From an optimization exercise on the open Yosys and OpenROAD flow, aimed at small area and a short achievable clock period; shortcuts taken in it are not production practice.
Not every run is shown, and edits may drop behaviour that the tests do not exercise.
Function was not checked in any run shown here: the RTL went through the layout flow alone.
Power and IR drop assume default switching activity.

==> flow/design.v <==
module decoder(
input [1:0]alu_fn,
output arith_enable,cmp_enable,logic_enable,shift_enable
);
assign arith_enable = (alu_fn == 2'b00);
assign logic_enable = (alu_fn == 2'b01);
assign cmp_enable   = (alu_fn == 2'b10);
assign shift_enable = (alu_fn == 2'b11);
endmodule
module alu_fa (input a, input b, input c, output s, output co);
  assign s  = a ^ b ^ c;
  assign co = (a & b) | (a & c) | (b & c);
endmodule
module alu_ha (input a, input b, output s, output co);
  assign s  = a ^ b;
  assign co = a & b;
endmodule
module logic_unit(
input [15:0] A,B,
input [1:0] alu_fn,
output [15:0] y
);
wire [15:0] t = alu_fn[0] ? (A | B) : (A & B);
assign y = t ^ {16{alu_fn[1]}};
endmodule
module cmp_unit(
input ge, diff_zero,
input [1:0] alu_fn,
output [1:0] y
);
wire eq = diff_zero;
wire gt = ge & ~diff_zero;
wire lt = ~ge;
assign y = (alu_fn == 2'b01) ? {1'b0, eq} :
           (alu_fn == 2'b10) ? {gt, 1'b0} :
           (alu_fn == 2'b11) ? {lt, lt}   : 2'b00;
endmodule
module shift_unit(
input [15:0] A,B,
input [1:0] alu_fn,
output [15:0] y
);
wire [15:0] x = alu_fn[1] ? B : A;
assign y = alu_fn[0] ? {x[14:0], 1'b0} : {1'b0, x[15:1]};
endmodule
module parameterized_signed_alu #(parameter in_data_width=16,out_data_width=16,arith_out_data_width=32)(
input signed [in_data_width-1:0]A,B,
input clk,rst,
input [3:0]alu_fn,
output shift_flag,arith_flag,logic_flag,cmp_flag,carry_out,
output [out_data_width-1:0]shift_out,logic_out,cmp_out,
output signed[arith_out_data_width-1:0] arith_out
);
localparam K0 = 6;               
localparam RW = 16 - K0;         
localparam DSW = 1 + 16 + RW + RW + K0;    
localparam WW = (DSW > 32) ? DSW : 32;
wire arith_en = (alu_fn[3:2] == 2'b00);
wire logic_en = (alu_fn[3:2] == 2'b01);
wire cmp_en   = (alu_fn[3:2] == 2'b10);
wire shift_en = (alu_fn[3:2] == 2'b11);
wire [16:0] sum;
wire ge;
wire ad_sub = alu_fn[0] | alu_fn[3];
  wire [16:0] ad_c;
  wire [15:0] ad_bb = B ^ {16{ad_sub}};
  assign ad_c[0] = ad_sub;
  genvar ad_i;
  generate for (ad_i = 0; ad_i < 16; ad_i = ad_i + 1) begin : ad_bt
    alu_fa ad_u_fa (.a(A[ad_i]), .b(ad_bb[ad_i]), .c(ad_c[ad_i]), .s(sum[ad_i]), .co(ad_c[ad_i+1]));
  end endgenerate
  assign sum[16] = A[15] ^ ad_bb[15] ^ ad_c[16];
  assign ge = ad_c[16];
wire [31:0] prod;
  wire [16:0] mu_bx = {B, 1'b0};
  wire [7:0] mu_one, mu_two, mu_neg;
  wire [16:0] mu_pp0;
  wire mu_ppn0 = ~mu_pp0[16];
  wire [16:0] mu_pp1;
  wire mu_ppn1 = ~mu_pp1[16];
  wire [16:0] mu_pp2;
  wire mu_ppn2 = ~mu_pp2[16];
  wire [16:0] mu_pp3;
  wire mu_ppn3 = ~mu_pp3[16];
  wire [16:0] mu_pp4;
  wire mu_ppn4 = ~mu_pp4[16];
  wire [16:0] mu_pp5;
  wire mu_ppn5 = ~mu_pp5[16];
  wire [16:0] mu_pp6;
  wire mu_ppn6 = ~mu_pp6[16];
  wire [16:0] mu_pp7;
  wire mu_ppn7 = ~mu_pp7[16];
  wire [16:0] mu_ax = {A[15], A};
  wire [17:0] mu_ax2 = {A[15], A, 1'b0};
  genvar mu_i;
  generate for (mu_i = 0; mu_i < 8; mu_i = mu_i + 1) begin : mu_enc
    assign mu_one[mu_i] = mu_bx[2*mu_i+1] ^ mu_bx[2*mu_i];
    assign mu_two[mu_i] = (mu_bx[2*mu_i+2] & ~mu_bx[2*mu_i+1] & ~mu_bx[2*mu_i]) | (~mu_bx[2*mu_i+2] & mu_bx[2*mu_i+1] & mu_bx[2*mu_i]);
    assign mu_neg[mu_i] = mu_bx[2*mu_i+2];
  end endgenerate
  assign mu_pp0 = ({17{mu_one[0]}} & mu_ax | {17{mu_two[0]}} & mu_ax2[16:0]) ^ {17{mu_neg[0]}};
  assign mu_pp1 = ({17{mu_one[1]}} & mu_ax | {17{mu_two[1]}} & mu_ax2[16:0]) ^ {17{mu_neg[1]}};
  assign mu_pp2 = ({17{mu_one[2]}} & mu_ax | {17{mu_two[2]}} & mu_ax2[16:0]) ^ {17{mu_neg[2]}};
  assign mu_pp3 = ({17{mu_one[3]}} & mu_ax | {17{mu_two[3]}} & mu_ax2[16:0]) ^ {17{mu_neg[3]}};
  assign mu_pp4 = ({17{mu_one[4]}} & mu_ax | {17{mu_two[4]}} & mu_ax2[16:0]) ^ {17{mu_neg[4]}};
  assign mu_pp5 = ({17{mu_one[5]}} & mu_ax | {17{mu_two[5]}} & mu_ax2[16:0]) ^ {17{mu_neg[5]}};
  assign mu_pp6 = ({17{mu_one[6]}} & mu_ax | {17{mu_two[6]}} & mu_ax2[16:0]) ^ {17{mu_neg[6]}};
  assign mu_pp7 = ({17{mu_one[7]}} & mu_ax | {17{mu_two[7]}} & mu_ax2[16:0]) ^ {17{mu_neg[7]}};
  wire mu_s1, mu_c2;
  alu_ha mu_u_s1 (.a(mu_pp0[10]), .b(mu_pp1[8]), .s(mu_s1), .co(mu_c2));
  wire mu_s3, mu_c4;
  alu_ha mu_u_s3 (.a(mu_pp0[11]), .b(mu_pp1[9]), .s(mu_s3), .co(mu_c4));
  wire mu_s5, mu_c6;
  alu_fa mu_u_s5 (.a(mu_pp0[12]), .b(mu_pp1[10]), .c(mu_pp2[8]), .s(mu_s5), .co(mu_c6));
  wire mu_s7, mu_c8;
  alu_ha mu_u_s7 (.a(mu_pp3[6]), .b(mu_pp4[4]), .s(mu_s7), .co(mu_c8));
  wire mu_s9, mu_c10;
  alu_fa mu_u_s9 (.a(mu_pp0[13]), .b(mu_pp1[11]), .c(mu_pp2[9]), .s(mu_s9), .co(mu_c10));
  wire mu_s11, mu_c12;
  alu_ha mu_u_s11 (.a(mu_pp3[7]), .b(mu_pp4[5]), .s(mu_s11), .co(mu_c12));
  wire mu_s13, mu_c14;
  alu_fa mu_u_s13 (.a(mu_pp0[14]), .b(mu_pp1[12]), .c(mu_pp2[10]), .s(mu_s13), .co(mu_c14));
  wire mu_s15, mu_c16;
  alu_fa mu_u_s15 (.a(mu_pp3[8]), .b(mu_pp4[6]), .c(mu_pp5[4]), .s(mu_s15), .co(mu_c16));
  wire mu_s17, mu_c18;
  alu_ha mu_u_s17 (.a(mu_pp6[2]), .b(mu_pp7[0]), .s(mu_s17), .co(mu_c18));
  wire mu_s19, mu_c20;
  alu_fa mu_u_s19 (.a(mu_pp0[15]), .b(mu_pp1[13]), .c(mu_pp2[11]), .s(mu_s19), .co(mu_c20));
  wire mu_s21, mu_c22;
  alu_fa mu_u_s21 (.a(mu_pp3[9]), .b(mu_pp4[7]), .c(mu_pp5[5]), .s(mu_s21), .co(mu_c22));
  wire mu_s23, mu_c24;
  alu_ha mu_u_s23 (.a(mu_pp6[3]), .b(mu_pp7[1]), .s(mu_s23), .co(mu_c24));
  wire mu_s25, mu_c26;
  alu_fa mu_u_s25 (.a(mu_ppn0), .b(mu_pp1[14]), .c(mu_pp2[12]), .s(mu_s25), .co(mu_c26));
  wire mu_s27, mu_c28;
  alu_fa mu_u_s27 (.a(mu_pp3[10]), .b(mu_pp4[8]), .c(mu_pp5[6]), .s(mu_s27), .co(mu_c28));
  wire mu_s29, mu_c30;
  alu_ha mu_u_s29 (.a(mu_pp6[4]), .b(~mu_pp7[2]), .s(mu_s29), .co(mu_c30));
  wire mu_s31, mu_c32;
  alu_fa mu_u_s31 (.a(mu_pp1[15]), .b(mu_pp2[13]), .c(mu_pp3[11]), .s(mu_s31), .co(mu_c32));
  wire mu_s33, mu_c34;
  alu_fa mu_u_s33 (.a(mu_pp4[9]), .b(mu_pp5[7]), .c(mu_pp6[5]), .s(mu_s33), .co(mu_c34));
  wire mu_s35, mu_c36;
  alu_ha mu_u_s35 (.a(mu_pp7[3]), .b(~mu_pp7[2]), .s(mu_s35), .co(mu_c36));
  wire mu_s37, mu_c38;
  alu_fa mu_u_s37 (.a(mu_ppn1), .b(mu_pp2[14]), .c(mu_pp3[12]), .s(mu_s37), .co(mu_c38));
  wire mu_s39, mu_c40;
  alu_fa mu_u_s39 (.a(mu_pp4[10]), .b(mu_pp5[8]), .c(mu_pp6[6]), .s(mu_s39), .co(mu_c40));
  wire mu_s41, mu_c42;
  alu_ha mu_u_s41 (.a(mu_pp7[4]), .b(mu_pp7[2]), .s(mu_s41), .co(mu_c42));
  wire mu_s43, mu_c44;
  alu_fa mu_u_s43 (.a(mu_pp2[15]), .b(mu_pp3[13]), .c(mu_pp4[11]), .s(mu_s43), .co(mu_c44));
  wire mu_s45, mu_c46;
  alu_ha mu_u_s45 (.a(mu_pp5[9]), .b(mu_pp6[7]), .s(mu_s45), .co(mu_c46));
  wire mu_s47, mu_c48;
  alu_fa mu_u_s47 (.a(mu_ppn2), .b(mu_pp3[14]), .c(mu_pp4[12]), .s(mu_s47), .co(mu_c48));
  wire mu_s49, mu_c50;
  alu_ha mu_u_s49 (.a(mu_pp5[10]), .b(mu_pp6[8]), .s(mu_s49), .co(mu_c50));
  wire mu_s51, mu_c52;
  alu_ha mu_u_s51 (.a(mu_pp3[15]), .b(mu_pp4[13]), .s(mu_s51), .co(mu_c52));
  wire mu_s53, mu_c54;
  alu_ha mu_u_s53 (.a(mu_ppn3), .b(mu_pp4[14]), .s(mu_s53), .co(mu_c54));
  wire mu_s55, mu_c56;
  alu_ha mu_u_s55 (.a(mu_pp0[6]), .b(mu_pp1[4]), .s(mu_s55), .co(mu_c56));
  wire mu_s57, mu_c58;
  alu_ha mu_u_s57 (.a(mu_pp0[7]), .b(mu_pp1[5]), .s(mu_s57), .co(mu_c58));
  wire mu_s59, mu_c60;
  alu_fa mu_u_s59 (.a(mu_pp0[8]), .b(mu_pp1[6]), .c(mu_pp2[4]), .s(mu_s59), .co(mu_c60));
  wire mu_s61, mu_c62;
  alu_ha mu_u_s61 (.a(mu_pp3[2]), .b(mu_pp4[0]), .s(mu_s61), .co(mu_c62));
  wire mu_s63, mu_c64;
  alu_fa mu_u_s63 (.a(mu_pp0[9]), .b(mu_pp1[7]), .c(mu_pp2[5]), .s(mu_s63), .co(mu_c64));
  wire mu_s65, mu_c66;
  alu_ha mu_u_s65 (.a(mu_pp3[3]), .b(mu_pp4[1]), .s(mu_s65), .co(mu_c66));
  wire mu_s67, mu_c68;
  alu_fa mu_u_s67 (.a(mu_s1), .b(mu_pp2[6]), .c(mu_pp3[4]), .s(mu_s67), .co(mu_c68));
  wire mu_s69, mu_c70;
  alu_fa mu_u_s69 (.a(mu_pp4[2]), .b(mu_pp5[0]), .c(mu_neg[5]), .s(mu_s69), .co(mu_c70));
  wire mu_s71, mu_c72;
  alu_fa mu_u_s71 (.a(mu_s3), .b(mu_pp2[7]), .c(mu_pp3[5]), .s(mu_s71), .co(mu_c72));
  wire mu_s73, mu_c74;
  alu_fa mu_u_s73 (.a(mu_pp4[3]), .b(mu_pp5[1]), .c(mu_c2), .s(mu_s73), .co(mu_c74));
  wire mu_s75, mu_c76;
  alu_fa mu_u_s75 (.a(mu_s5), .b(mu_s7), .c(mu_pp5[2]), .s(mu_s75), .co(mu_c76));
  wire mu_s77, mu_c78;
  alu_fa mu_u_s77 (.a(mu_pp6[0]), .b(mu_neg[6]), .c(mu_c4), .s(mu_s77), .co(mu_c78));
  wire mu_s79, mu_c80;
  alu_fa mu_u_s79 (.a(mu_s9), .b(mu_s11), .c(mu_pp5[3]), .s(mu_s79), .co(mu_c80));
  wire mu_s81, mu_c82;
  alu_fa mu_u_s81 (.a(mu_pp6[1]), .b(mu_c6), .c(mu_c8), .s(mu_s81), .co(mu_c82));
  wire mu_s83, mu_c84;
  alu_fa mu_u_s83 (.a(mu_s13), .b(mu_s15), .c(mu_s17), .s(mu_s83), .co(mu_c84));
  wire mu_s85, mu_c86;
  alu_fa mu_u_s85 (.a(mu_neg[7]), .b(mu_c10), .c(mu_c12), .s(mu_s85), .co(mu_c86));
  wire mu_s87, mu_c88;
  alu_fa mu_u_s87 (.a(mu_s19), .b(mu_s21), .c(mu_s23), .s(mu_s87), .co(mu_c88));
  wire mu_s89, mu_c90;
  alu_fa mu_u_s89 (.a(mu_c14), .b(mu_c16), .c(mu_c18), .s(mu_s89), .co(mu_c90));
  wire mu_s91, mu_c92;
  alu_fa mu_u_s91 (.a(mu_s25), .b(mu_s27), .c(mu_s29), .s(mu_s91), .co(mu_c92));
  wire mu_s93, mu_c94;
  alu_fa mu_u_s93 (.a(mu_c20), .b(mu_c22), .c(mu_c24), .s(mu_s93), .co(mu_c94));
  wire mu_s95, mu_c96;
  alu_fa mu_u_s95 (.a(mu_s31), .b(mu_s33), .c(mu_s35), .s(mu_s95), .co(mu_c96));
  wire mu_s97, mu_c98;
  alu_fa mu_u_s97 (.a(mu_c26), .b(mu_c28), .c(mu_c30), .s(mu_s97), .co(mu_c98));
  wire mu_s99, mu_c100;
  alu_fa mu_u_s99 (.a(mu_s37), .b(mu_s39), .c(mu_s41), .s(mu_s99), .co(mu_c100));
  wire mu_s101, mu_c102;
  alu_fa mu_u_s101 (.a(mu_c32), .b(mu_c34), .c(mu_c36), .s(mu_s101), .co(mu_c102));
  wire mu_s103, mu_c104;
  alu_fa mu_u_s103 (.a(mu_s43), .b(mu_s45), .c(~mu_pp7[5]), .s(mu_s103), .co(mu_c104));
  wire mu_s105, mu_c106;
  alu_fa mu_u_s105 (.a(mu_c38), .b(mu_c40), .c(mu_c42), .s(mu_s105), .co(mu_c106));
  wire mu_s107, mu_c108;
  alu_fa mu_u_s107 (.a(mu_s47), .b(mu_s49), .c(mu_pp7[6]), .s(mu_s107), .co(mu_c108));
  wire mu_s109, mu_c110;
  alu_fa mu_u_s109 (.a(mu_pp7[5]), .b(mu_c44), .c(mu_c46), .s(mu_s109), .co(mu_c110));
  wire mu_s111, mu_c112;
  alu_fa mu_u_s111 (.a(mu_s51), .b(mu_pp5[11]), .c(mu_pp6[9]), .s(mu_s111), .co(mu_c112));
  wire mu_s113, mu_c114;
  alu_fa mu_u_s113 (.a(~mu_pp7[7]), .b(mu_c48), .c(mu_c50), .s(mu_s113), .co(mu_c114));
  wire mu_s115, mu_c116;
  alu_fa mu_u_s115 (.a(mu_s53), .b(mu_pp5[12]), .c(mu_pp6[10]), .s(mu_s115), .co(mu_c116));
  wire mu_s117, mu_c118;
  alu_fa mu_u_s117 (.a(mu_pp7[8]), .b(mu_pp7[7]), .c(mu_c52), .s(mu_s117), .co(mu_c118));
  wire mu_s119, mu_c120;
  alu_fa mu_u_s119 (.a(mu_pp4[15]), .b(mu_pp5[13]), .c(mu_pp6[11]), .s(mu_s119), .co(mu_c120));
  wire mu_s121, mu_c122;
  alu_ha mu_u_s121 (.a(~mu_pp7[9]), .b(mu_c54), .s(mu_s121), .co(mu_c122));
  wire mu_s123, mu_c124;
  alu_fa mu_u_s123 (.a(mu_ppn4), .b(mu_pp5[14]), .c(mu_pp6[12]), .s(mu_s123), .co(mu_c124));
  wire mu_s125, mu_c126;
  alu_ha mu_u_s125 (.a(mu_pp7[10]), .b(mu_pp7[9]), .s(mu_s125), .co(mu_c126));
  wire mu_s127, mu_c128;
  alu_ha mu_u_s127 (.a(mu_pp5[15]), .b(mu_pp6[13]), .s(mu_s127), .co(mu_c128));
  wire mu_s129, mu_c130;
  alu_ha mu_u_s129 (.a(mu_ppn5), .b(mu_pp6[14]), .s(mu_s129), .co(mu_c130));
  wire mu_s131, mu_c132;
  alu_ha mu_u_s131 (.a(mu_pp0[4]), .b(mu_pp1[2]), .s(mu_s131), .co(mu_c132));
  wire mu_s133, mu_c134;
  alu_ha mu_u_s133 (.a(mu_pp0[5]), .b(mu_pp1[3]), .s(mu_s133), .co(mu_c134));
  wire mu_s135, mu_c136;
  alu_fa mu_u_s135 (.a(mu_s55), .b(mu_pp2[2]), .c(mu_pp3[0]), .s(mu_s135), .co(mu_c136));
  wire mu_s137, mu_c138;
  alu_fa mu_u_s137 (.a(mu_s57), .b(mu_pp2[3]), .c(mu_pp3[1]), .s(mu_s137), .co(mu_c138));
  wire mu_s139, mu_c140;
  alu_fa mu_u_s139 (.a(mu_s59), .b(mu_s61), .c(mu_neg[4]), .s(mu_s139), .co(mu_c140));
  wire mu_s141, mu_c142;
  alu_fa mu_u_s141 (.a(mu_s63), .b(mu_s65), .c(mu_c60), .s(mu_s141), .co(mu_c142));
  wire mu_s143, mu_c144;
  alu_fa mu_u_s143 (.a(mu_s67), .b(mu_s69), .c(mu_c64), .s(mu_s143), .co(mu_c144));
  wire mu_s145, mu_c146;
  alu_fa mu_u_s145 (.a(mu_s71), .b(mu_s73), .c(mu_c68), .s(mu_s145), .co(mu_c146));
  wire mu_s147, mu_c148;
  alu_fa mu_u_s147 (.a(mu_s75), .b(mu_s77), .c(mu_c72), .s(mu_s147), .co(mu_c148));
  wire mu_s149, mu_c150;
  alu_fa mu_u_s149 (.a(mu_s79), .b(mu_s81), .c(mu_c76), .s(mu_s149), .co(mu_c150));
  wire mu_s151, mu_c152;
  alu_fa mu_u_s151 (.a(mu_s83), .b(mu_s85), .c(mu_c80), .s(mu_s151), .co(mu_c152));
  wire mu_s153, mu_c154;
  alu_fa mu_u_s153 (.a(mu_s87), .b(mu_s89), .c(mu_c84), .s(mu_s153), .co(mu_c154));
  wire mu_s155, mu_c156;
  alu_fa mu_u_s155 (.a(mu_s91), .b(mu_s93), .c(mu_c88), .s(mu_s155), .co(mu_c156));
  wire mu_s157, mu_c158;
  alu_fa mu_u_s157 (.a(mu_s95), .b(mu_s97), .c(mu_c92), .s(mu_s157), .co(mu_c158));
  wire mu_s159, mu_c160;
  alu_fa mu_u_s159 (.a(mu_s99), .b(mu_s101), .c(mu_c96), .s(mu_s159), .co(mu_c160));
  wire mu_s161, mu_c162;
  alu_fa mu_u_s161 (.a(mu_s103), .b(mu_s105), .c(mu_c100), .s(mu_s161), .co(mu_c162));
  wire mu_s163, mu_c164;
  alu_fa mu_u_s163 (.a(mu_s107), .b(mu_s109), .c(mu_c104), .s(mu_s163), .co(mu_c164));
  wire mu_s165, mu_c166;
  alu_fa mu_u_s165 (.a(mu_s111), .b(mu_s113), .c(mu_c108), .s(mu_s165), .co(mu_c166));
  wire mu_s167, mu_c168;
  alu_fa mu_u_s167 (.a(mu_s115), .b(mu_s117), .c(mu_c112), .s(mu_s167), .co(mu_c168));
  wire mu_s169, mu_c170;
  alu_fa mu_u_s169 (.a(mu_s119), .b(mu_s121), .c(mu_c116), .s(mu_s169), .co(mu_c170));
  wire mu_s171, mu_c172;
  alu_fa mu_u_s171 (.a(mu_s123), .b(mu_s125), .c(mu_c120), .s(mu_s171), .co(mu_c172));
  wire mu_s173, mu_c174;
  alu_fa mu_u_s173 (.a(mu_s127), .b(~mu_pp7[11]), .c(mu_c124), .s(mu_s173), .co(mu_c174));
  wire mu_s175, mu_c176;
  alu_fa mu_u_s175 (.a(mu_s129), .b(mu_pp7[12]), .c(mu_pp7[11]), .s(mu_s175), .co(mu_c176));
  wire mu_s177, mu_c178;
  alu_ha mu_u_s177 (.a(mu_pp6[15]), .b(~mu_pp7[13]), .s(mu_s177), .co(mu_c178));
  wire mu_s179, mu_c180;
  alu_ha mu_u_s179 (.a(mu_ppn6), .b(mu_pp7[14]), .s(mu_s179), .co(mu_c180));
  wire mu_s181, mu_c182;
  alu_ha mu_u_s181 (.a(mu_pp0[2]), .b(mu_pp1[0]), .s(mu_s181), .co(mu_c182));
  wire mu_s183, mu_c184;
  alu_ha mu_u_s183 (.a(mu_pp0[3]), .b(mu_pp1[1]), .s(mu_s183), .co(mu_c184));
  wire mu_s185, mu_c186;
  alu_fa mu_u_s185 (.a(mu_s131), .b(mu_pp2[0]), .c(mu_neg[2]), .s(mu_s185), .co(mu_c186));
  wire mu_s187, mu_c188;
  alu_fa mu_u_s187 (.a(mu_s133), .b(mu_pp2[1]), .c(mu_c132), .s(mu_s187), .co(mu_c188));
  wire mu_s189, mu_c190;
  alu_fa mu_u_s189 (.a(mu_s135), .b(mu_neg[3]), .c(mu_c134), .s(mu_s189), .co(mu_c190));
  wire mu_s191, mu_c192;
  alu_fa mu_u_s191 (.a(mu_s137), .b(mu_c56), .c(mu_c136), .s(mu_s191), .co(mu_c192));
  wire mu_s193, mu_c194;
  alu_fa mu_u_s193 (.a(mu_s139), .b(mu_c58), .c(mu_c138), .s(mu_s193), .co(mu_c194));
  wire mu_s195, mu_c196;
  alu_fa mu_u_s195 (.a(mu_s141), .b(mu_c62), .c(mu_c140), .s(mu_s195), .co(mu_c196));
  wire mu_s197, mu_c198;
  alu_fa mu_u_s197 (.a(mu_s143), .b(mu_c66), .c(mu_c142), .s(mu_s197), .co(mu_c198));
  wire mu_s199, mu_c200;
  alu_fa mu_u_s199 (.a(mu_s145), .b(mu_c70), .c(mu_c144), .s(mu_s199), .co(mu_c200));
  wire mu_s201, mu_c202;
  alu_fa mu_u_s201 (.a(mu_s147), .b(mu_c74), .c(mu_c146), .s(mu_s201), .co(mu_c202));
  wire mu_s203, mu_c204;
  alu_fa mu_u_s203 (.a(mu_s149), .b(mu_c78), .c(mu_c148), .s(mu_s203), .co(mu_c204));
  wire mu_s205, mu_c206;
  alu_fa mu_u_s205 (.a(mu_s151), .b(mu_c82), .c(mu_c150), .s(mu_s205), .co(mu_c206));
  wire mu_s207, mu_c208;
  alu_fa mu_u_s207 (.a(mu_s153), .b(mu_c86), .c(mu_c152), .s(mu_s207), .co(mu_c208));
  wire mu_s209, mu_c210;
  alu_fa mu_u_s209 (.a(mu_s155), .b(mu_c90), .c(mu_c154), .s(mu_s209), .co(mu_c210));
  wire mu_s211, mu_c212;
  alu_fa mu_u_s211 (.a(mu_s157), .b(mu_c94), .c(mu_c156), .s(mu_s211), .co(mu_c212));
  wire mu_s213, mu_c214;
  alu_fa mu_u_s213 (.a(mu_s159), .b(mu_c98), .c(mu_c158), .s(mu_s213), .co(mu_c214));
  wire mu_s215, mu_c216;
  alu_fa mu_u_s215 (.a(mu_s161), .b(mu_c102), .c(mu_c160), .s(mu_s215), .co(mu_c216));
  wire mu_s217, mu_c218;
  alu_fa mu_u_s217 (.a(mu_s163), .b(mu_c106), .c(mu_c162), .s(mu_s217), .co(mu_c218));
  wire mu_s219, mu_c220;
  alu_fa mu_u_s219 (.a(mu_s165), .b(mu_c110), .c(mu_c164), .s(mu_s219), .co(mu_c220));
  wire mu_s221, mu_c222;
  alu_fa mu_u_s221 (.a(mu_s167), .b(mu_c114), .c(mu_c166), .s(mu_s221), .co(mu_c222));
  wire mu_s223, mu_c224;
  alu_fa mu_u_s223 (.a(mu_s169), .b(mu_c118), .c(mu_c168), .s(mu_s223), .co(mu_c224));
  wire mu_s225, mu_c226;
  alu_fa mu_u_s225 (.a(mu_s171), .b(mu_c122), .c(mu_c170), .s(mu_s225), .co(mu_c226));
  wire mu_s227, mu_c228;
  alu_fa mu_u_s227 (.a(mu_s173), .b(mu_c126), .c(mu_c172), .s(mu_s227), .co(mu_c228));
  wire mu_s229, mu_c230;
  alu_fa mu_u_s229 (.a(mu_s175), .b(mu_c128), .c(mu_c174), .s(mu_s229), .co(mu_c230));
  wire mu_s231, mu_c232;
  alu_fa mu_u_s231 (.a(mu_s177), .b(mu_c130), .c(mu_c176), .s(mu_s231), .co(mu_c232));
  wire mu_s233, mu_c234;
  alu_fa mu_u_s233 (.a(mu_s179), .b(mu_pp7[13]), .c(mu_c178), .s(mu_s233), .co(mu_c234));
  wire mu_s235, mu_c236;
  alu_ha mu_u_s235 (.a(~mu_pp7[15]), .b(mu_c180), .s(mu_s235), .co(mu_c236));
  wire mu_s237, mu_c238;
  alu_ha mu_u_s237 (.a(mu_ppn7), .b(mu_pp7[15]), .s(mu_s237), .co(mu_c238));
  wire mu_s239, mu_c240;
  alu_ha mu_u_s239 (.a(mu_pp0[0]), .b(mu_neg[0]), .s(mu_s239), .co(mu_c240));
  wire mu_s241, mu_c242;
  alu_ha mu_u_s241 (.a(mu_pp0[1]), .b(mu_c240), .s(mu_s241), .co(mu_c242));
  wire mu_s243, mu_c244;
  alu_fa mu_u_s243 (.a(mu_s181), .b(mu_neg[1]), .c(mu_c242), .s(mu_s243), .co(mu_c244));
  wire mu_s245, mu_c246;
  alu_fa mu_u_s245 (.a(mu_s183), .b(mu_c182), .c(mu_c244), .s(mu_s245), .co(mu_c246));
  wire mu_s247, mu_c248;
  alu_fa mu_u_s247 (.a(mu_s185), .b(mu_c184), .c(mu_c246), .s(mu_s247), .co(mu_c248));
  wire mu_s249, mu_c250;
  alu_fa mu_u_s249 (.a(mu_s187), .b(mu_c186), .c(mu_c248), .s(mu_s249), .co(mu_c250));
  wire mu_s251, mu_c252;
  alu_fa mu_u_s251 (.a(mu_s189), .b(mu_c188), .c(mu_c250), .s(mu_s251), .co(mu_c252));
  wire mu_s253, mu_c254;
  alu_fa mu_u_s253 (.a(mu_s191), .b(mu_c190), .c(mu_c252), .s(mu_s253), .co(mu_c254));
  wire mu_s255, mu_c256;
  alu_fa mu_u_s255 (.a(mu_s193), .b(mu_c192), .c(mu_c254), .s(mu_s255), .co(mu_c256));
  wire mu_s257, mu_c258;
  alu_fa mu_u_s257 (.a(mu_s195), .b(mu_c194), .c(mu_c256), .s(mu_s257), .co(mu_c258));
  wire mu_s259, mu_c260;
  alu_fa mu_u_s259 (.a(mu_s197), .b(mu_c196), .c(mu_c258), .s(mu_s259), .co(mu_c260));
  wire mu_s261, mu_c262;
  alu_fa mu_u_s261 (.a(mu_s199), .b(mu_c198), .c(mu_c260), .s(mu_s261), .co(mu_c262));
  wire mu_s263, mu_c264;
  alu_fa mu_u_s263 (.a(mu_s201), .b(mu_c200), .c(mu_c262), .s(mu_s263), .co(mu_c264));
  wire mu_s265, mu_c266;
  alu_fa mu_u_s265 (.a(mu_s203), .b(mu_c202), .c(mu_c264), .s(mu_s265), .co(mu_c266));
  wire mu_s267, mu_c268;
  alu_fa mu_u_s267 (.a(mu_s205), .b(mu_c204), .c(mu_c266), .s(mu_s267), .co(mu_c268));
  wire mu_s269, mu_c270;
  alu_fa mu_u_s269 (.a(mu_s207), .b(mu_c206), .c(mu_c268), .s(mu_s269), .co(mu_c270));
  wire mu_s271, mu_c272;
  alu_fa mu_u_s271 (.a(mu_s209), .b(mu_c208), .c(mu_c270), .s(mu_s271), .co(mu_c272));
  wire mu_s273, mu_c274;
  alu_fa mu_u_s273 (.a(mu_s211), .b(mu_c210), .c(mu_c272), .s(mu_s273), .co(mu_c274));
  wire mu_s275, mu_c276;
  alu_fa mu_u_s275 (.a(mu_s213), .b(mu_c212), .c(mu_c274), .s(mu_s275), .co(mu_c276));
  wire mu_s277, mu_c278;
  alu_fa mu_u_s277 (.a(mu_s215), .b(mu_c214), .c(mu_c276), .s(mu_s277), .co(mu_c278));
  wire mu_s279, mu_c280;
  alu_fa mu_u_s279 (.a(mu_s217), .b(mu_c216), .c(mu_c278), .s(mu_s279), .co(mu_c280));
  wire mu_s281, mu_c282;
  alu_fa mu_u_s281 (.a(mu_s219), .b(mu_c218), .c(mu_c280), .s(mu_s281), .co(mu_c282));
  wire mu_s283, mu_c284;
  alu_fa mu_u_s283 (.a(mu_s221), .b(mu_c220), .c(mu_c282), .s(mu_s283), .co(mu_c284));
  wire mu_s285, mu_c286;
  alu_fa mu_u_s285 (.a(mu_s223), .b(mu_c222), .c(mu_c284), .s(mu_s285), .co(mu_c286));
  wire mu_s287, mu_c288;
  alu_fa mu_u_s287 (.a(mu_s225), .b(mu_c224), .c(mu_c286), .s(mu_s287), .co(mu_c288));
  wire mu_s289, mu_c290;
  alu_fa mu_u_s289 (.a(mu_s227), .b(mu_c226), .c(mu_c288), .s(mu_s289), .co(mu_c290));
  wire mu_s291, mu_c292;
  alu_fa mu_u_s291 (.a(mu_s229), .b(mu_c228), .c(mu_c290), .s(mu_s291), .co(mu_c292));
  wire mu_s293, mu_c294;
  alu_fa mu_u_s293 (.a(mu_s231), .b(mu_c230), .c(mu_c292), .s(mu_s293), .co(mu_c294));
  wire mu_s295, mu_c296;
  alu_fa mu_u_s295 (.a(mu_s233), .b(mu_c232), .c(mu_c294), .s(mu_s295), .co(mu_c296));
  wire mu_s297, mu_c298;
  alu_fa mu_u_s297 (.a(mu_s235), .b(mu_c234), .c(mu_c296), .s(mu_s297), .co(mu_c298));
  wire mu_s299, mu_c300;
  alu_fa mu_u_s299 (.a(mu_s237), .b(mu_c236), .c(mu_c298), .s(mu_s299), .co(mu_c300));
  assign prod = {(1'b1 ^ mu_c238 ^ mu_c300), mu_s299, mu_s297, mu_s295, mu_s293, mu_s291, mu_s289, mu_s287, mu_s285, mu_s283, mu_s281, mu_s279, mu_s277, mu_s275, mu_s273, mu_s271, mu_s269, mu_s267, mu_s265, mu_s263, mu_s261, mu_s259, mu_s257, mu_s255, mu_s253, mu_s251, mu_s249, mu_s247, mu_s245, mu_s243, mu_s241, mu_s239};
wire [15:0] alo, blo;
assign alo[0] = 1'b0;
assign blo[0] = 1'b0;
genvar gi;
generate for (gi = 1; gi < 16; gi = gi + 1) begin : absg
    assign alo[gi] = alo[gi-1] | A[gi-1];
    assign blo[gi] = blo[gi-1] | B[gi-1];
end endgenerate
wire [15:0] ua = A ^ ({16{A[15]}} & alo);
wire [15:0] ub = B ^ ({16{B[15]}} & blo);
wire [16:0] nzab1;
assign nzab1[16] = 1'b0;
generate for (gi = 15; gi >= 0; gi = gi - 1) begin : nz1g
    assign nzab1[gi] = nzab1[gi+1] | ub[gi];
end endgenerate
wire b_nz = nzab1[0];
wire [15:K0] q1;
wire [RW-1:0] r1;
  wire [15:0] d1_nd = ~ub;
  genvar d1_i;
  wire [0:0] d1_x15 = {ua[15]};
  wire [0:0] d1_h15, d1_g15;
  generate for (d1_i = 0; d1_i < 1; d1_i = d1_i + 1) begin : d1_hr15
    alu_ha d1_u_ha (.a(d1_x15[d1_i]), .b(d1_nd[d1_i]), .s(d1_h15[d1_i]), .co(d1_g15[d1_i]));
  end endgenerate
  wire [1:0] d1_c15;
  assign d1_c15[0] = 1'b1;
  assign d1_c15[1:1] = d1_g15 | (d1_h15 & d1_c15[0:0]);
  assign q1[15] = d1_c15[1] & ~nzab1[1];
  wire [1:0] d1_x14 = {(q1[15] ? (d1_h15 ^ d1_c15[0:0]) : d1_x15), ua[14]};
  wire [1:0] d1_h14, d1_g14;
  generate for (d1_i = 0; d1_i < 2; d1_i = d1_i + 1) begin : d1_hr14
    alu_ha d1_u_ha (.a(d1_x14[d1_i]), .b(d1_nd[d1_i]), .s(d1_h14[d1_i]), .co(d1_g14[d1_i]));
  end endgenerate
  wire [2:0] d1_c14;
  assign d1_c14[0] = 1'b1;
  assign d1_c14[2:1] = d1_g14 | (d1_h14 & d1_c14[1:0]);
  assign q1[14] = d1_c14[2] & ~nzab1[2];
  wire [2:0] d1_x13 = {(q1[14] ? (d1_h14 ^ d1_c14[1:0]) : d1_x14), ua[13]};
  wire [2:0] d1_h13, d1_g13;
  generate for (d1_i = 0; d1_i < 3; d1_i = d1_i + 1) begin : d1_hr13
    alu_ha d1_u_ha (.a(d1_x13[d1_i]), .b(d1_nd[d1_i]), .s(d1_h13[d1_i]), .co(d1_g13[d1_i]));
  end endgenerate
  wire [3:0] d1_c13;
  assign d1_c13[0] = 1'b1;
  assign d1_c13[3:1] = d1_g13 | (d1_h13 & d1_c13[2:0]);
  assign q1[13] = d1_c13[3] & ~nzab1[3];
  wire [3:0] d1_x12 = {(q1[13] ? (d1_h13 ^ d1_c13[2:0]) : d1_x13), ua[12]};
  wire [3:0] d1_h12, d1_g12;
  generate for (d1_i = 0; d1_i < 4; d1_i = d1_i + 1) begin : d1_hr12
    alu_ha d1_u_ha (.a(d1_x12[d1_i]), .b(d1_nd[d1_i]), .s(d1_h12[d1_i]), .co(d1_g12[d1_i]));
  end endgenerate
  wire [4:0] d1_c12;
  assign d1_c12[0] = 1'b1;
  assign d1_c12[4:1] = d1_g12 | (d1_h12 & d1_c12[3:0]);
  assign q1[12] = d1_c12[4] & ~nzab1[4];
  wire [4:0] d1_x11 = {(q1[12] ? (d1_h12 ^ d1_c12[3:0]) : d1_x12), ua[11]};
  wire [4:0] d1_h11, d1_g11;
  generate for (d1_i = 0; d1_i < 5; d1_i = d1_i + 1) begin : d1_hr11
    alu_ha d1_u_ha (.a(d1_x11[d1_i]), .b(d1_nd[d1_i]), .s(d1_h11[d1_i]), .co(d1_g11[d1_i]));
  end endgenerate
  wire [5:0] d1_c11;
  assign d1_c11[0] = 1'b1;
  assign d1_c11[5:1] = d1_g11 | (d1_h11 & d1_c11[4:0]);
  assign q1[11] = d1_c11[5] & ~nzab1[5];
  wire [5:0] d1_x10 = {(q1[11] ? (d1_h11 ^ d1_c11[4:0]) : d1_x11), ua[10]};
  wire [5:0] d1_h10, d1_g10;
  generate for (d1_i = 0; d1_i < 6; d1_i = d1_i + 1) begin : d1_hr10
    alu_ha d1_u_ha (.a(d1_x10[d1_i]), .b(d1_nd[d1_i]), .s(d1_h10[d1_i]), .co(d1_g10[d1_i]));
  end endgenerate
  wire [6:0] d1_c10;
  assign d1_c10[0] = 1'b1;
  assign d1_c10[6:1] = d1_g10 | (d1_h10 & d1_c10[5:0]);
  assign q1[10] = d1_c10[6] & ~nzab1[6];
  wire [6:0] d1_x9 = {(q1[10] ? (d1_h10 ^ d1_c10[5:0]) : d1_x10), ua[9]};
  wire [6:0] d1_h9, d1_g9;
  generate for (d1_i = 0; d1_i < 7; d1_i = d1_i + 1) begin : d1_hr9
    alu_ha d1_u_ha (.a(d1_x9[d1_i]), .b(d1_nd[d1_i]), .s(d1_h9[d1_i]), .co(d1_g9[d1_i]));
  end endgenerate
  wire [7:0] d1_c9;
  assign d1_c9[0] = 1'b1;
  assign d1_c9[7:1] = d1_g9 | (d1_h9 & d1_c9[6:0]);
  assign q1[9] = d1_c9[7] & ~nzab1[7];
  wire [7:0] d1_x8 = {(q1[9] ? (d1_h9 ^ d1_c9[6:0]) : d1_x9), ua[8]};
  wire [7:0] d1_h8, d1_g8;
  generate for (d1_i = 0; d1_i < 8; d1_i = d1_i + 1) begin : d1_hr8
    alu_ha d1_u_ha (.a(d1_x8[d1_i]), .b(d1_nd[d1_i]), .s(d1_h8[d1_i]), .co(d1_g8[d1_i]));
  end endgenerate
  wire [8:0] d1_c8;
  assign d1_c8[0] = 1'b1;
  assign d1_c8[8:1] = d1_g8 | (d1_h8 & d1_c8[7:0]);
  assign q1[8] = d1_c8[8] & ~nzab1[8];
  wire [8:0] d1_x7 = {(q1[8] ? (d1_h8 ^ d1_c8[7:0]) : d1_x8), ua[7]};
  wire [8:0] d1_h7, d1_g7;
  generate for (d1_i = 0; d1_i < 9; d1_i = d1_i + 1) begin : d1_hr7
    alu_ha d1_u_ha (.a(d1_x7[d1_i]), .b(d1_nd[d1_i]), .s(d1_h7[d1_i]), .co(d1_g7[d1_i]));
  end endgenerate
  wire [9:0] d1_c7;
  assign d1_c7[0] = 1'b1;
  assign d1_c7[9:1] = d1_g7 | (d1_h7 & d1_c7[8:0]);
  assign q1[7] = d1_c7[9] & ~nzab1[9];
  wire [9:0] d1_x6 = {(q1[7] ? (d1_h7 ^ d1_c7[8:0]) : d1_x7), ua[6]};
  wire [9:0] d1_h6, d1_g6;
  generate for (d1_i = 0; d1_i < 10; d1_i = d1_i + 1) begin : d1_hr6
    alu_ha d1_u_ha (.a(d1_x6[d1_i]), .b(d1_nd[d1_i]), .s(d1_h6[d1_i]), .co(d1_g6[d1_i]));
  end endgenerate
  wire [10:0] d1_c6;
  assign d1_c6[0] = 1'b1;
  assign d1_c6[10:1] = d1_g6 | (d1_h6 & d1_c6[9:0]);
  assign q1[6] = d1_c6[10] & ~nzab1[10];
  assign r1 = q1[6] ? (d1_h6 ^ d1_c6[9:0]) : d1_x6;
wire [DSW-1:0] ds = {A[15] ^ B[15], ub, r1, q1, ua[K0-1:0]};
wire [15:0] lres = (alu_fn[0] ? (A | B) : (A & B)) ^ {16{alu_fn[1]}};
wire [15:0] sx = alu_fn[1] ? B : A;
wire [15:0] sres = alu_fn[0] ? {sx[14:0], 1'b0} : {1'b0, sx[15:1]};
wire eq = (sum[15:0] == 16'd0);
wire [1:0] cres = (alu_fn[1:0] == 2'b01) ? {1'b0, eq} :
                  (alu_fn[1:0] == 2'b10) ? {ge & ~eq, 1'b0} :
                  (alu_fn[1:0] == 2'b11) ? {~ge, ~ge} : 2'b00;
reg [31:0] aval;
always @(*) begin
    case (alu_fn[1:0])
        2'b00, 2'b01: aval = {{15{sum[16]}}, sum};
        2'b10:        aval = prod;
        default:      aval = ds[31:0] & {32{b_nz}};
    endcase
end
wire [15:0] olo = alu_fn[3] ? {sres[15:2], (alu_fn[2] ? sres[1:0] : cres)}
                            : (alu_fn[2] ? lres : aval[15:0]);
wire [WW-1:0] w_d;
generate if (WW > 32) begin : wx
    assign w_d = {ds[WW-1:32], aval[31:16], olo};
end else begin : wn
    assign w_d = {aval[31:16], olo};
end endgenerate
wire div_sel = arith_en & (alu_fn[1:0] == 2'b11) & b_nz;
reg [WW-1:0] w;
reg f_an, f_div, f_logic, f_cmp, f_shift;
always @(posedge clk) w <= w_d;
always @(posedge clk, negedge rst) begin
    if (!rst) begin
        f_an <= 1'b0; f_div <= 1'b0; f_logic <= 1'b0; f_cmp <= 1'b0; f_shift <= 1'b0;
    end else begin
        f_an    <= arith_en & ~div_sel;
        f_div   <= div_sel;
        f_logic <= logic_en;
        f_cmp   <= cmp_en;
        f_shift <= shift_en;
    end
end
wire [DSW-1:0] dr = w[DSW-1:0];
wire        d_sgn = dr[DSW-1];
wire [15:0] d_d   = dr[DSW-2 -: 16];
wire [RW-1:0] d_r = dr[2*RW+K0-1 -: RW];
wire [RW-1:0] d_q = dr[RW+K0-1 -: RW];
wire [K0-1:0] d_a = dr[K0-1:0];
wire [16:0] nzab2;
assign nzab2[16] = 1'b0;
generate for (gi = 15; gi >= 0; gi = gi - 1) begin : nz2g
    assign nzab2[gi] = nzab2[gi+1] | d_d[gi];
end endgenerate
wire [K0-1:0] q2;
wire [15:0] d_ax = {{(16-K0){1'b0}}, d_a};
  wire [15:0] d2_nd = ~d_d;
  genvar d2_i;
  wire [10:0] d2_x5 = {d_r, d_ax[5]};
  wire [10:0] d2_h5, d2_g5;
  generate for (d2_i = 0; d2_i < 11; d2_i = d2_i + 1) begin : d2_hr5
    alu_ha d2_u_ha (.a(d2_x5[d2_i]), .b(d2_nd[d2_i]), .s(d2_h5[d2_i]), .co(d2_g5[d2_i]));
  end endgenerate
  wire [11:0] d2_c5;
  assign d2_c5[0] = 1'b1;
  assign d2_c5[11:1] = d2_g5 | (d2_h5 & d2_c5[10:0]);
  assign q2[5] = d2_c5[11] & ~nzab2[11];
  wire [11:0] d2_x4 = {(q2[5] ? (d2_h5 ^ d2_c5[10:0]) : d2_x5), d_ax[4]};
  wire [11:0] d2_h4, d2_g4;
  generate for (d2_i = 0; d2_i < 12; d2_i = d2_i + 1) begin : d2_hr4
    alu_ha d2_u_ha (.a(d2_x4[d2_i]), .b(d2_nd[d2_i]), .s(d2_h4[d2_i]), .co(d2_g4[d2_i]));
  end endgenerate
  wire [12:0] d2_c4;
  assign d2_c4[0] = 1'b1;
  assign d2_c4[12:1] = d2_g4 | (d2_h4 & d2_c4[11:0]);
  assign q2[4] = d2_c4[12] & ~nzab2[12];
  wire [12:0] d2_x3 = {(q2[4] ? (d2_h4 ^ d2_c4[11:0]) : d2_x4), d_ax[3]};
  wire [12:0] d2_h3, d2_g3;
  generate for (d2_i = 0; d2_i < 13; d2_i = d2_i + 1) begin : d2_hr3
    alu_ha d2_u_ha (.a(d2_x3[d2_i]), .b(d2_nd[d2_i]), .s(d2_h3[d2_i]), .co(d2_g3[d2_i]));
  end endgenerate
  wire [13:0] d2_c3;
  assign d2_c3[0] = 1'b1;
  assign d2_c3[13:1] = d2_g3 | (d2_h3 & d2_c3[12:0]);
  assign q2[3] = d2_c3[13] & ~nzab2[13];
  wire [13:0] d2_x2 = {(q2[3] ? (d2_h3 ^ d2_c3[12:0]) : d2_x3), d_ax[2]};
  wire [13:0] d2_h2, d2_g2;
  generate for (d2_i = 0; d2_i < 14; d2_i = d2_i + 1) begin : d2_hr2
    alu_ha d2_u_ha (.a(d2_x2[d2_i]), .b(d2_nd[d2_i]), .s(d2_h2[d2_i]), .co(d2_g2[d2_i]));
  end endgenerate
  wire [14:0] d2_c2;
  assign d2_c2[0] = 1'b1;
  assign d2_c2[14:1] = d2_g2 | (d2_h2 & d2_c2[13:0]);
  assign q2[2] = d2_c2[14] & ~nzab2[14];
  wire [14:0] d2_x1 = {(q2[2] ? (d2_h2 ^ d2_c2[13:0]) : d2_x2), d_ax[1]};
  wire [14:0] d2_h1, d2_g1;
  generate for (d2_i = 0; d2_i < 15; d2_i = d2_i + 1) begin : d2_hr1
    alu_ha d2_u_ha (.a(d2_x1[d2_i]), .b(d2_nd[d2_i]), .s(d2_h1[d2_i]), .co(d2_g1[d2_i]));
  end endgenerate
  wire [15:0] d2_c1;
  assign d2_c1[0] = 1'b1;
  assign d2_c1[15:1] = d2_g1 | (d2_h1 & d2_c1[14:0]);
  assign q2[1] = d2_c1[15] & ~nzab2[15];
  wire [15:0] d2_x0 = {(q2[1] ? (d2_h1 ^ d2_c1[14:0]) : d2_x1), d_ax[0]};
  wire [15:0] d2_h0, d2_g0;
  generate for (d2_i = 0; d2_i < 16; d2_i = d2_i + 1) begin : d2_hr0
    alu_ha d2_u_ha (.a(d2_x0[d2_i]), .b(d2_nd[d2_i]), .s(d2_h0[d2_i]), .co(d2_g0[d2_i]));
  end endgenerate
  wire [16:0] d2_c0;
  assign d2_c0[0] = 1'b1;
  assign d2_c0[16:1] = d2_g0 | (d2_h0 & d2_c0[15:0]);
  assign q2[0] = d2_c0[16] & ~nzab2[16];
wire [15:0] quo = {d_q, q2};
wire [16:0] qlo;
assign qlo[1] = 1'b0;
generate for (gi = 2; gi < 17; gi = gi + 1) begin : qlog
    assign qlo[gi] = qlo[gi-1] | quo[gi-1];
end endgenerate
wire [31:0] divres;
assign divres[0] = quo[0];
generate for (gi = 1; gi < 16; gi = gi + 1) begin : qfxg
    assign divres[gi] = quo[gi] ^ (d_sgn & (quo[0] | qlo[gi]));
end endgenerate
assign divres[31:16] = {16{d_sgn & (quo[0] | qlo[16])}};
assign arith_out = ({32{f_an}} & w[31:0]) | ({32{f_div}} & divres);
assign carry_out = arith_out[16];
assign arith_flag = f_an | f_div;
assign logic_flag = f_logic;
assign cmp_flag = f_cmp;
assign shift_flag = f_shift;
assign logic_out = {16{f_logic}} & w[15:0];
assign shift_out = {16{f_shift}} & w[15:0];
assign cmp_out = {14'd0, {2{f_cmp}} & w[1:0]};
endmodule
==> flow/run.sh <==
#!/bin/bash
# synth_recipe.tcl (not shown) runs the flow's synth.tcl, then flattens the netlist and writes it again
# the make line also repeats each setting of config.mk as NAME=value (left out here)
make -C /OpenROAD-flow-scripts/flow DESIGN_CONFIG=/design/flow/config.mk WORK_HOME=/design/flow/orfs CLKGATE_MAP_FILE= SYNTH_SCRIPT=/design/flow/synth_recipe.tcl finish
==> flow/config.mk <==
export PLATFORM = sky130hd
export DESIGN_NAME = parameterized_signed_alu
export DESIGN_NICKNAME = parameterized_signed_alu
export VERILOG_FILES = /design/flow/design.v
export SDC_FILE = /design/flow/constraint.sdc
export NUM_CORES = 4
export LEC_CHECK = 0
export ABC_AREA = 1
export CAP_MARGIN = 20
export CORE_MARGIN = 2
export CORE_UTILIZATION = 40
export SLEW_MARGIN = 20
export SYNTH_HIERARCHICAL = 1
export SYNTH_MINIMUM_KEEP_SIZE = 0
==> flow/constraint.sdc <==
create_clock -name core_clock -period 85.0 [get_ports {clk}]
set_input_delay 17.0000 -clock core_clock [delete_from_list [all_inputs] [get_ports {clk}]]
set_output_delay 17.0000 -clock core_clock [all_outputs]
set_load 0.01 [all_outputs]
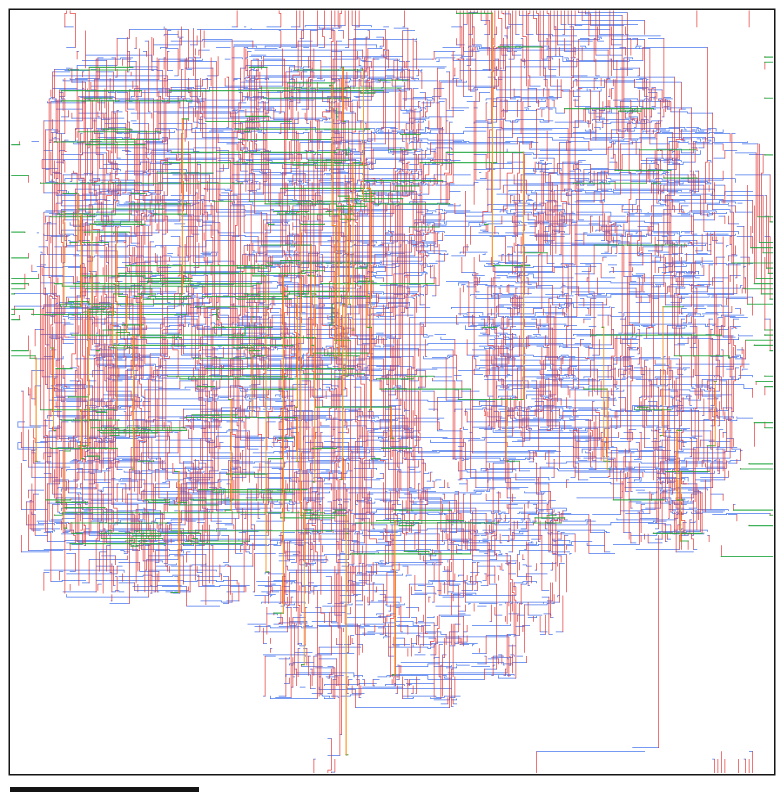
(run_1/metal_stack.png)
The bar under the picture is 50 um long.
Key: red = met2 [wire length 23.8 mm]; orange = met4 [wire length 1650 um]; green = met3 [wire length 3360 um]; blue = met1 [wire length 22.4 mm]

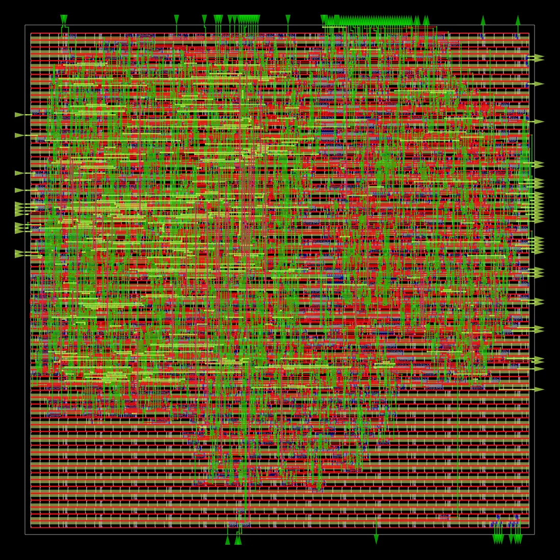
(run_1/final_routing.png)
GRT Resource Usage Total: 0.2519
Wirelength per Cell: 19.26 um
met2 wire len: 23.77 mm

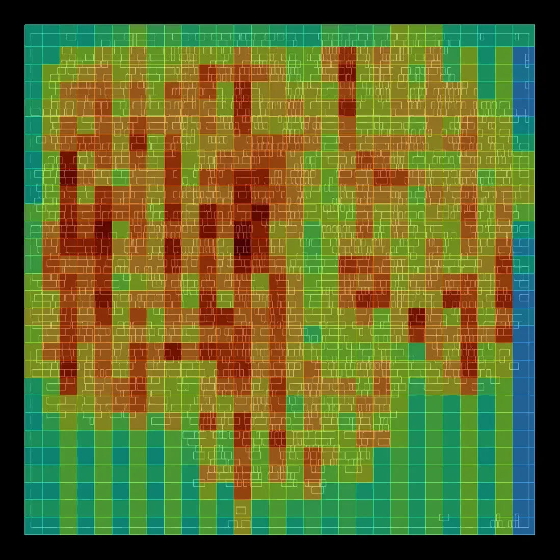
(run_1/final_congestion.png)
met2 Resource Use GR: 0.4195
GR peak layer: met2
routing usage on met1: 0.3439
met3 usage: 0.02241
Finished Core Util: 0.4504

## run 1: stage by stage
stage	cells	setup WS, ns	power [mW]	area [um^2]	hold slack, ns
5_1_grt	2656	29.90	0.7086	17410	16.95
2_1_floorplan	2109	34.91	0.4005	15700	16.70
6_report	2656	31.95	0.6297	17410	16.92
3_3_place_gp	2647	32.13	0.5777	17180	17.24
4_1_cts	2655	31.01	0.6244	17390	16.92
3_5_place_dp	2647	31.42	0.5912	17180	17.25
## run 1: cell families (layout without fill, tap and decap cells)
logic type / after synthesis / count (layout) / share of synthesized area
simple gates: 783 / 783 / 0.2257
fa+ha+maj: 409 / 409 / 0.3917
compound gates: 364 / 364 / 0.1392
buf+inv: 316 / 345 / 0.08113
xor+xnor: 174 / 174 / 0.09831
flops: 48 / 48 / 0.06298
other cells: 1 / 14 / 0.0002396
mux: 1 / 1 / 0.0007193
## run 1: critical path: cells and delay by family, from the launching register on
family,cells,cell delay [ns]
buffers and inverters,9,2.62
AND/OR/NAND/NOR,86,17.74
flip-flops,1,0.30
AO/OA/AOI/OAI,13,2.69
adder cells (fa/ha/maj),66,12.37
## run 1: per-layer routing
layer / vias up / routed length, um / track usage
li1: 7019 / - / -
met1: 7007 / 22380 / 0.3439
met2: 547 / 23770 / 0.4195
met3: 107 / 3364 / 0.02241
met4: 0 / 1650 / 0.08325
met5: - / 0 / 0
## run 1: flip-flops by register name, summed over array words and instances (netlist names)
register	count
f_an	1
f_logic	1
w	43
f_div	1
f_shift	1
f_cmp	1
## run 1: area by class of cell
class | instances | area share
clock buffer | 5 | 0.007189
inverter | 187 | 0.04033
clock inverter | 3 | 0.005176
timing repair buffer | 150 | 0.07994
sequential | 48 | 0.05665
tap | 518 | 0.03724
multi-input combinational | 1745 | 0.7735
## run 1: power by group
group | total [mW] | switching [mW] | internal [mW]
combinational | 0.566 | 0.323 | 0.243
clock | 0.0285 | 0.00865 | 0.0198
sequential | 0.0353 | 0.00606 | 0.0293
total | 0.630 | 0.338 | 0.292
## run 1: modules after synthesis (local to each module, per instance)
module,flip-flops and latches,times used
alu_fa,0,135
alu_ha,0,167
parameterized_signed_alu,48,1
==> flow_summary.toml, run 1 <==
[sta]
min_period_ns = 53.05
setup_viol = 0
tns_ns = 0
clock.fmax_mhz = 18.85
period_share = 0.6242
grt_setup_unrepaired = "false"

[cts]
hold_buffers = 0
ctsResizeCount = 0
cts_tree = "done"
post-cts-setup-buffers = 0
cts.sinks = 48
cts_root_buffer = "clkbuf_16"

[synth]
synth_top_area_frac = 0.2190
synth_common_cells = "nand2_1, ha_1, xor2_1"
ys_seq_elements = 48
ys_warn_count = 7
yosysMostFrequentCell = "nand2_1"
synth_edf_count = 0
synthTopCellsByArea = "ha_1, fa_1, nand2_1"
mappedNetlistArea_mm2 = 0.01565

[layout]
syn_to_final_growth_pct = 11.19
layout_commonest_cell = "nand2_1"
finalNetCount = 2584
num-fill-cells = 3897
drive_above_1_share = 0.1043

[critical_path]
worstPathArrival_ns = 36.05
start_kind = "flip-flop"
cpMostUsedCell = "ha_1"
slowest_stage = "o21ai_4"
worstSetupEndpointType = "primary output"
critPathKind = "flip-flop to primary output"
critical_path.max_stage_delay_ns = 0.62

[drt]
first_pass_iters = 6
totalWireLength_mm = 51.17
ant_nets = 0
vias = 14680
viasPerCell = 5.527

[die]
die_h_um = 201.8
die_area_mm2 = 0.04073
dieWidth_um = 201.8
coreArea_mm2 = 0.03865
rows = 72
start_util = 0.4050

[place]
io_buffers = 108

[run]
drv_cap = 0

[grt]
grt_pass1_vias = 14670
antenna_found_initial = 1
grt_pass1_wl_mm = 82.00
grt.overflow.total = 0
grt_max_degree = 68

[power]
leakage_nw = 8.708
peakVddDrop_v = 0.00007911
power_density_mw_per_mm2 = 36.18

[outcome]
status = "complete, no violations"
==> run 2, diff against run 1 <==
--- a/flow/design.v
+++ b/flow/design.v
@@ -436,7 +436,7 @@
   assign d1_c15[0] = 1'b1;
   assign d1_c15[1:1] = d1_g15 | (d1_h15 & d1_c15[0:0]);
   assign q1[15] = d1_c15[1] & ~nzab1[1];
-  wire [1:0] d1_x14 = {(q1[15] ? (d1_h15 ^ d1_c15[0:0]) : d1_x15), ua[14]};
+  wire [1:0] d1_x14 = {(d1_x15 ^ ({1{q1[15]}} & (d1_nd[0:0] ^ d1_c15[0:0]))), ua[14]};
   wire [1:0] d1_h14, d1_g14;
   generate for (d1_i = 0; d1_i < 2; d1_i = d1_i + 1) begin : d1_hr14
     alu_ha d1_u_ha (.a(d1_x14[d1_i]), .b(d1_nd[d1_i]), .s(d1_h14[d1_i]), .co(d1_g14[d1_i]));
@@ -445,7 +445,7 @@
   assign d1_c14[0] = 1'b1;
   assign d1_c14[2:1] = d1_g14 | (d1_h14 & d1_c14[1:0]);
   assign q1[14] = d1_c14[2] & ~nzab1[2];
-  wire [2:0] d1_x13 = {(q1[14] ? (d1_h14 ^ d1_c14[1:0]) : d1_x14), ua[13]};
+  wire [2:0] d1_x13 = {(d1_x14 ^ ({2{q1[14]}} & (d1_nd[1:0] ^ d1_c14[1:0]))), ua[13]};
   wire [2:0] d1_h13, d1_g13;
   generate for (d1_i = 0; d1_i < 3; d1_i = d1_i + 1) begin : d1_hr13
     alu_ha d1_u_ha (.a(d1_x13[d1_i]), .b(d1_nd[d1_i]), .s(d1_h13[d1_i]), .co(d1_g13[d1_i]));
@@ -454,7 +454,7 @@
   assign d1_c13[0] = 1'b1;
   assign d1_c13[3:1] = d1_g13 | (d1_h13 & d1_c13[2:0]);
   assign q1[13] = d1_c13[3] & ~nzab1[3];
-  wire [3:0] d1_x12 = {(q1[13] ? (d1_h13 ^ d1_c13[2:0]) : d1_x13), ua[12]};
+  wire [3:0] d1_x12 = {(d1_x13 ^ ({3{q1[13]}} & (d1_nd[2:0] ^ d1_c13[2:0]))), ua[12]};
   wire [3:0] d1_h12, d1_g12;
   generate for (d1_i = 0; d1_i < 4; d1_i = d1_i + 1) begin : d1_hr12
     alu_ha d1_u_ha (.a(d1_x12[d1_i]), .b(d1_nd[d1_i]), .s(d1_h12[d1_i]), .co(d1_g12[d1_i]));
@@ -463,7 +463,7 @@
   assign d1_c12[0] = 1'b1;
   assign d1_c12[4:1] = d1_g12 | (d1_h12 & d1_c12[3:0]);
   assign q1[12] = d1_c12[4] & ~nzab1[4];
-  wire [4:0] d1_x11 = {(q1[12] ? (d1_h12 ^ d1_c12[3:0]) : d1_x12), ua[11]};
+  wire [4:0] d1_x11 = {(d1_x12 ^ ({4{q1[12]}} & (d1_nd[3:0] ^ d1_c12[3:0]))), ua[11]};
   wire [4:0] d1_h11, d1_g11;
   generate for (d1_i = 0; d1_i < 5; d1_i = d1_i + 1) begin : d1_hr11
     alu_ha d1_u_ha (.a(d1_x11[d1_i]), .b(d1_nd[d1_i]), .s(d1_h11[d1_i]), .co(d1_g11[d1_i]));
@@ -472,7 +472,7 @@
   assign d1_c11[0] = 1'b1;
   assign d1_c11[5:1] = d1_g11 | (d1_h11 & d1_c11[4:0]);
   assign q1[11] = d1_c11[5] & ~nzab1[5];
-  wire [5:0] d1_x10 = {(q1[11] ? (d1_h11 ^ d1_c11[4:0]) : d1_x11), ua[10]};
+  wire [5:0] d1_x10 = {(d1_x11 ^ ({5{q1[11]}} & (d1_nd[4:0] ^ d1_c11[4:0]))), ua[10]};
   wire [5:0] d1_h10, d1_g10;
   generate for (d1_i = 0; d1_i < 6; d1_i = d1_i + 1) begin : d1_hr10
     alu_ha d1_u_ha (.a(d1_x10[d1_i]), .b(d1_nd[d1_i]), .s(d1_h10[d1_i]), .co(d1_g10[d1_i]));
@@ -481,7 +481,7 @@
   assign d1_c10[0] = 1'b1;
   assign d1_c10[6:1] = d1_g10 | (d1_h10 & d1_c10[5:0]);
   assign q1[10] = d1_c10[6] & ~nzab1[6];
-  wire [6:0] d1_x9 = {(q1[10] ? (d1_h10 ^ d1_c10[5:0]) : d1_x10), ua[9]};
+  wire [6:0] d1_x9 = {(d1_x10 ^ ({6{q1[10]}} & (d1_nd[5:0] ^ d1_c10[5:0]))), ua[9]};
   wire [6:0] d1_h9, d1_g9;
   generate for (d1_i = 0; d1_i < 7; d1_i = d1_i + 1) begin : d1_hr9
     alu_ha d1_u_ha (.a(d1_x9[d1_i]), .b(d1_nd[d1_i]), .s(d1_h9[d1_i]), .co(d1_g9[d1_i]));
@@ -490,7 +490,7 @@
   assign d1_c9[0] = 1'b1;
   assign d1_c9[7:1] = d1_g9 | (d1_h9 & d1_c9[6:0]);
   assign q1[9] = d1_c9[7] & ~nzab1[7];
-  wire [7:0] d1_x8 = {(q1[9] ? (d1_h9 ^ d1_c9[6:0]) : d1_x9), ua[8]};
+  wire [7:0] d1_x8 = {(d1_x9 ^ ({7{q1[9]}} & (d1_nd[6:0] ^ d1_c9[6:0]))), ua[8]};
   wire [7:0] d1_h8, d1_g8;
   generate for (d1_i = 0; d1_i < 8; d1_i = d1_i + 1) begin : d1_hr8
     alu_ha d1_u_ha (.a(d1_x8[d1_i]), .b(d1_nd[d1_i]), .s(d1_h8[d1_i]), .co(d1_g8[d1_i]));
@@ -499,7 +499,7 @@
   assign d1_c8[0] = 1'b1;
   assign d1_c8[8:1] = d1_g8 | (d1_h8 & d1_c8[7:0]);
   assign q1[8] = d1_c8[8] & ~nzab1[8];
-  wire [8:0] d1_x7 = {(q1[8] ? (d1_h8 ^ d1_c8[7:0]) : d1_x8), ua[7]};
+  wire [8:0] d1_x7 = {(d1_x8 ^ ({8{q1[8]}} & (d1_nd[7:0] ^ d1_c8[7:0]))), ua[7]};
   wire [8:0] d1_h7, d1_g7;
   generate for (d1_i = 0; d1_i < 9; d1_i = d1_i + 1) begin : d1_hr7
     alu_ha d1_u_ha (.a(d1_x7[d1_i]), .b(d1_nd[d1_i]), .s(d1_h7[d1_i]), .co(d1_g7[d1_i]));
@@ -508,7 +508,7 @@
   assign d1_c7[0] = 1'b1;
   assign d1_c7[9:1] = d1_g7 | (d1_h7 & d1_c7[8:0]);
   assign q1[7] = d1_c7[9] & ~nzab1[9];
-  wire [9:0] d1_x6 = {(q1[7] ? (d1_h7 ^ d1_c7[8:0]) : d1_x7), ua[6]};
+  wire [9:0] d1_x6 = {(d1_x7 ^ ({9{q1[7]}} & (d1_nd[8:0] ^ d1_c7[8:0]))), ua[6]};
   wire [9:0] d1_h6, d1_g6;
   generate for (d1_i = 0; d1_i < 10; d1_i = d1_i + 1) begin : d1_hr6
     alu_ha d1_u_ha (.a(d1_x6[d1_i]), .b(d1_nd[d1_i]), .s(d1_h6[d1_i]), .co(d1_g6[d1_i]));
@@ -517,7 +517,7 @@
   assign d1_c6[0] = 1'b1;
   assign d1_c6[10:1] = d1_g6 | (d1_h6 & d1_c6[9:0]);
   assign q1[6] = d1_c6[10] & ~nzab1[10];
-  assign r1 = q1[6] ? (d1_h6 ^ d1_c6[9:0]) : d1_x6;
+  assign r1 = d1_x6 ^ ({10{q1[6]}} & (d1_nd[9:0] ^ d1_c6[9:0]));
 wire [DSW-1:0] ds = {A[15] ^ B[15], ub, r1, q1, ua[K0-1:0]};
 wire [15:0] lres = (alu_fn[0] ? (A | B) : (A & B)) ^ {16{alu_fn[1]}};
 wire [15:0] sx = alu_fn[1] ? B : A;
@@ -581,7 +581,7 @@
   assign d2_c5[0] = 1'b1;
   assign d2_c5[11:1] = d2_g5 | (d2_h5 & d2_c5[10:0]);
   assign q2[5] = d2_c5[11] & ~nzab2[11];
-  wire [11:0] d2_x4 = {(q2[5] ? (d2_h5 ^ d2_c5[10:0]) : d2_x5), d_ax[4]};
+  wire [11:0] d2_x4 = {(d2_x5 ^ ({11{q2[5]}} & (d2_nd[10:0] ^ d2_c5[10:0]))), d_ax[4]};
   wire [11:0] d2_h4, d2_g4;
   generate for (d2_i = 0; d2_i < 12; d2_i = d2_i + 1) begin : d2_hr4
     alu_ha d2_u_ha (.a(d2_x4[d2_i]), .b(d2_nd[d2_i]), .s(d2_h4[d2_i]), .co(d2_g4[d2_i]));
@@ -590,7 +590,7 @@
   assign d2_c4[0] = 1'b1;
   assign d2_c4[12:1] = d2_g4 | (d2_h4 & d2_c4[11:0]);
   assign q2[4] = d2_c4[12] & ~nzab2[12];
-  wire [12:0] d2_x3 = {(q2[4] ? (d2_h4 ^ d2_c4[11:0]) : d2_x4), d_ax[3]};
+  wire [12:0] d2_x3 = {(d2_x4 ^ ({12{q2[4]}} & (d2_nd[11:0] ^ d2_c4[11:0]))), d_ax[3]};
   wire [12:0] d2_h3, d2_g3;
   generate for (d2_i = 0; d2_i < 13; d2_i = d2_i + 1) begin : d2_hr3
     alu_ha d2_u_ha (.a(d2_x3[d2_i]), .b(d2_nd[d2_i]), .s(d2_h3[d2_i]), .co(d2_g3[d2_i]));
@@ -599,7 +599,7 @@
   assign d2_c3[0] = 1'b1;
   assign d2_c3[13:1] = d2_g3 | (d2_h3 & d2_c3[12:0]);
   assign q2[3] = d2_c3[13] & ~nzab2[13];
-  wire [13:0] d2_x2 = {(q2[3] ? (d2_h3 ^ d2_c3[12:0]) : d2_x3), d_ax[2]};
+  wire [13:0] d2_x2 = {(d2_x3 ^ ({13{q2[3]}} & (d2_nd[12:0] ^ d2_c3[12:0]))), d_ax[2]};
   wire [13:0] d2_h2, d2_g2;
   generate for (d2_i = 0; d2_i < 14; d2_i = d2_i + 1) begin : d2_hr2
     alu_ha d2_u_ha (.a(d2_x2[d2_i]), .b(d2_nd[d2_i]), .s(d2_h2[d2_i]), .co(d2_g2[d2_i]));
@@ -608,7 +608,7 @@
   assign d2_c2[0] = 1'b1;
   assign d2_c2[14:1] = d2_g2 | (d2_h2 & d2_c2[13:0]);
   assign q2[2] = d2_c2[14] & ~nzab2[14];
-  wire [14:0] d2_x1 = {(q2[2] ? (d2_h2 ^ d2_c2[13:0]) : d2_x2), d_ax[1]};
+  wire [14:0] d2_x1 = {(d2_x2 ^ ({14{q2[2]}} & (d2_nd[13:0] ^ d2_c2[13:0]))), d_ax[1]};
   wire [14:0] d2_h1, d2_g1;
   generate for (d2_i = 0; d2_i < 15; d2_i = d2_i + 1) begin : d2_hr1
     alu_ha d2_u_ha (.a(d2_x1[d2_i]), .b(d2_nd[d2_i]), .s(d2_h1[d2_i]), .co(d2_g1[d2_i]));
@@ -617,7 +617,7 @@
   assign d2_c1[0] = 1'b1;
   assign d2_c1[15:1] = d2_g1 | (d2_h1 & d2_c1[14:0]);
   assign q2[1] = d2_c1[15] & ~nzab2[15];
-  wire [15:0] d2_x0 = {(q2[1] ? (d2_h1 ^ d2_c1[14:0]) : d2_x1), d_ax[0]};
+  wire [15:0] d2_x0 = {(d2_x1 ^ ({15{q2[1]}} & (d2_nd[14:0] ^ d2_c1[14:0]))), d_ax[0]};
   wire [15:0] d2_h0, d2_g0;
   generate for (d2_i = 0; d2_i < 16; d2_i = d2_i + 1) begin : d2_hr0
     alu_ha d2_u_ha (.a(d2_x0[d2_i]), .b(d2_nd[d2_i]), .s(d2_h0[d2_i]), .co(d2_g0[d2_i]));
--- a/flow/config.mk
+++ b/flow/config.mk
@@ -8,7 +8,7 @@
 export ABC_AREA = 1
 export CAP_MARGIN = 20
 export CORE_MARGIN = 2
-export CORE_UTILIZATION = 40
+export CORE_UTILIZATION = 70
 export SLEW_MARGIN = 20
 export SYNTH_HIERARCHICAL = 1
 export SYNTH_MINIMUM_KEEP_SIZE = 0
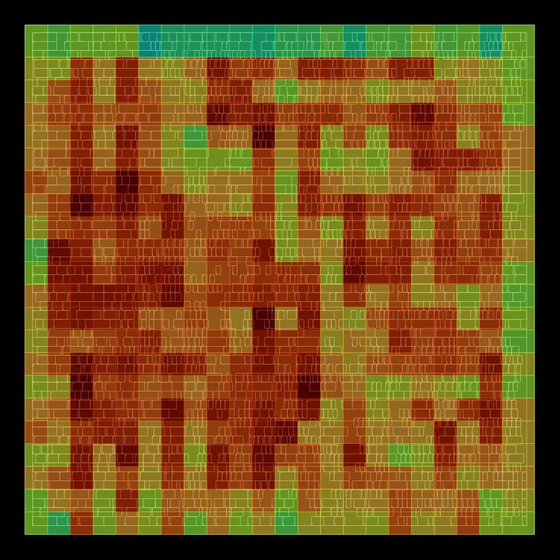
(run_2/final_congestion.png)
Wirelength per Cell: 20.01 um
GRT Resource Usage Total: 0.4376
routing usage on met1: 0.5267
met2 Resource Use GR: 0.7440
Finished Core Util: 0.7697

==> flow_summary.toml, run 2 <==
[sta]
setup_viol = 0
clock.fmax_mhz = 25.50

[layout]
finalNetCount = 2641
layout_commonest_cell = "nand2_1"

[drt]
first_pass_iters = 6

[critical_path]
critPathKind = "input port to flip-flop"
worstSetupEndpointType = "flip-flop"
crit_buf_inv = 33
slowest_stage = "clkdlybuf4s50_1"
critical_path.max_stage_delay_ns = 0.70

[grt]
grt.overflow.total = 0
grt_pass1_vias = 16140
use_met3 = 0.07817

[power]
leakage_nw = 8.854
seqPwrFrac = 0.056
p_int_mw = 0.2863
clockPowerShare = 0.038

[cts]
hold_buffers = 0
cts.sinks = 48
post-cts-setup-buffers = 0
cts_root_buffer = "clkbuf_16"
cts_tree = "done"

[place]
pre_cts_ws_ns = 45.90

[synth]
ys_warn_count = 7
ys_seq_elements = 48

[die]
dieWidth_um = 154.6
start_util = 0.7080
coreArea_mm2 = 0.02243

[outcome]
status = "complete, no violations"
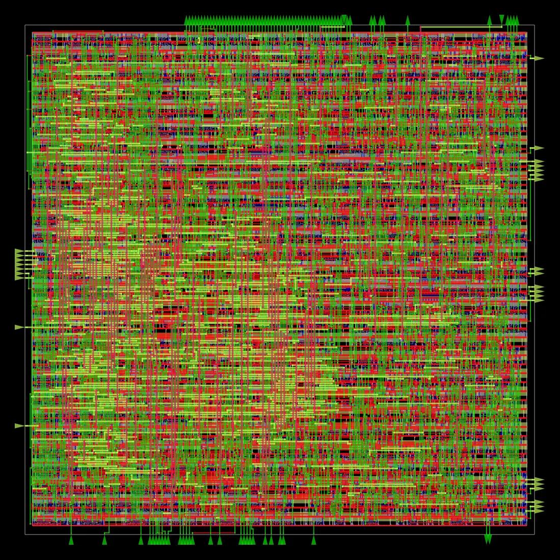
(run_2/final_routing.png)
Top Layer Used: met4
wl on met1: 19.15 mm
met2 wire len: 24.15 mm
routed wire length: 51.75 mm
metal3 WL: 5.102 mm

run 2: kinds of logic (layout without fill, tap and decap cells):
| kind of cell | after synthesis | count (layout) | synth area share |
|---|---|---|---|
| adder cells (fa/ha/maj) | 304 | 304 | 0.3033 |
| flip-flops | 48 | 48 | 0.06208 |
| buffers and inverters | 425 | 447 | 0.1047 |
| other | 1 | 15 | 0.0002361 |
| AO/OA/AOI/OAI | 378 | 378 | 0.1393 |
| XOR/XNOR | 348 | 348 | 0.1943 |
| AND/OR/NAND/NOR | 761 | 761 | 0.1962 |
run 2: power groups by stage:
stage / registers (mW) / logic [mW] / clock network (mW)
after floorplan: 0.0337 / 0.376 / 0
after global placement: 0.0387 / 0.573 / 0
after detailed placement: 0.0387 / 0.592 / 0
after CTS: 0.0382 / 0.597 / 0.0261
after global routing: 0.0391 / 0.670 / 0.0275
final: 0.0385 / 0.619 / 0.0260
run 2: final cells by class:
| class | instances | area (um^2) | area share |
|---|---|---|---|
| antenna | 1 | 2.502 | 0.0001449 |
| clock buffer | 5 | 125.1 | 0.007246 |
| clock inverter | 3 | 68.82 | 0.003985 |
| inverter | 299 | 1122 | 0.06500 |
| multi-input combinational | 1805 | 13290 | 0.7696 |
| sequential | 48 | 985.9 | 0.05710 |
| tap | 285 | 356.6 | 0.02065 |
| timing repair buffer | 140 | 1316 | 0.07623 |
run 2: stage by stage:
stage	std cells	util	power, mW	area, um^2	hold WS (ns)
4_1_cts	2585	0.7694	0.6610	17260	16.91
3_3_place_gp	2577	0.7607	0.6117	17070	17.24
5_1_grt	2585	0.7695	0.7368	17260	16.93
3_5_place_dp	2577	0.7607	0.6309	17070	17.23
2_1_floorplan	2278	-	0.4098	15930	16.70
6_report	2586	0.7697	0.6839	17270	16.91
run 2: routing by layer:
layer,vias to the layer above,part of all wire
li1,7285,-
met3,271,0.099
met1,7373,0.37
met4,0,0.065
met2,973,0.47
met5,-,0
run 2: modules after synthesis (local to each module, per instance):
module	copies in the design	area, um^2
alu_ha	167	12.51
parameterized_signed_alu	1	11090
alu_fa	135	20.02
run 2: worst max-delay path by stage:
stage	from	to	cells past startpoint	slack [ns]
3_3_place_gp	A[0]	w[18]	131	47.21
2_1_floorplan	B[3]	w[24]	127	50.00
4_1_cts	A[0]	w[24]	132	46.09
3_5_place_dp	A[0]	w[24]	132	45.90
6_report	A[0]	w[24]	132	45.78
5_1_grt	A[0]	w[24]	132	43.06
## Run 3: large edit since run 2, in outline
flow/design.v: 650 -> 666 lines; modules unchanged: 6
  parameterized_signed_alu: edited, 605 -> 621 lines
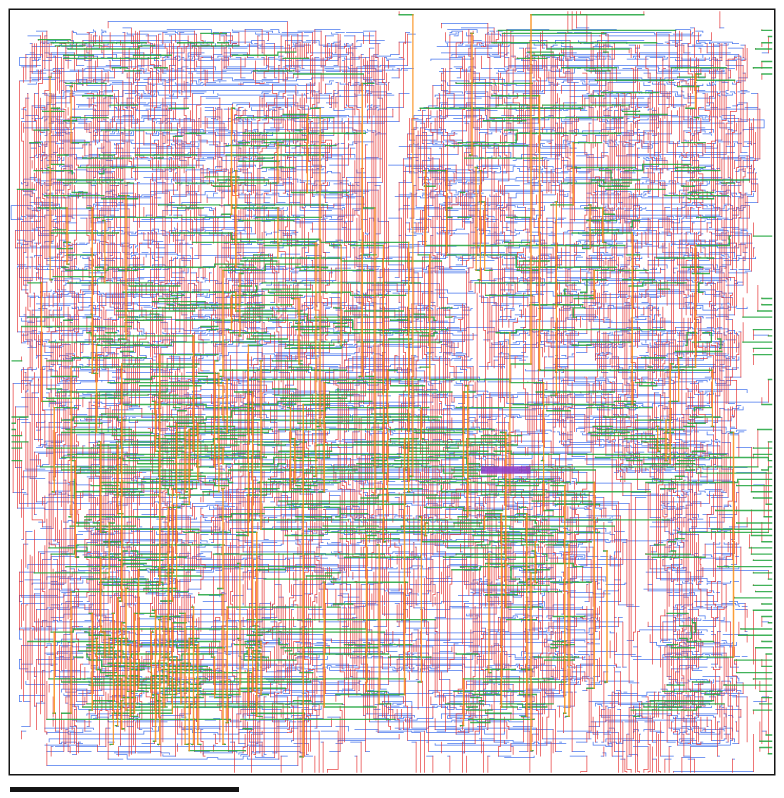
(run_3/metal_stack.png)
The bar under the picture is 50 um long.
Key: blue = met1 [wire length 23.4 mm]; orange = met4 [wire length 3490 um]; green = met3 [wire length 7930 um]; red = met2 [wire length 28.2 mm]; purple = met5 [wire length 9.20 um]

==> flow_summary.toml, run 3 <==
[grt]
grt_pass1_vias = 19950
grt_max_degree = 53
grt_pass1_wl_mm = 102.7
grt.overflow.total = 0

[synth]
synth_top_area_frac = 0.1947
ys_seq_elements = 48
ys_warn_count = 7
synth_edf_count = 0
synthTopCellsByArea = "nand2_1, fa_1, xor2_1"
yosysMostFrequentCell = "nand2_1"

[critical_path]
start_kind = "input port"
critical_path.max_stage_delay_ns = 0.45
slowest_stage = "clkdlybuf4s50_1"
critPathKind = "input port to flip-flop"
crit_buf_inv = 4
cpMostUsedCell = "fa_1"
crit_family = "adder cells"

[power]
peakVddDrop_v = 0.0001126

[layout]
num-fill-cells = 2139
drive_above_1_share = 0.07117
syn_to_final_growth_pct = 7.139
postLayoutCellArea_mm2 = 0.01983
largest_register_ff_count = 43
ff_latch_area_um2 = 985.9
finalNetCount = 3264

[sta]
clock.fmax_mhz = 31.86
grt_setup_unrepaired = "false"
setup_viol = 0
period_share = 0.3692

[place]
io_buffers = 108

[cts]
cts.sinks = 48
cts_root_buffer = "clkbuf_16"
ctsResizeCount = 0
post-cts-setup-buffers = 0

[drt]
ant_nets = 0
vias = 21100
first_pass_iters = 7

[die]
coreArea_mm2 = 0.02598
start_util = 0.7123

[outcome]
status = "complete, no violations"

[run]
drv_cap = 0
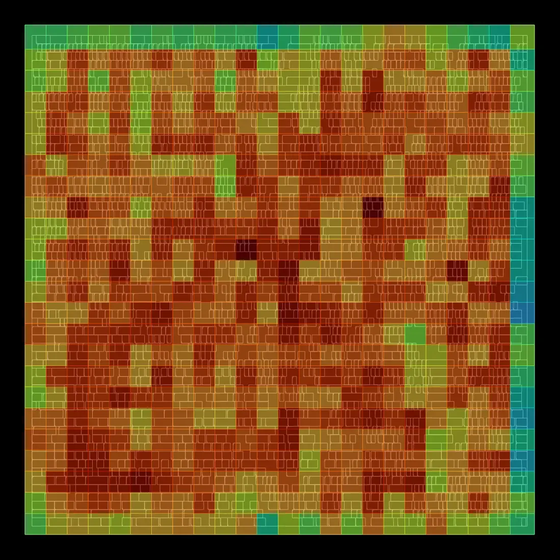
(run_3/final_congestion.png)
routing usage on met1: 0.5810
met2 Resource Use GR: 0.7363
Finished Core Util: 0.7631
GRT Resource Usage Total: 0.4508

run 3: changes by cell type after synthesis, sizes merged, moves of 58 or more:
cell | before | now
nand3 | 54 | 231
xor2 | 341 | 283
nand2 | 453 | 1035
nor2 | 206 | 146
inv | 280 | 345
ha | 169 | 69
run 3: where the power goes:
group | internal [mW] | total, mW | switching [mW]
Clock | 0.0147 | 0.0234 | 0.00865
Sequential | 0.0294 | 0.0449 | 0.0155
Combinational | 0.238 | 0.641 | 0.402
run 3: cell families after synthesis:
| family | count (synthesis) | synth area share |
|---|---|---|
| other | 1 | 0.0002026 |
| DFF | 48 | 0.05327 |
| adders and majority gates | 206 | 0.1948 |
| AOI/OAI and AO/OA | 477 | 0.1536 |
| buffers and inverters | 511 | 0.1117 |
| and+or+nand+nor | 1471 | 0.3492 |
| xor gates and xnor gates | 286 | 0.1372 |
run 3: per-stage QoR:
stage	cells	hold slack [ns]	util	setup WS (ns)	power (mW)
after floorplan	3013	16.70	-	55.30	0.4655
after global placement	3348	17.24	0.7561	53.80	0.6339
after detailed placement	3348	17.24	0.7561	53.53	0.6554
after CTS	3356	16.93	0.7629	53.83	0.6812
after global routing	3357	16.95	0.7631	53.25	0.7679
final	3357	16.92	0.7631	53.61	0.7090
run 3: final cells by class:
cell class / instances / share of cell area
Multi-Input combinational cell: 2454 / 0.7821
Inverter: 368 / 0.07016
Timing Repair Buffer: 143 / 0.06776
Sequential cell: 48 / 0.04972
Tap cell: 335 / 0.02114
Clock buffer: 6 / 0.007004
Clock inverter: 2 / 0.001956
Antenna cell: 1 / 0.0001262
run 3: worst paths after layout:
path / startpoint / cells after the start / slack [ns] / to
max in group asynchronous: rst / 1 / 67.88 / f_cmp
min: rst / 1 / 16.92 / f_an
min in group core_clock: alu_fn[3] / 2 / 17.54 / f_logic
max: B[0] / 40 / 53.61 / w[31]
run 3: layer usage:
| metal | share of wire | track usage | vias to the layer above |
|---|---|---|---|
| met1 | 0.37 | 0.5810 | 9618 |
| li1 | - | - | 9657 |
| met2 | 0.45 | 0.7363 | 1516 |
| met3 | 0.13 | 0.08531 | 308 |
| met5 | 0.00014 | 0 | - |
| met4 | 0.055 | 0.2039 | 2 |
run 3: modules after synthesis (local to each module, per instance):
module / cells / cell area, um^2
parameterized_signed_alu: 2834 / 15420
alu_fa: 1 / 20.02
alu_ha: 1 / 12.51

[static timing again, ports no longer ideal]
Ports are ideal in the flow. The routed layouts listed here were re-timed in OpenROAD. Step 1, drivers: a clkbuf_16 drives clk and a buf_2 each remaining input, both assumed. Step 2, shift: input delay + t, output delay - t, t = (earliest + latest rising clock arrival at the registers) / 2. This alone moves slack from input paths to output paths. a / b / c = ideal / step 1 / step 2; a / b = the first two.
run | t (ns) | slack for setup (ns) | cell pins on the clock port's net
run 1 | 0.333 | 31.947 / 31.908 / 32.241 | 1
run 2 | 0.333 | 45.782 / 45.794 / 45.462 | 1
run 3 | 0.332 | 53.615 / 53.636 / 53.304 | 1
After both steps every run listed still meets setup and hold. The setup slack of run 2, which loses most, moves by +0.012 ns with the drivers and by -0.320 ns with both steps.
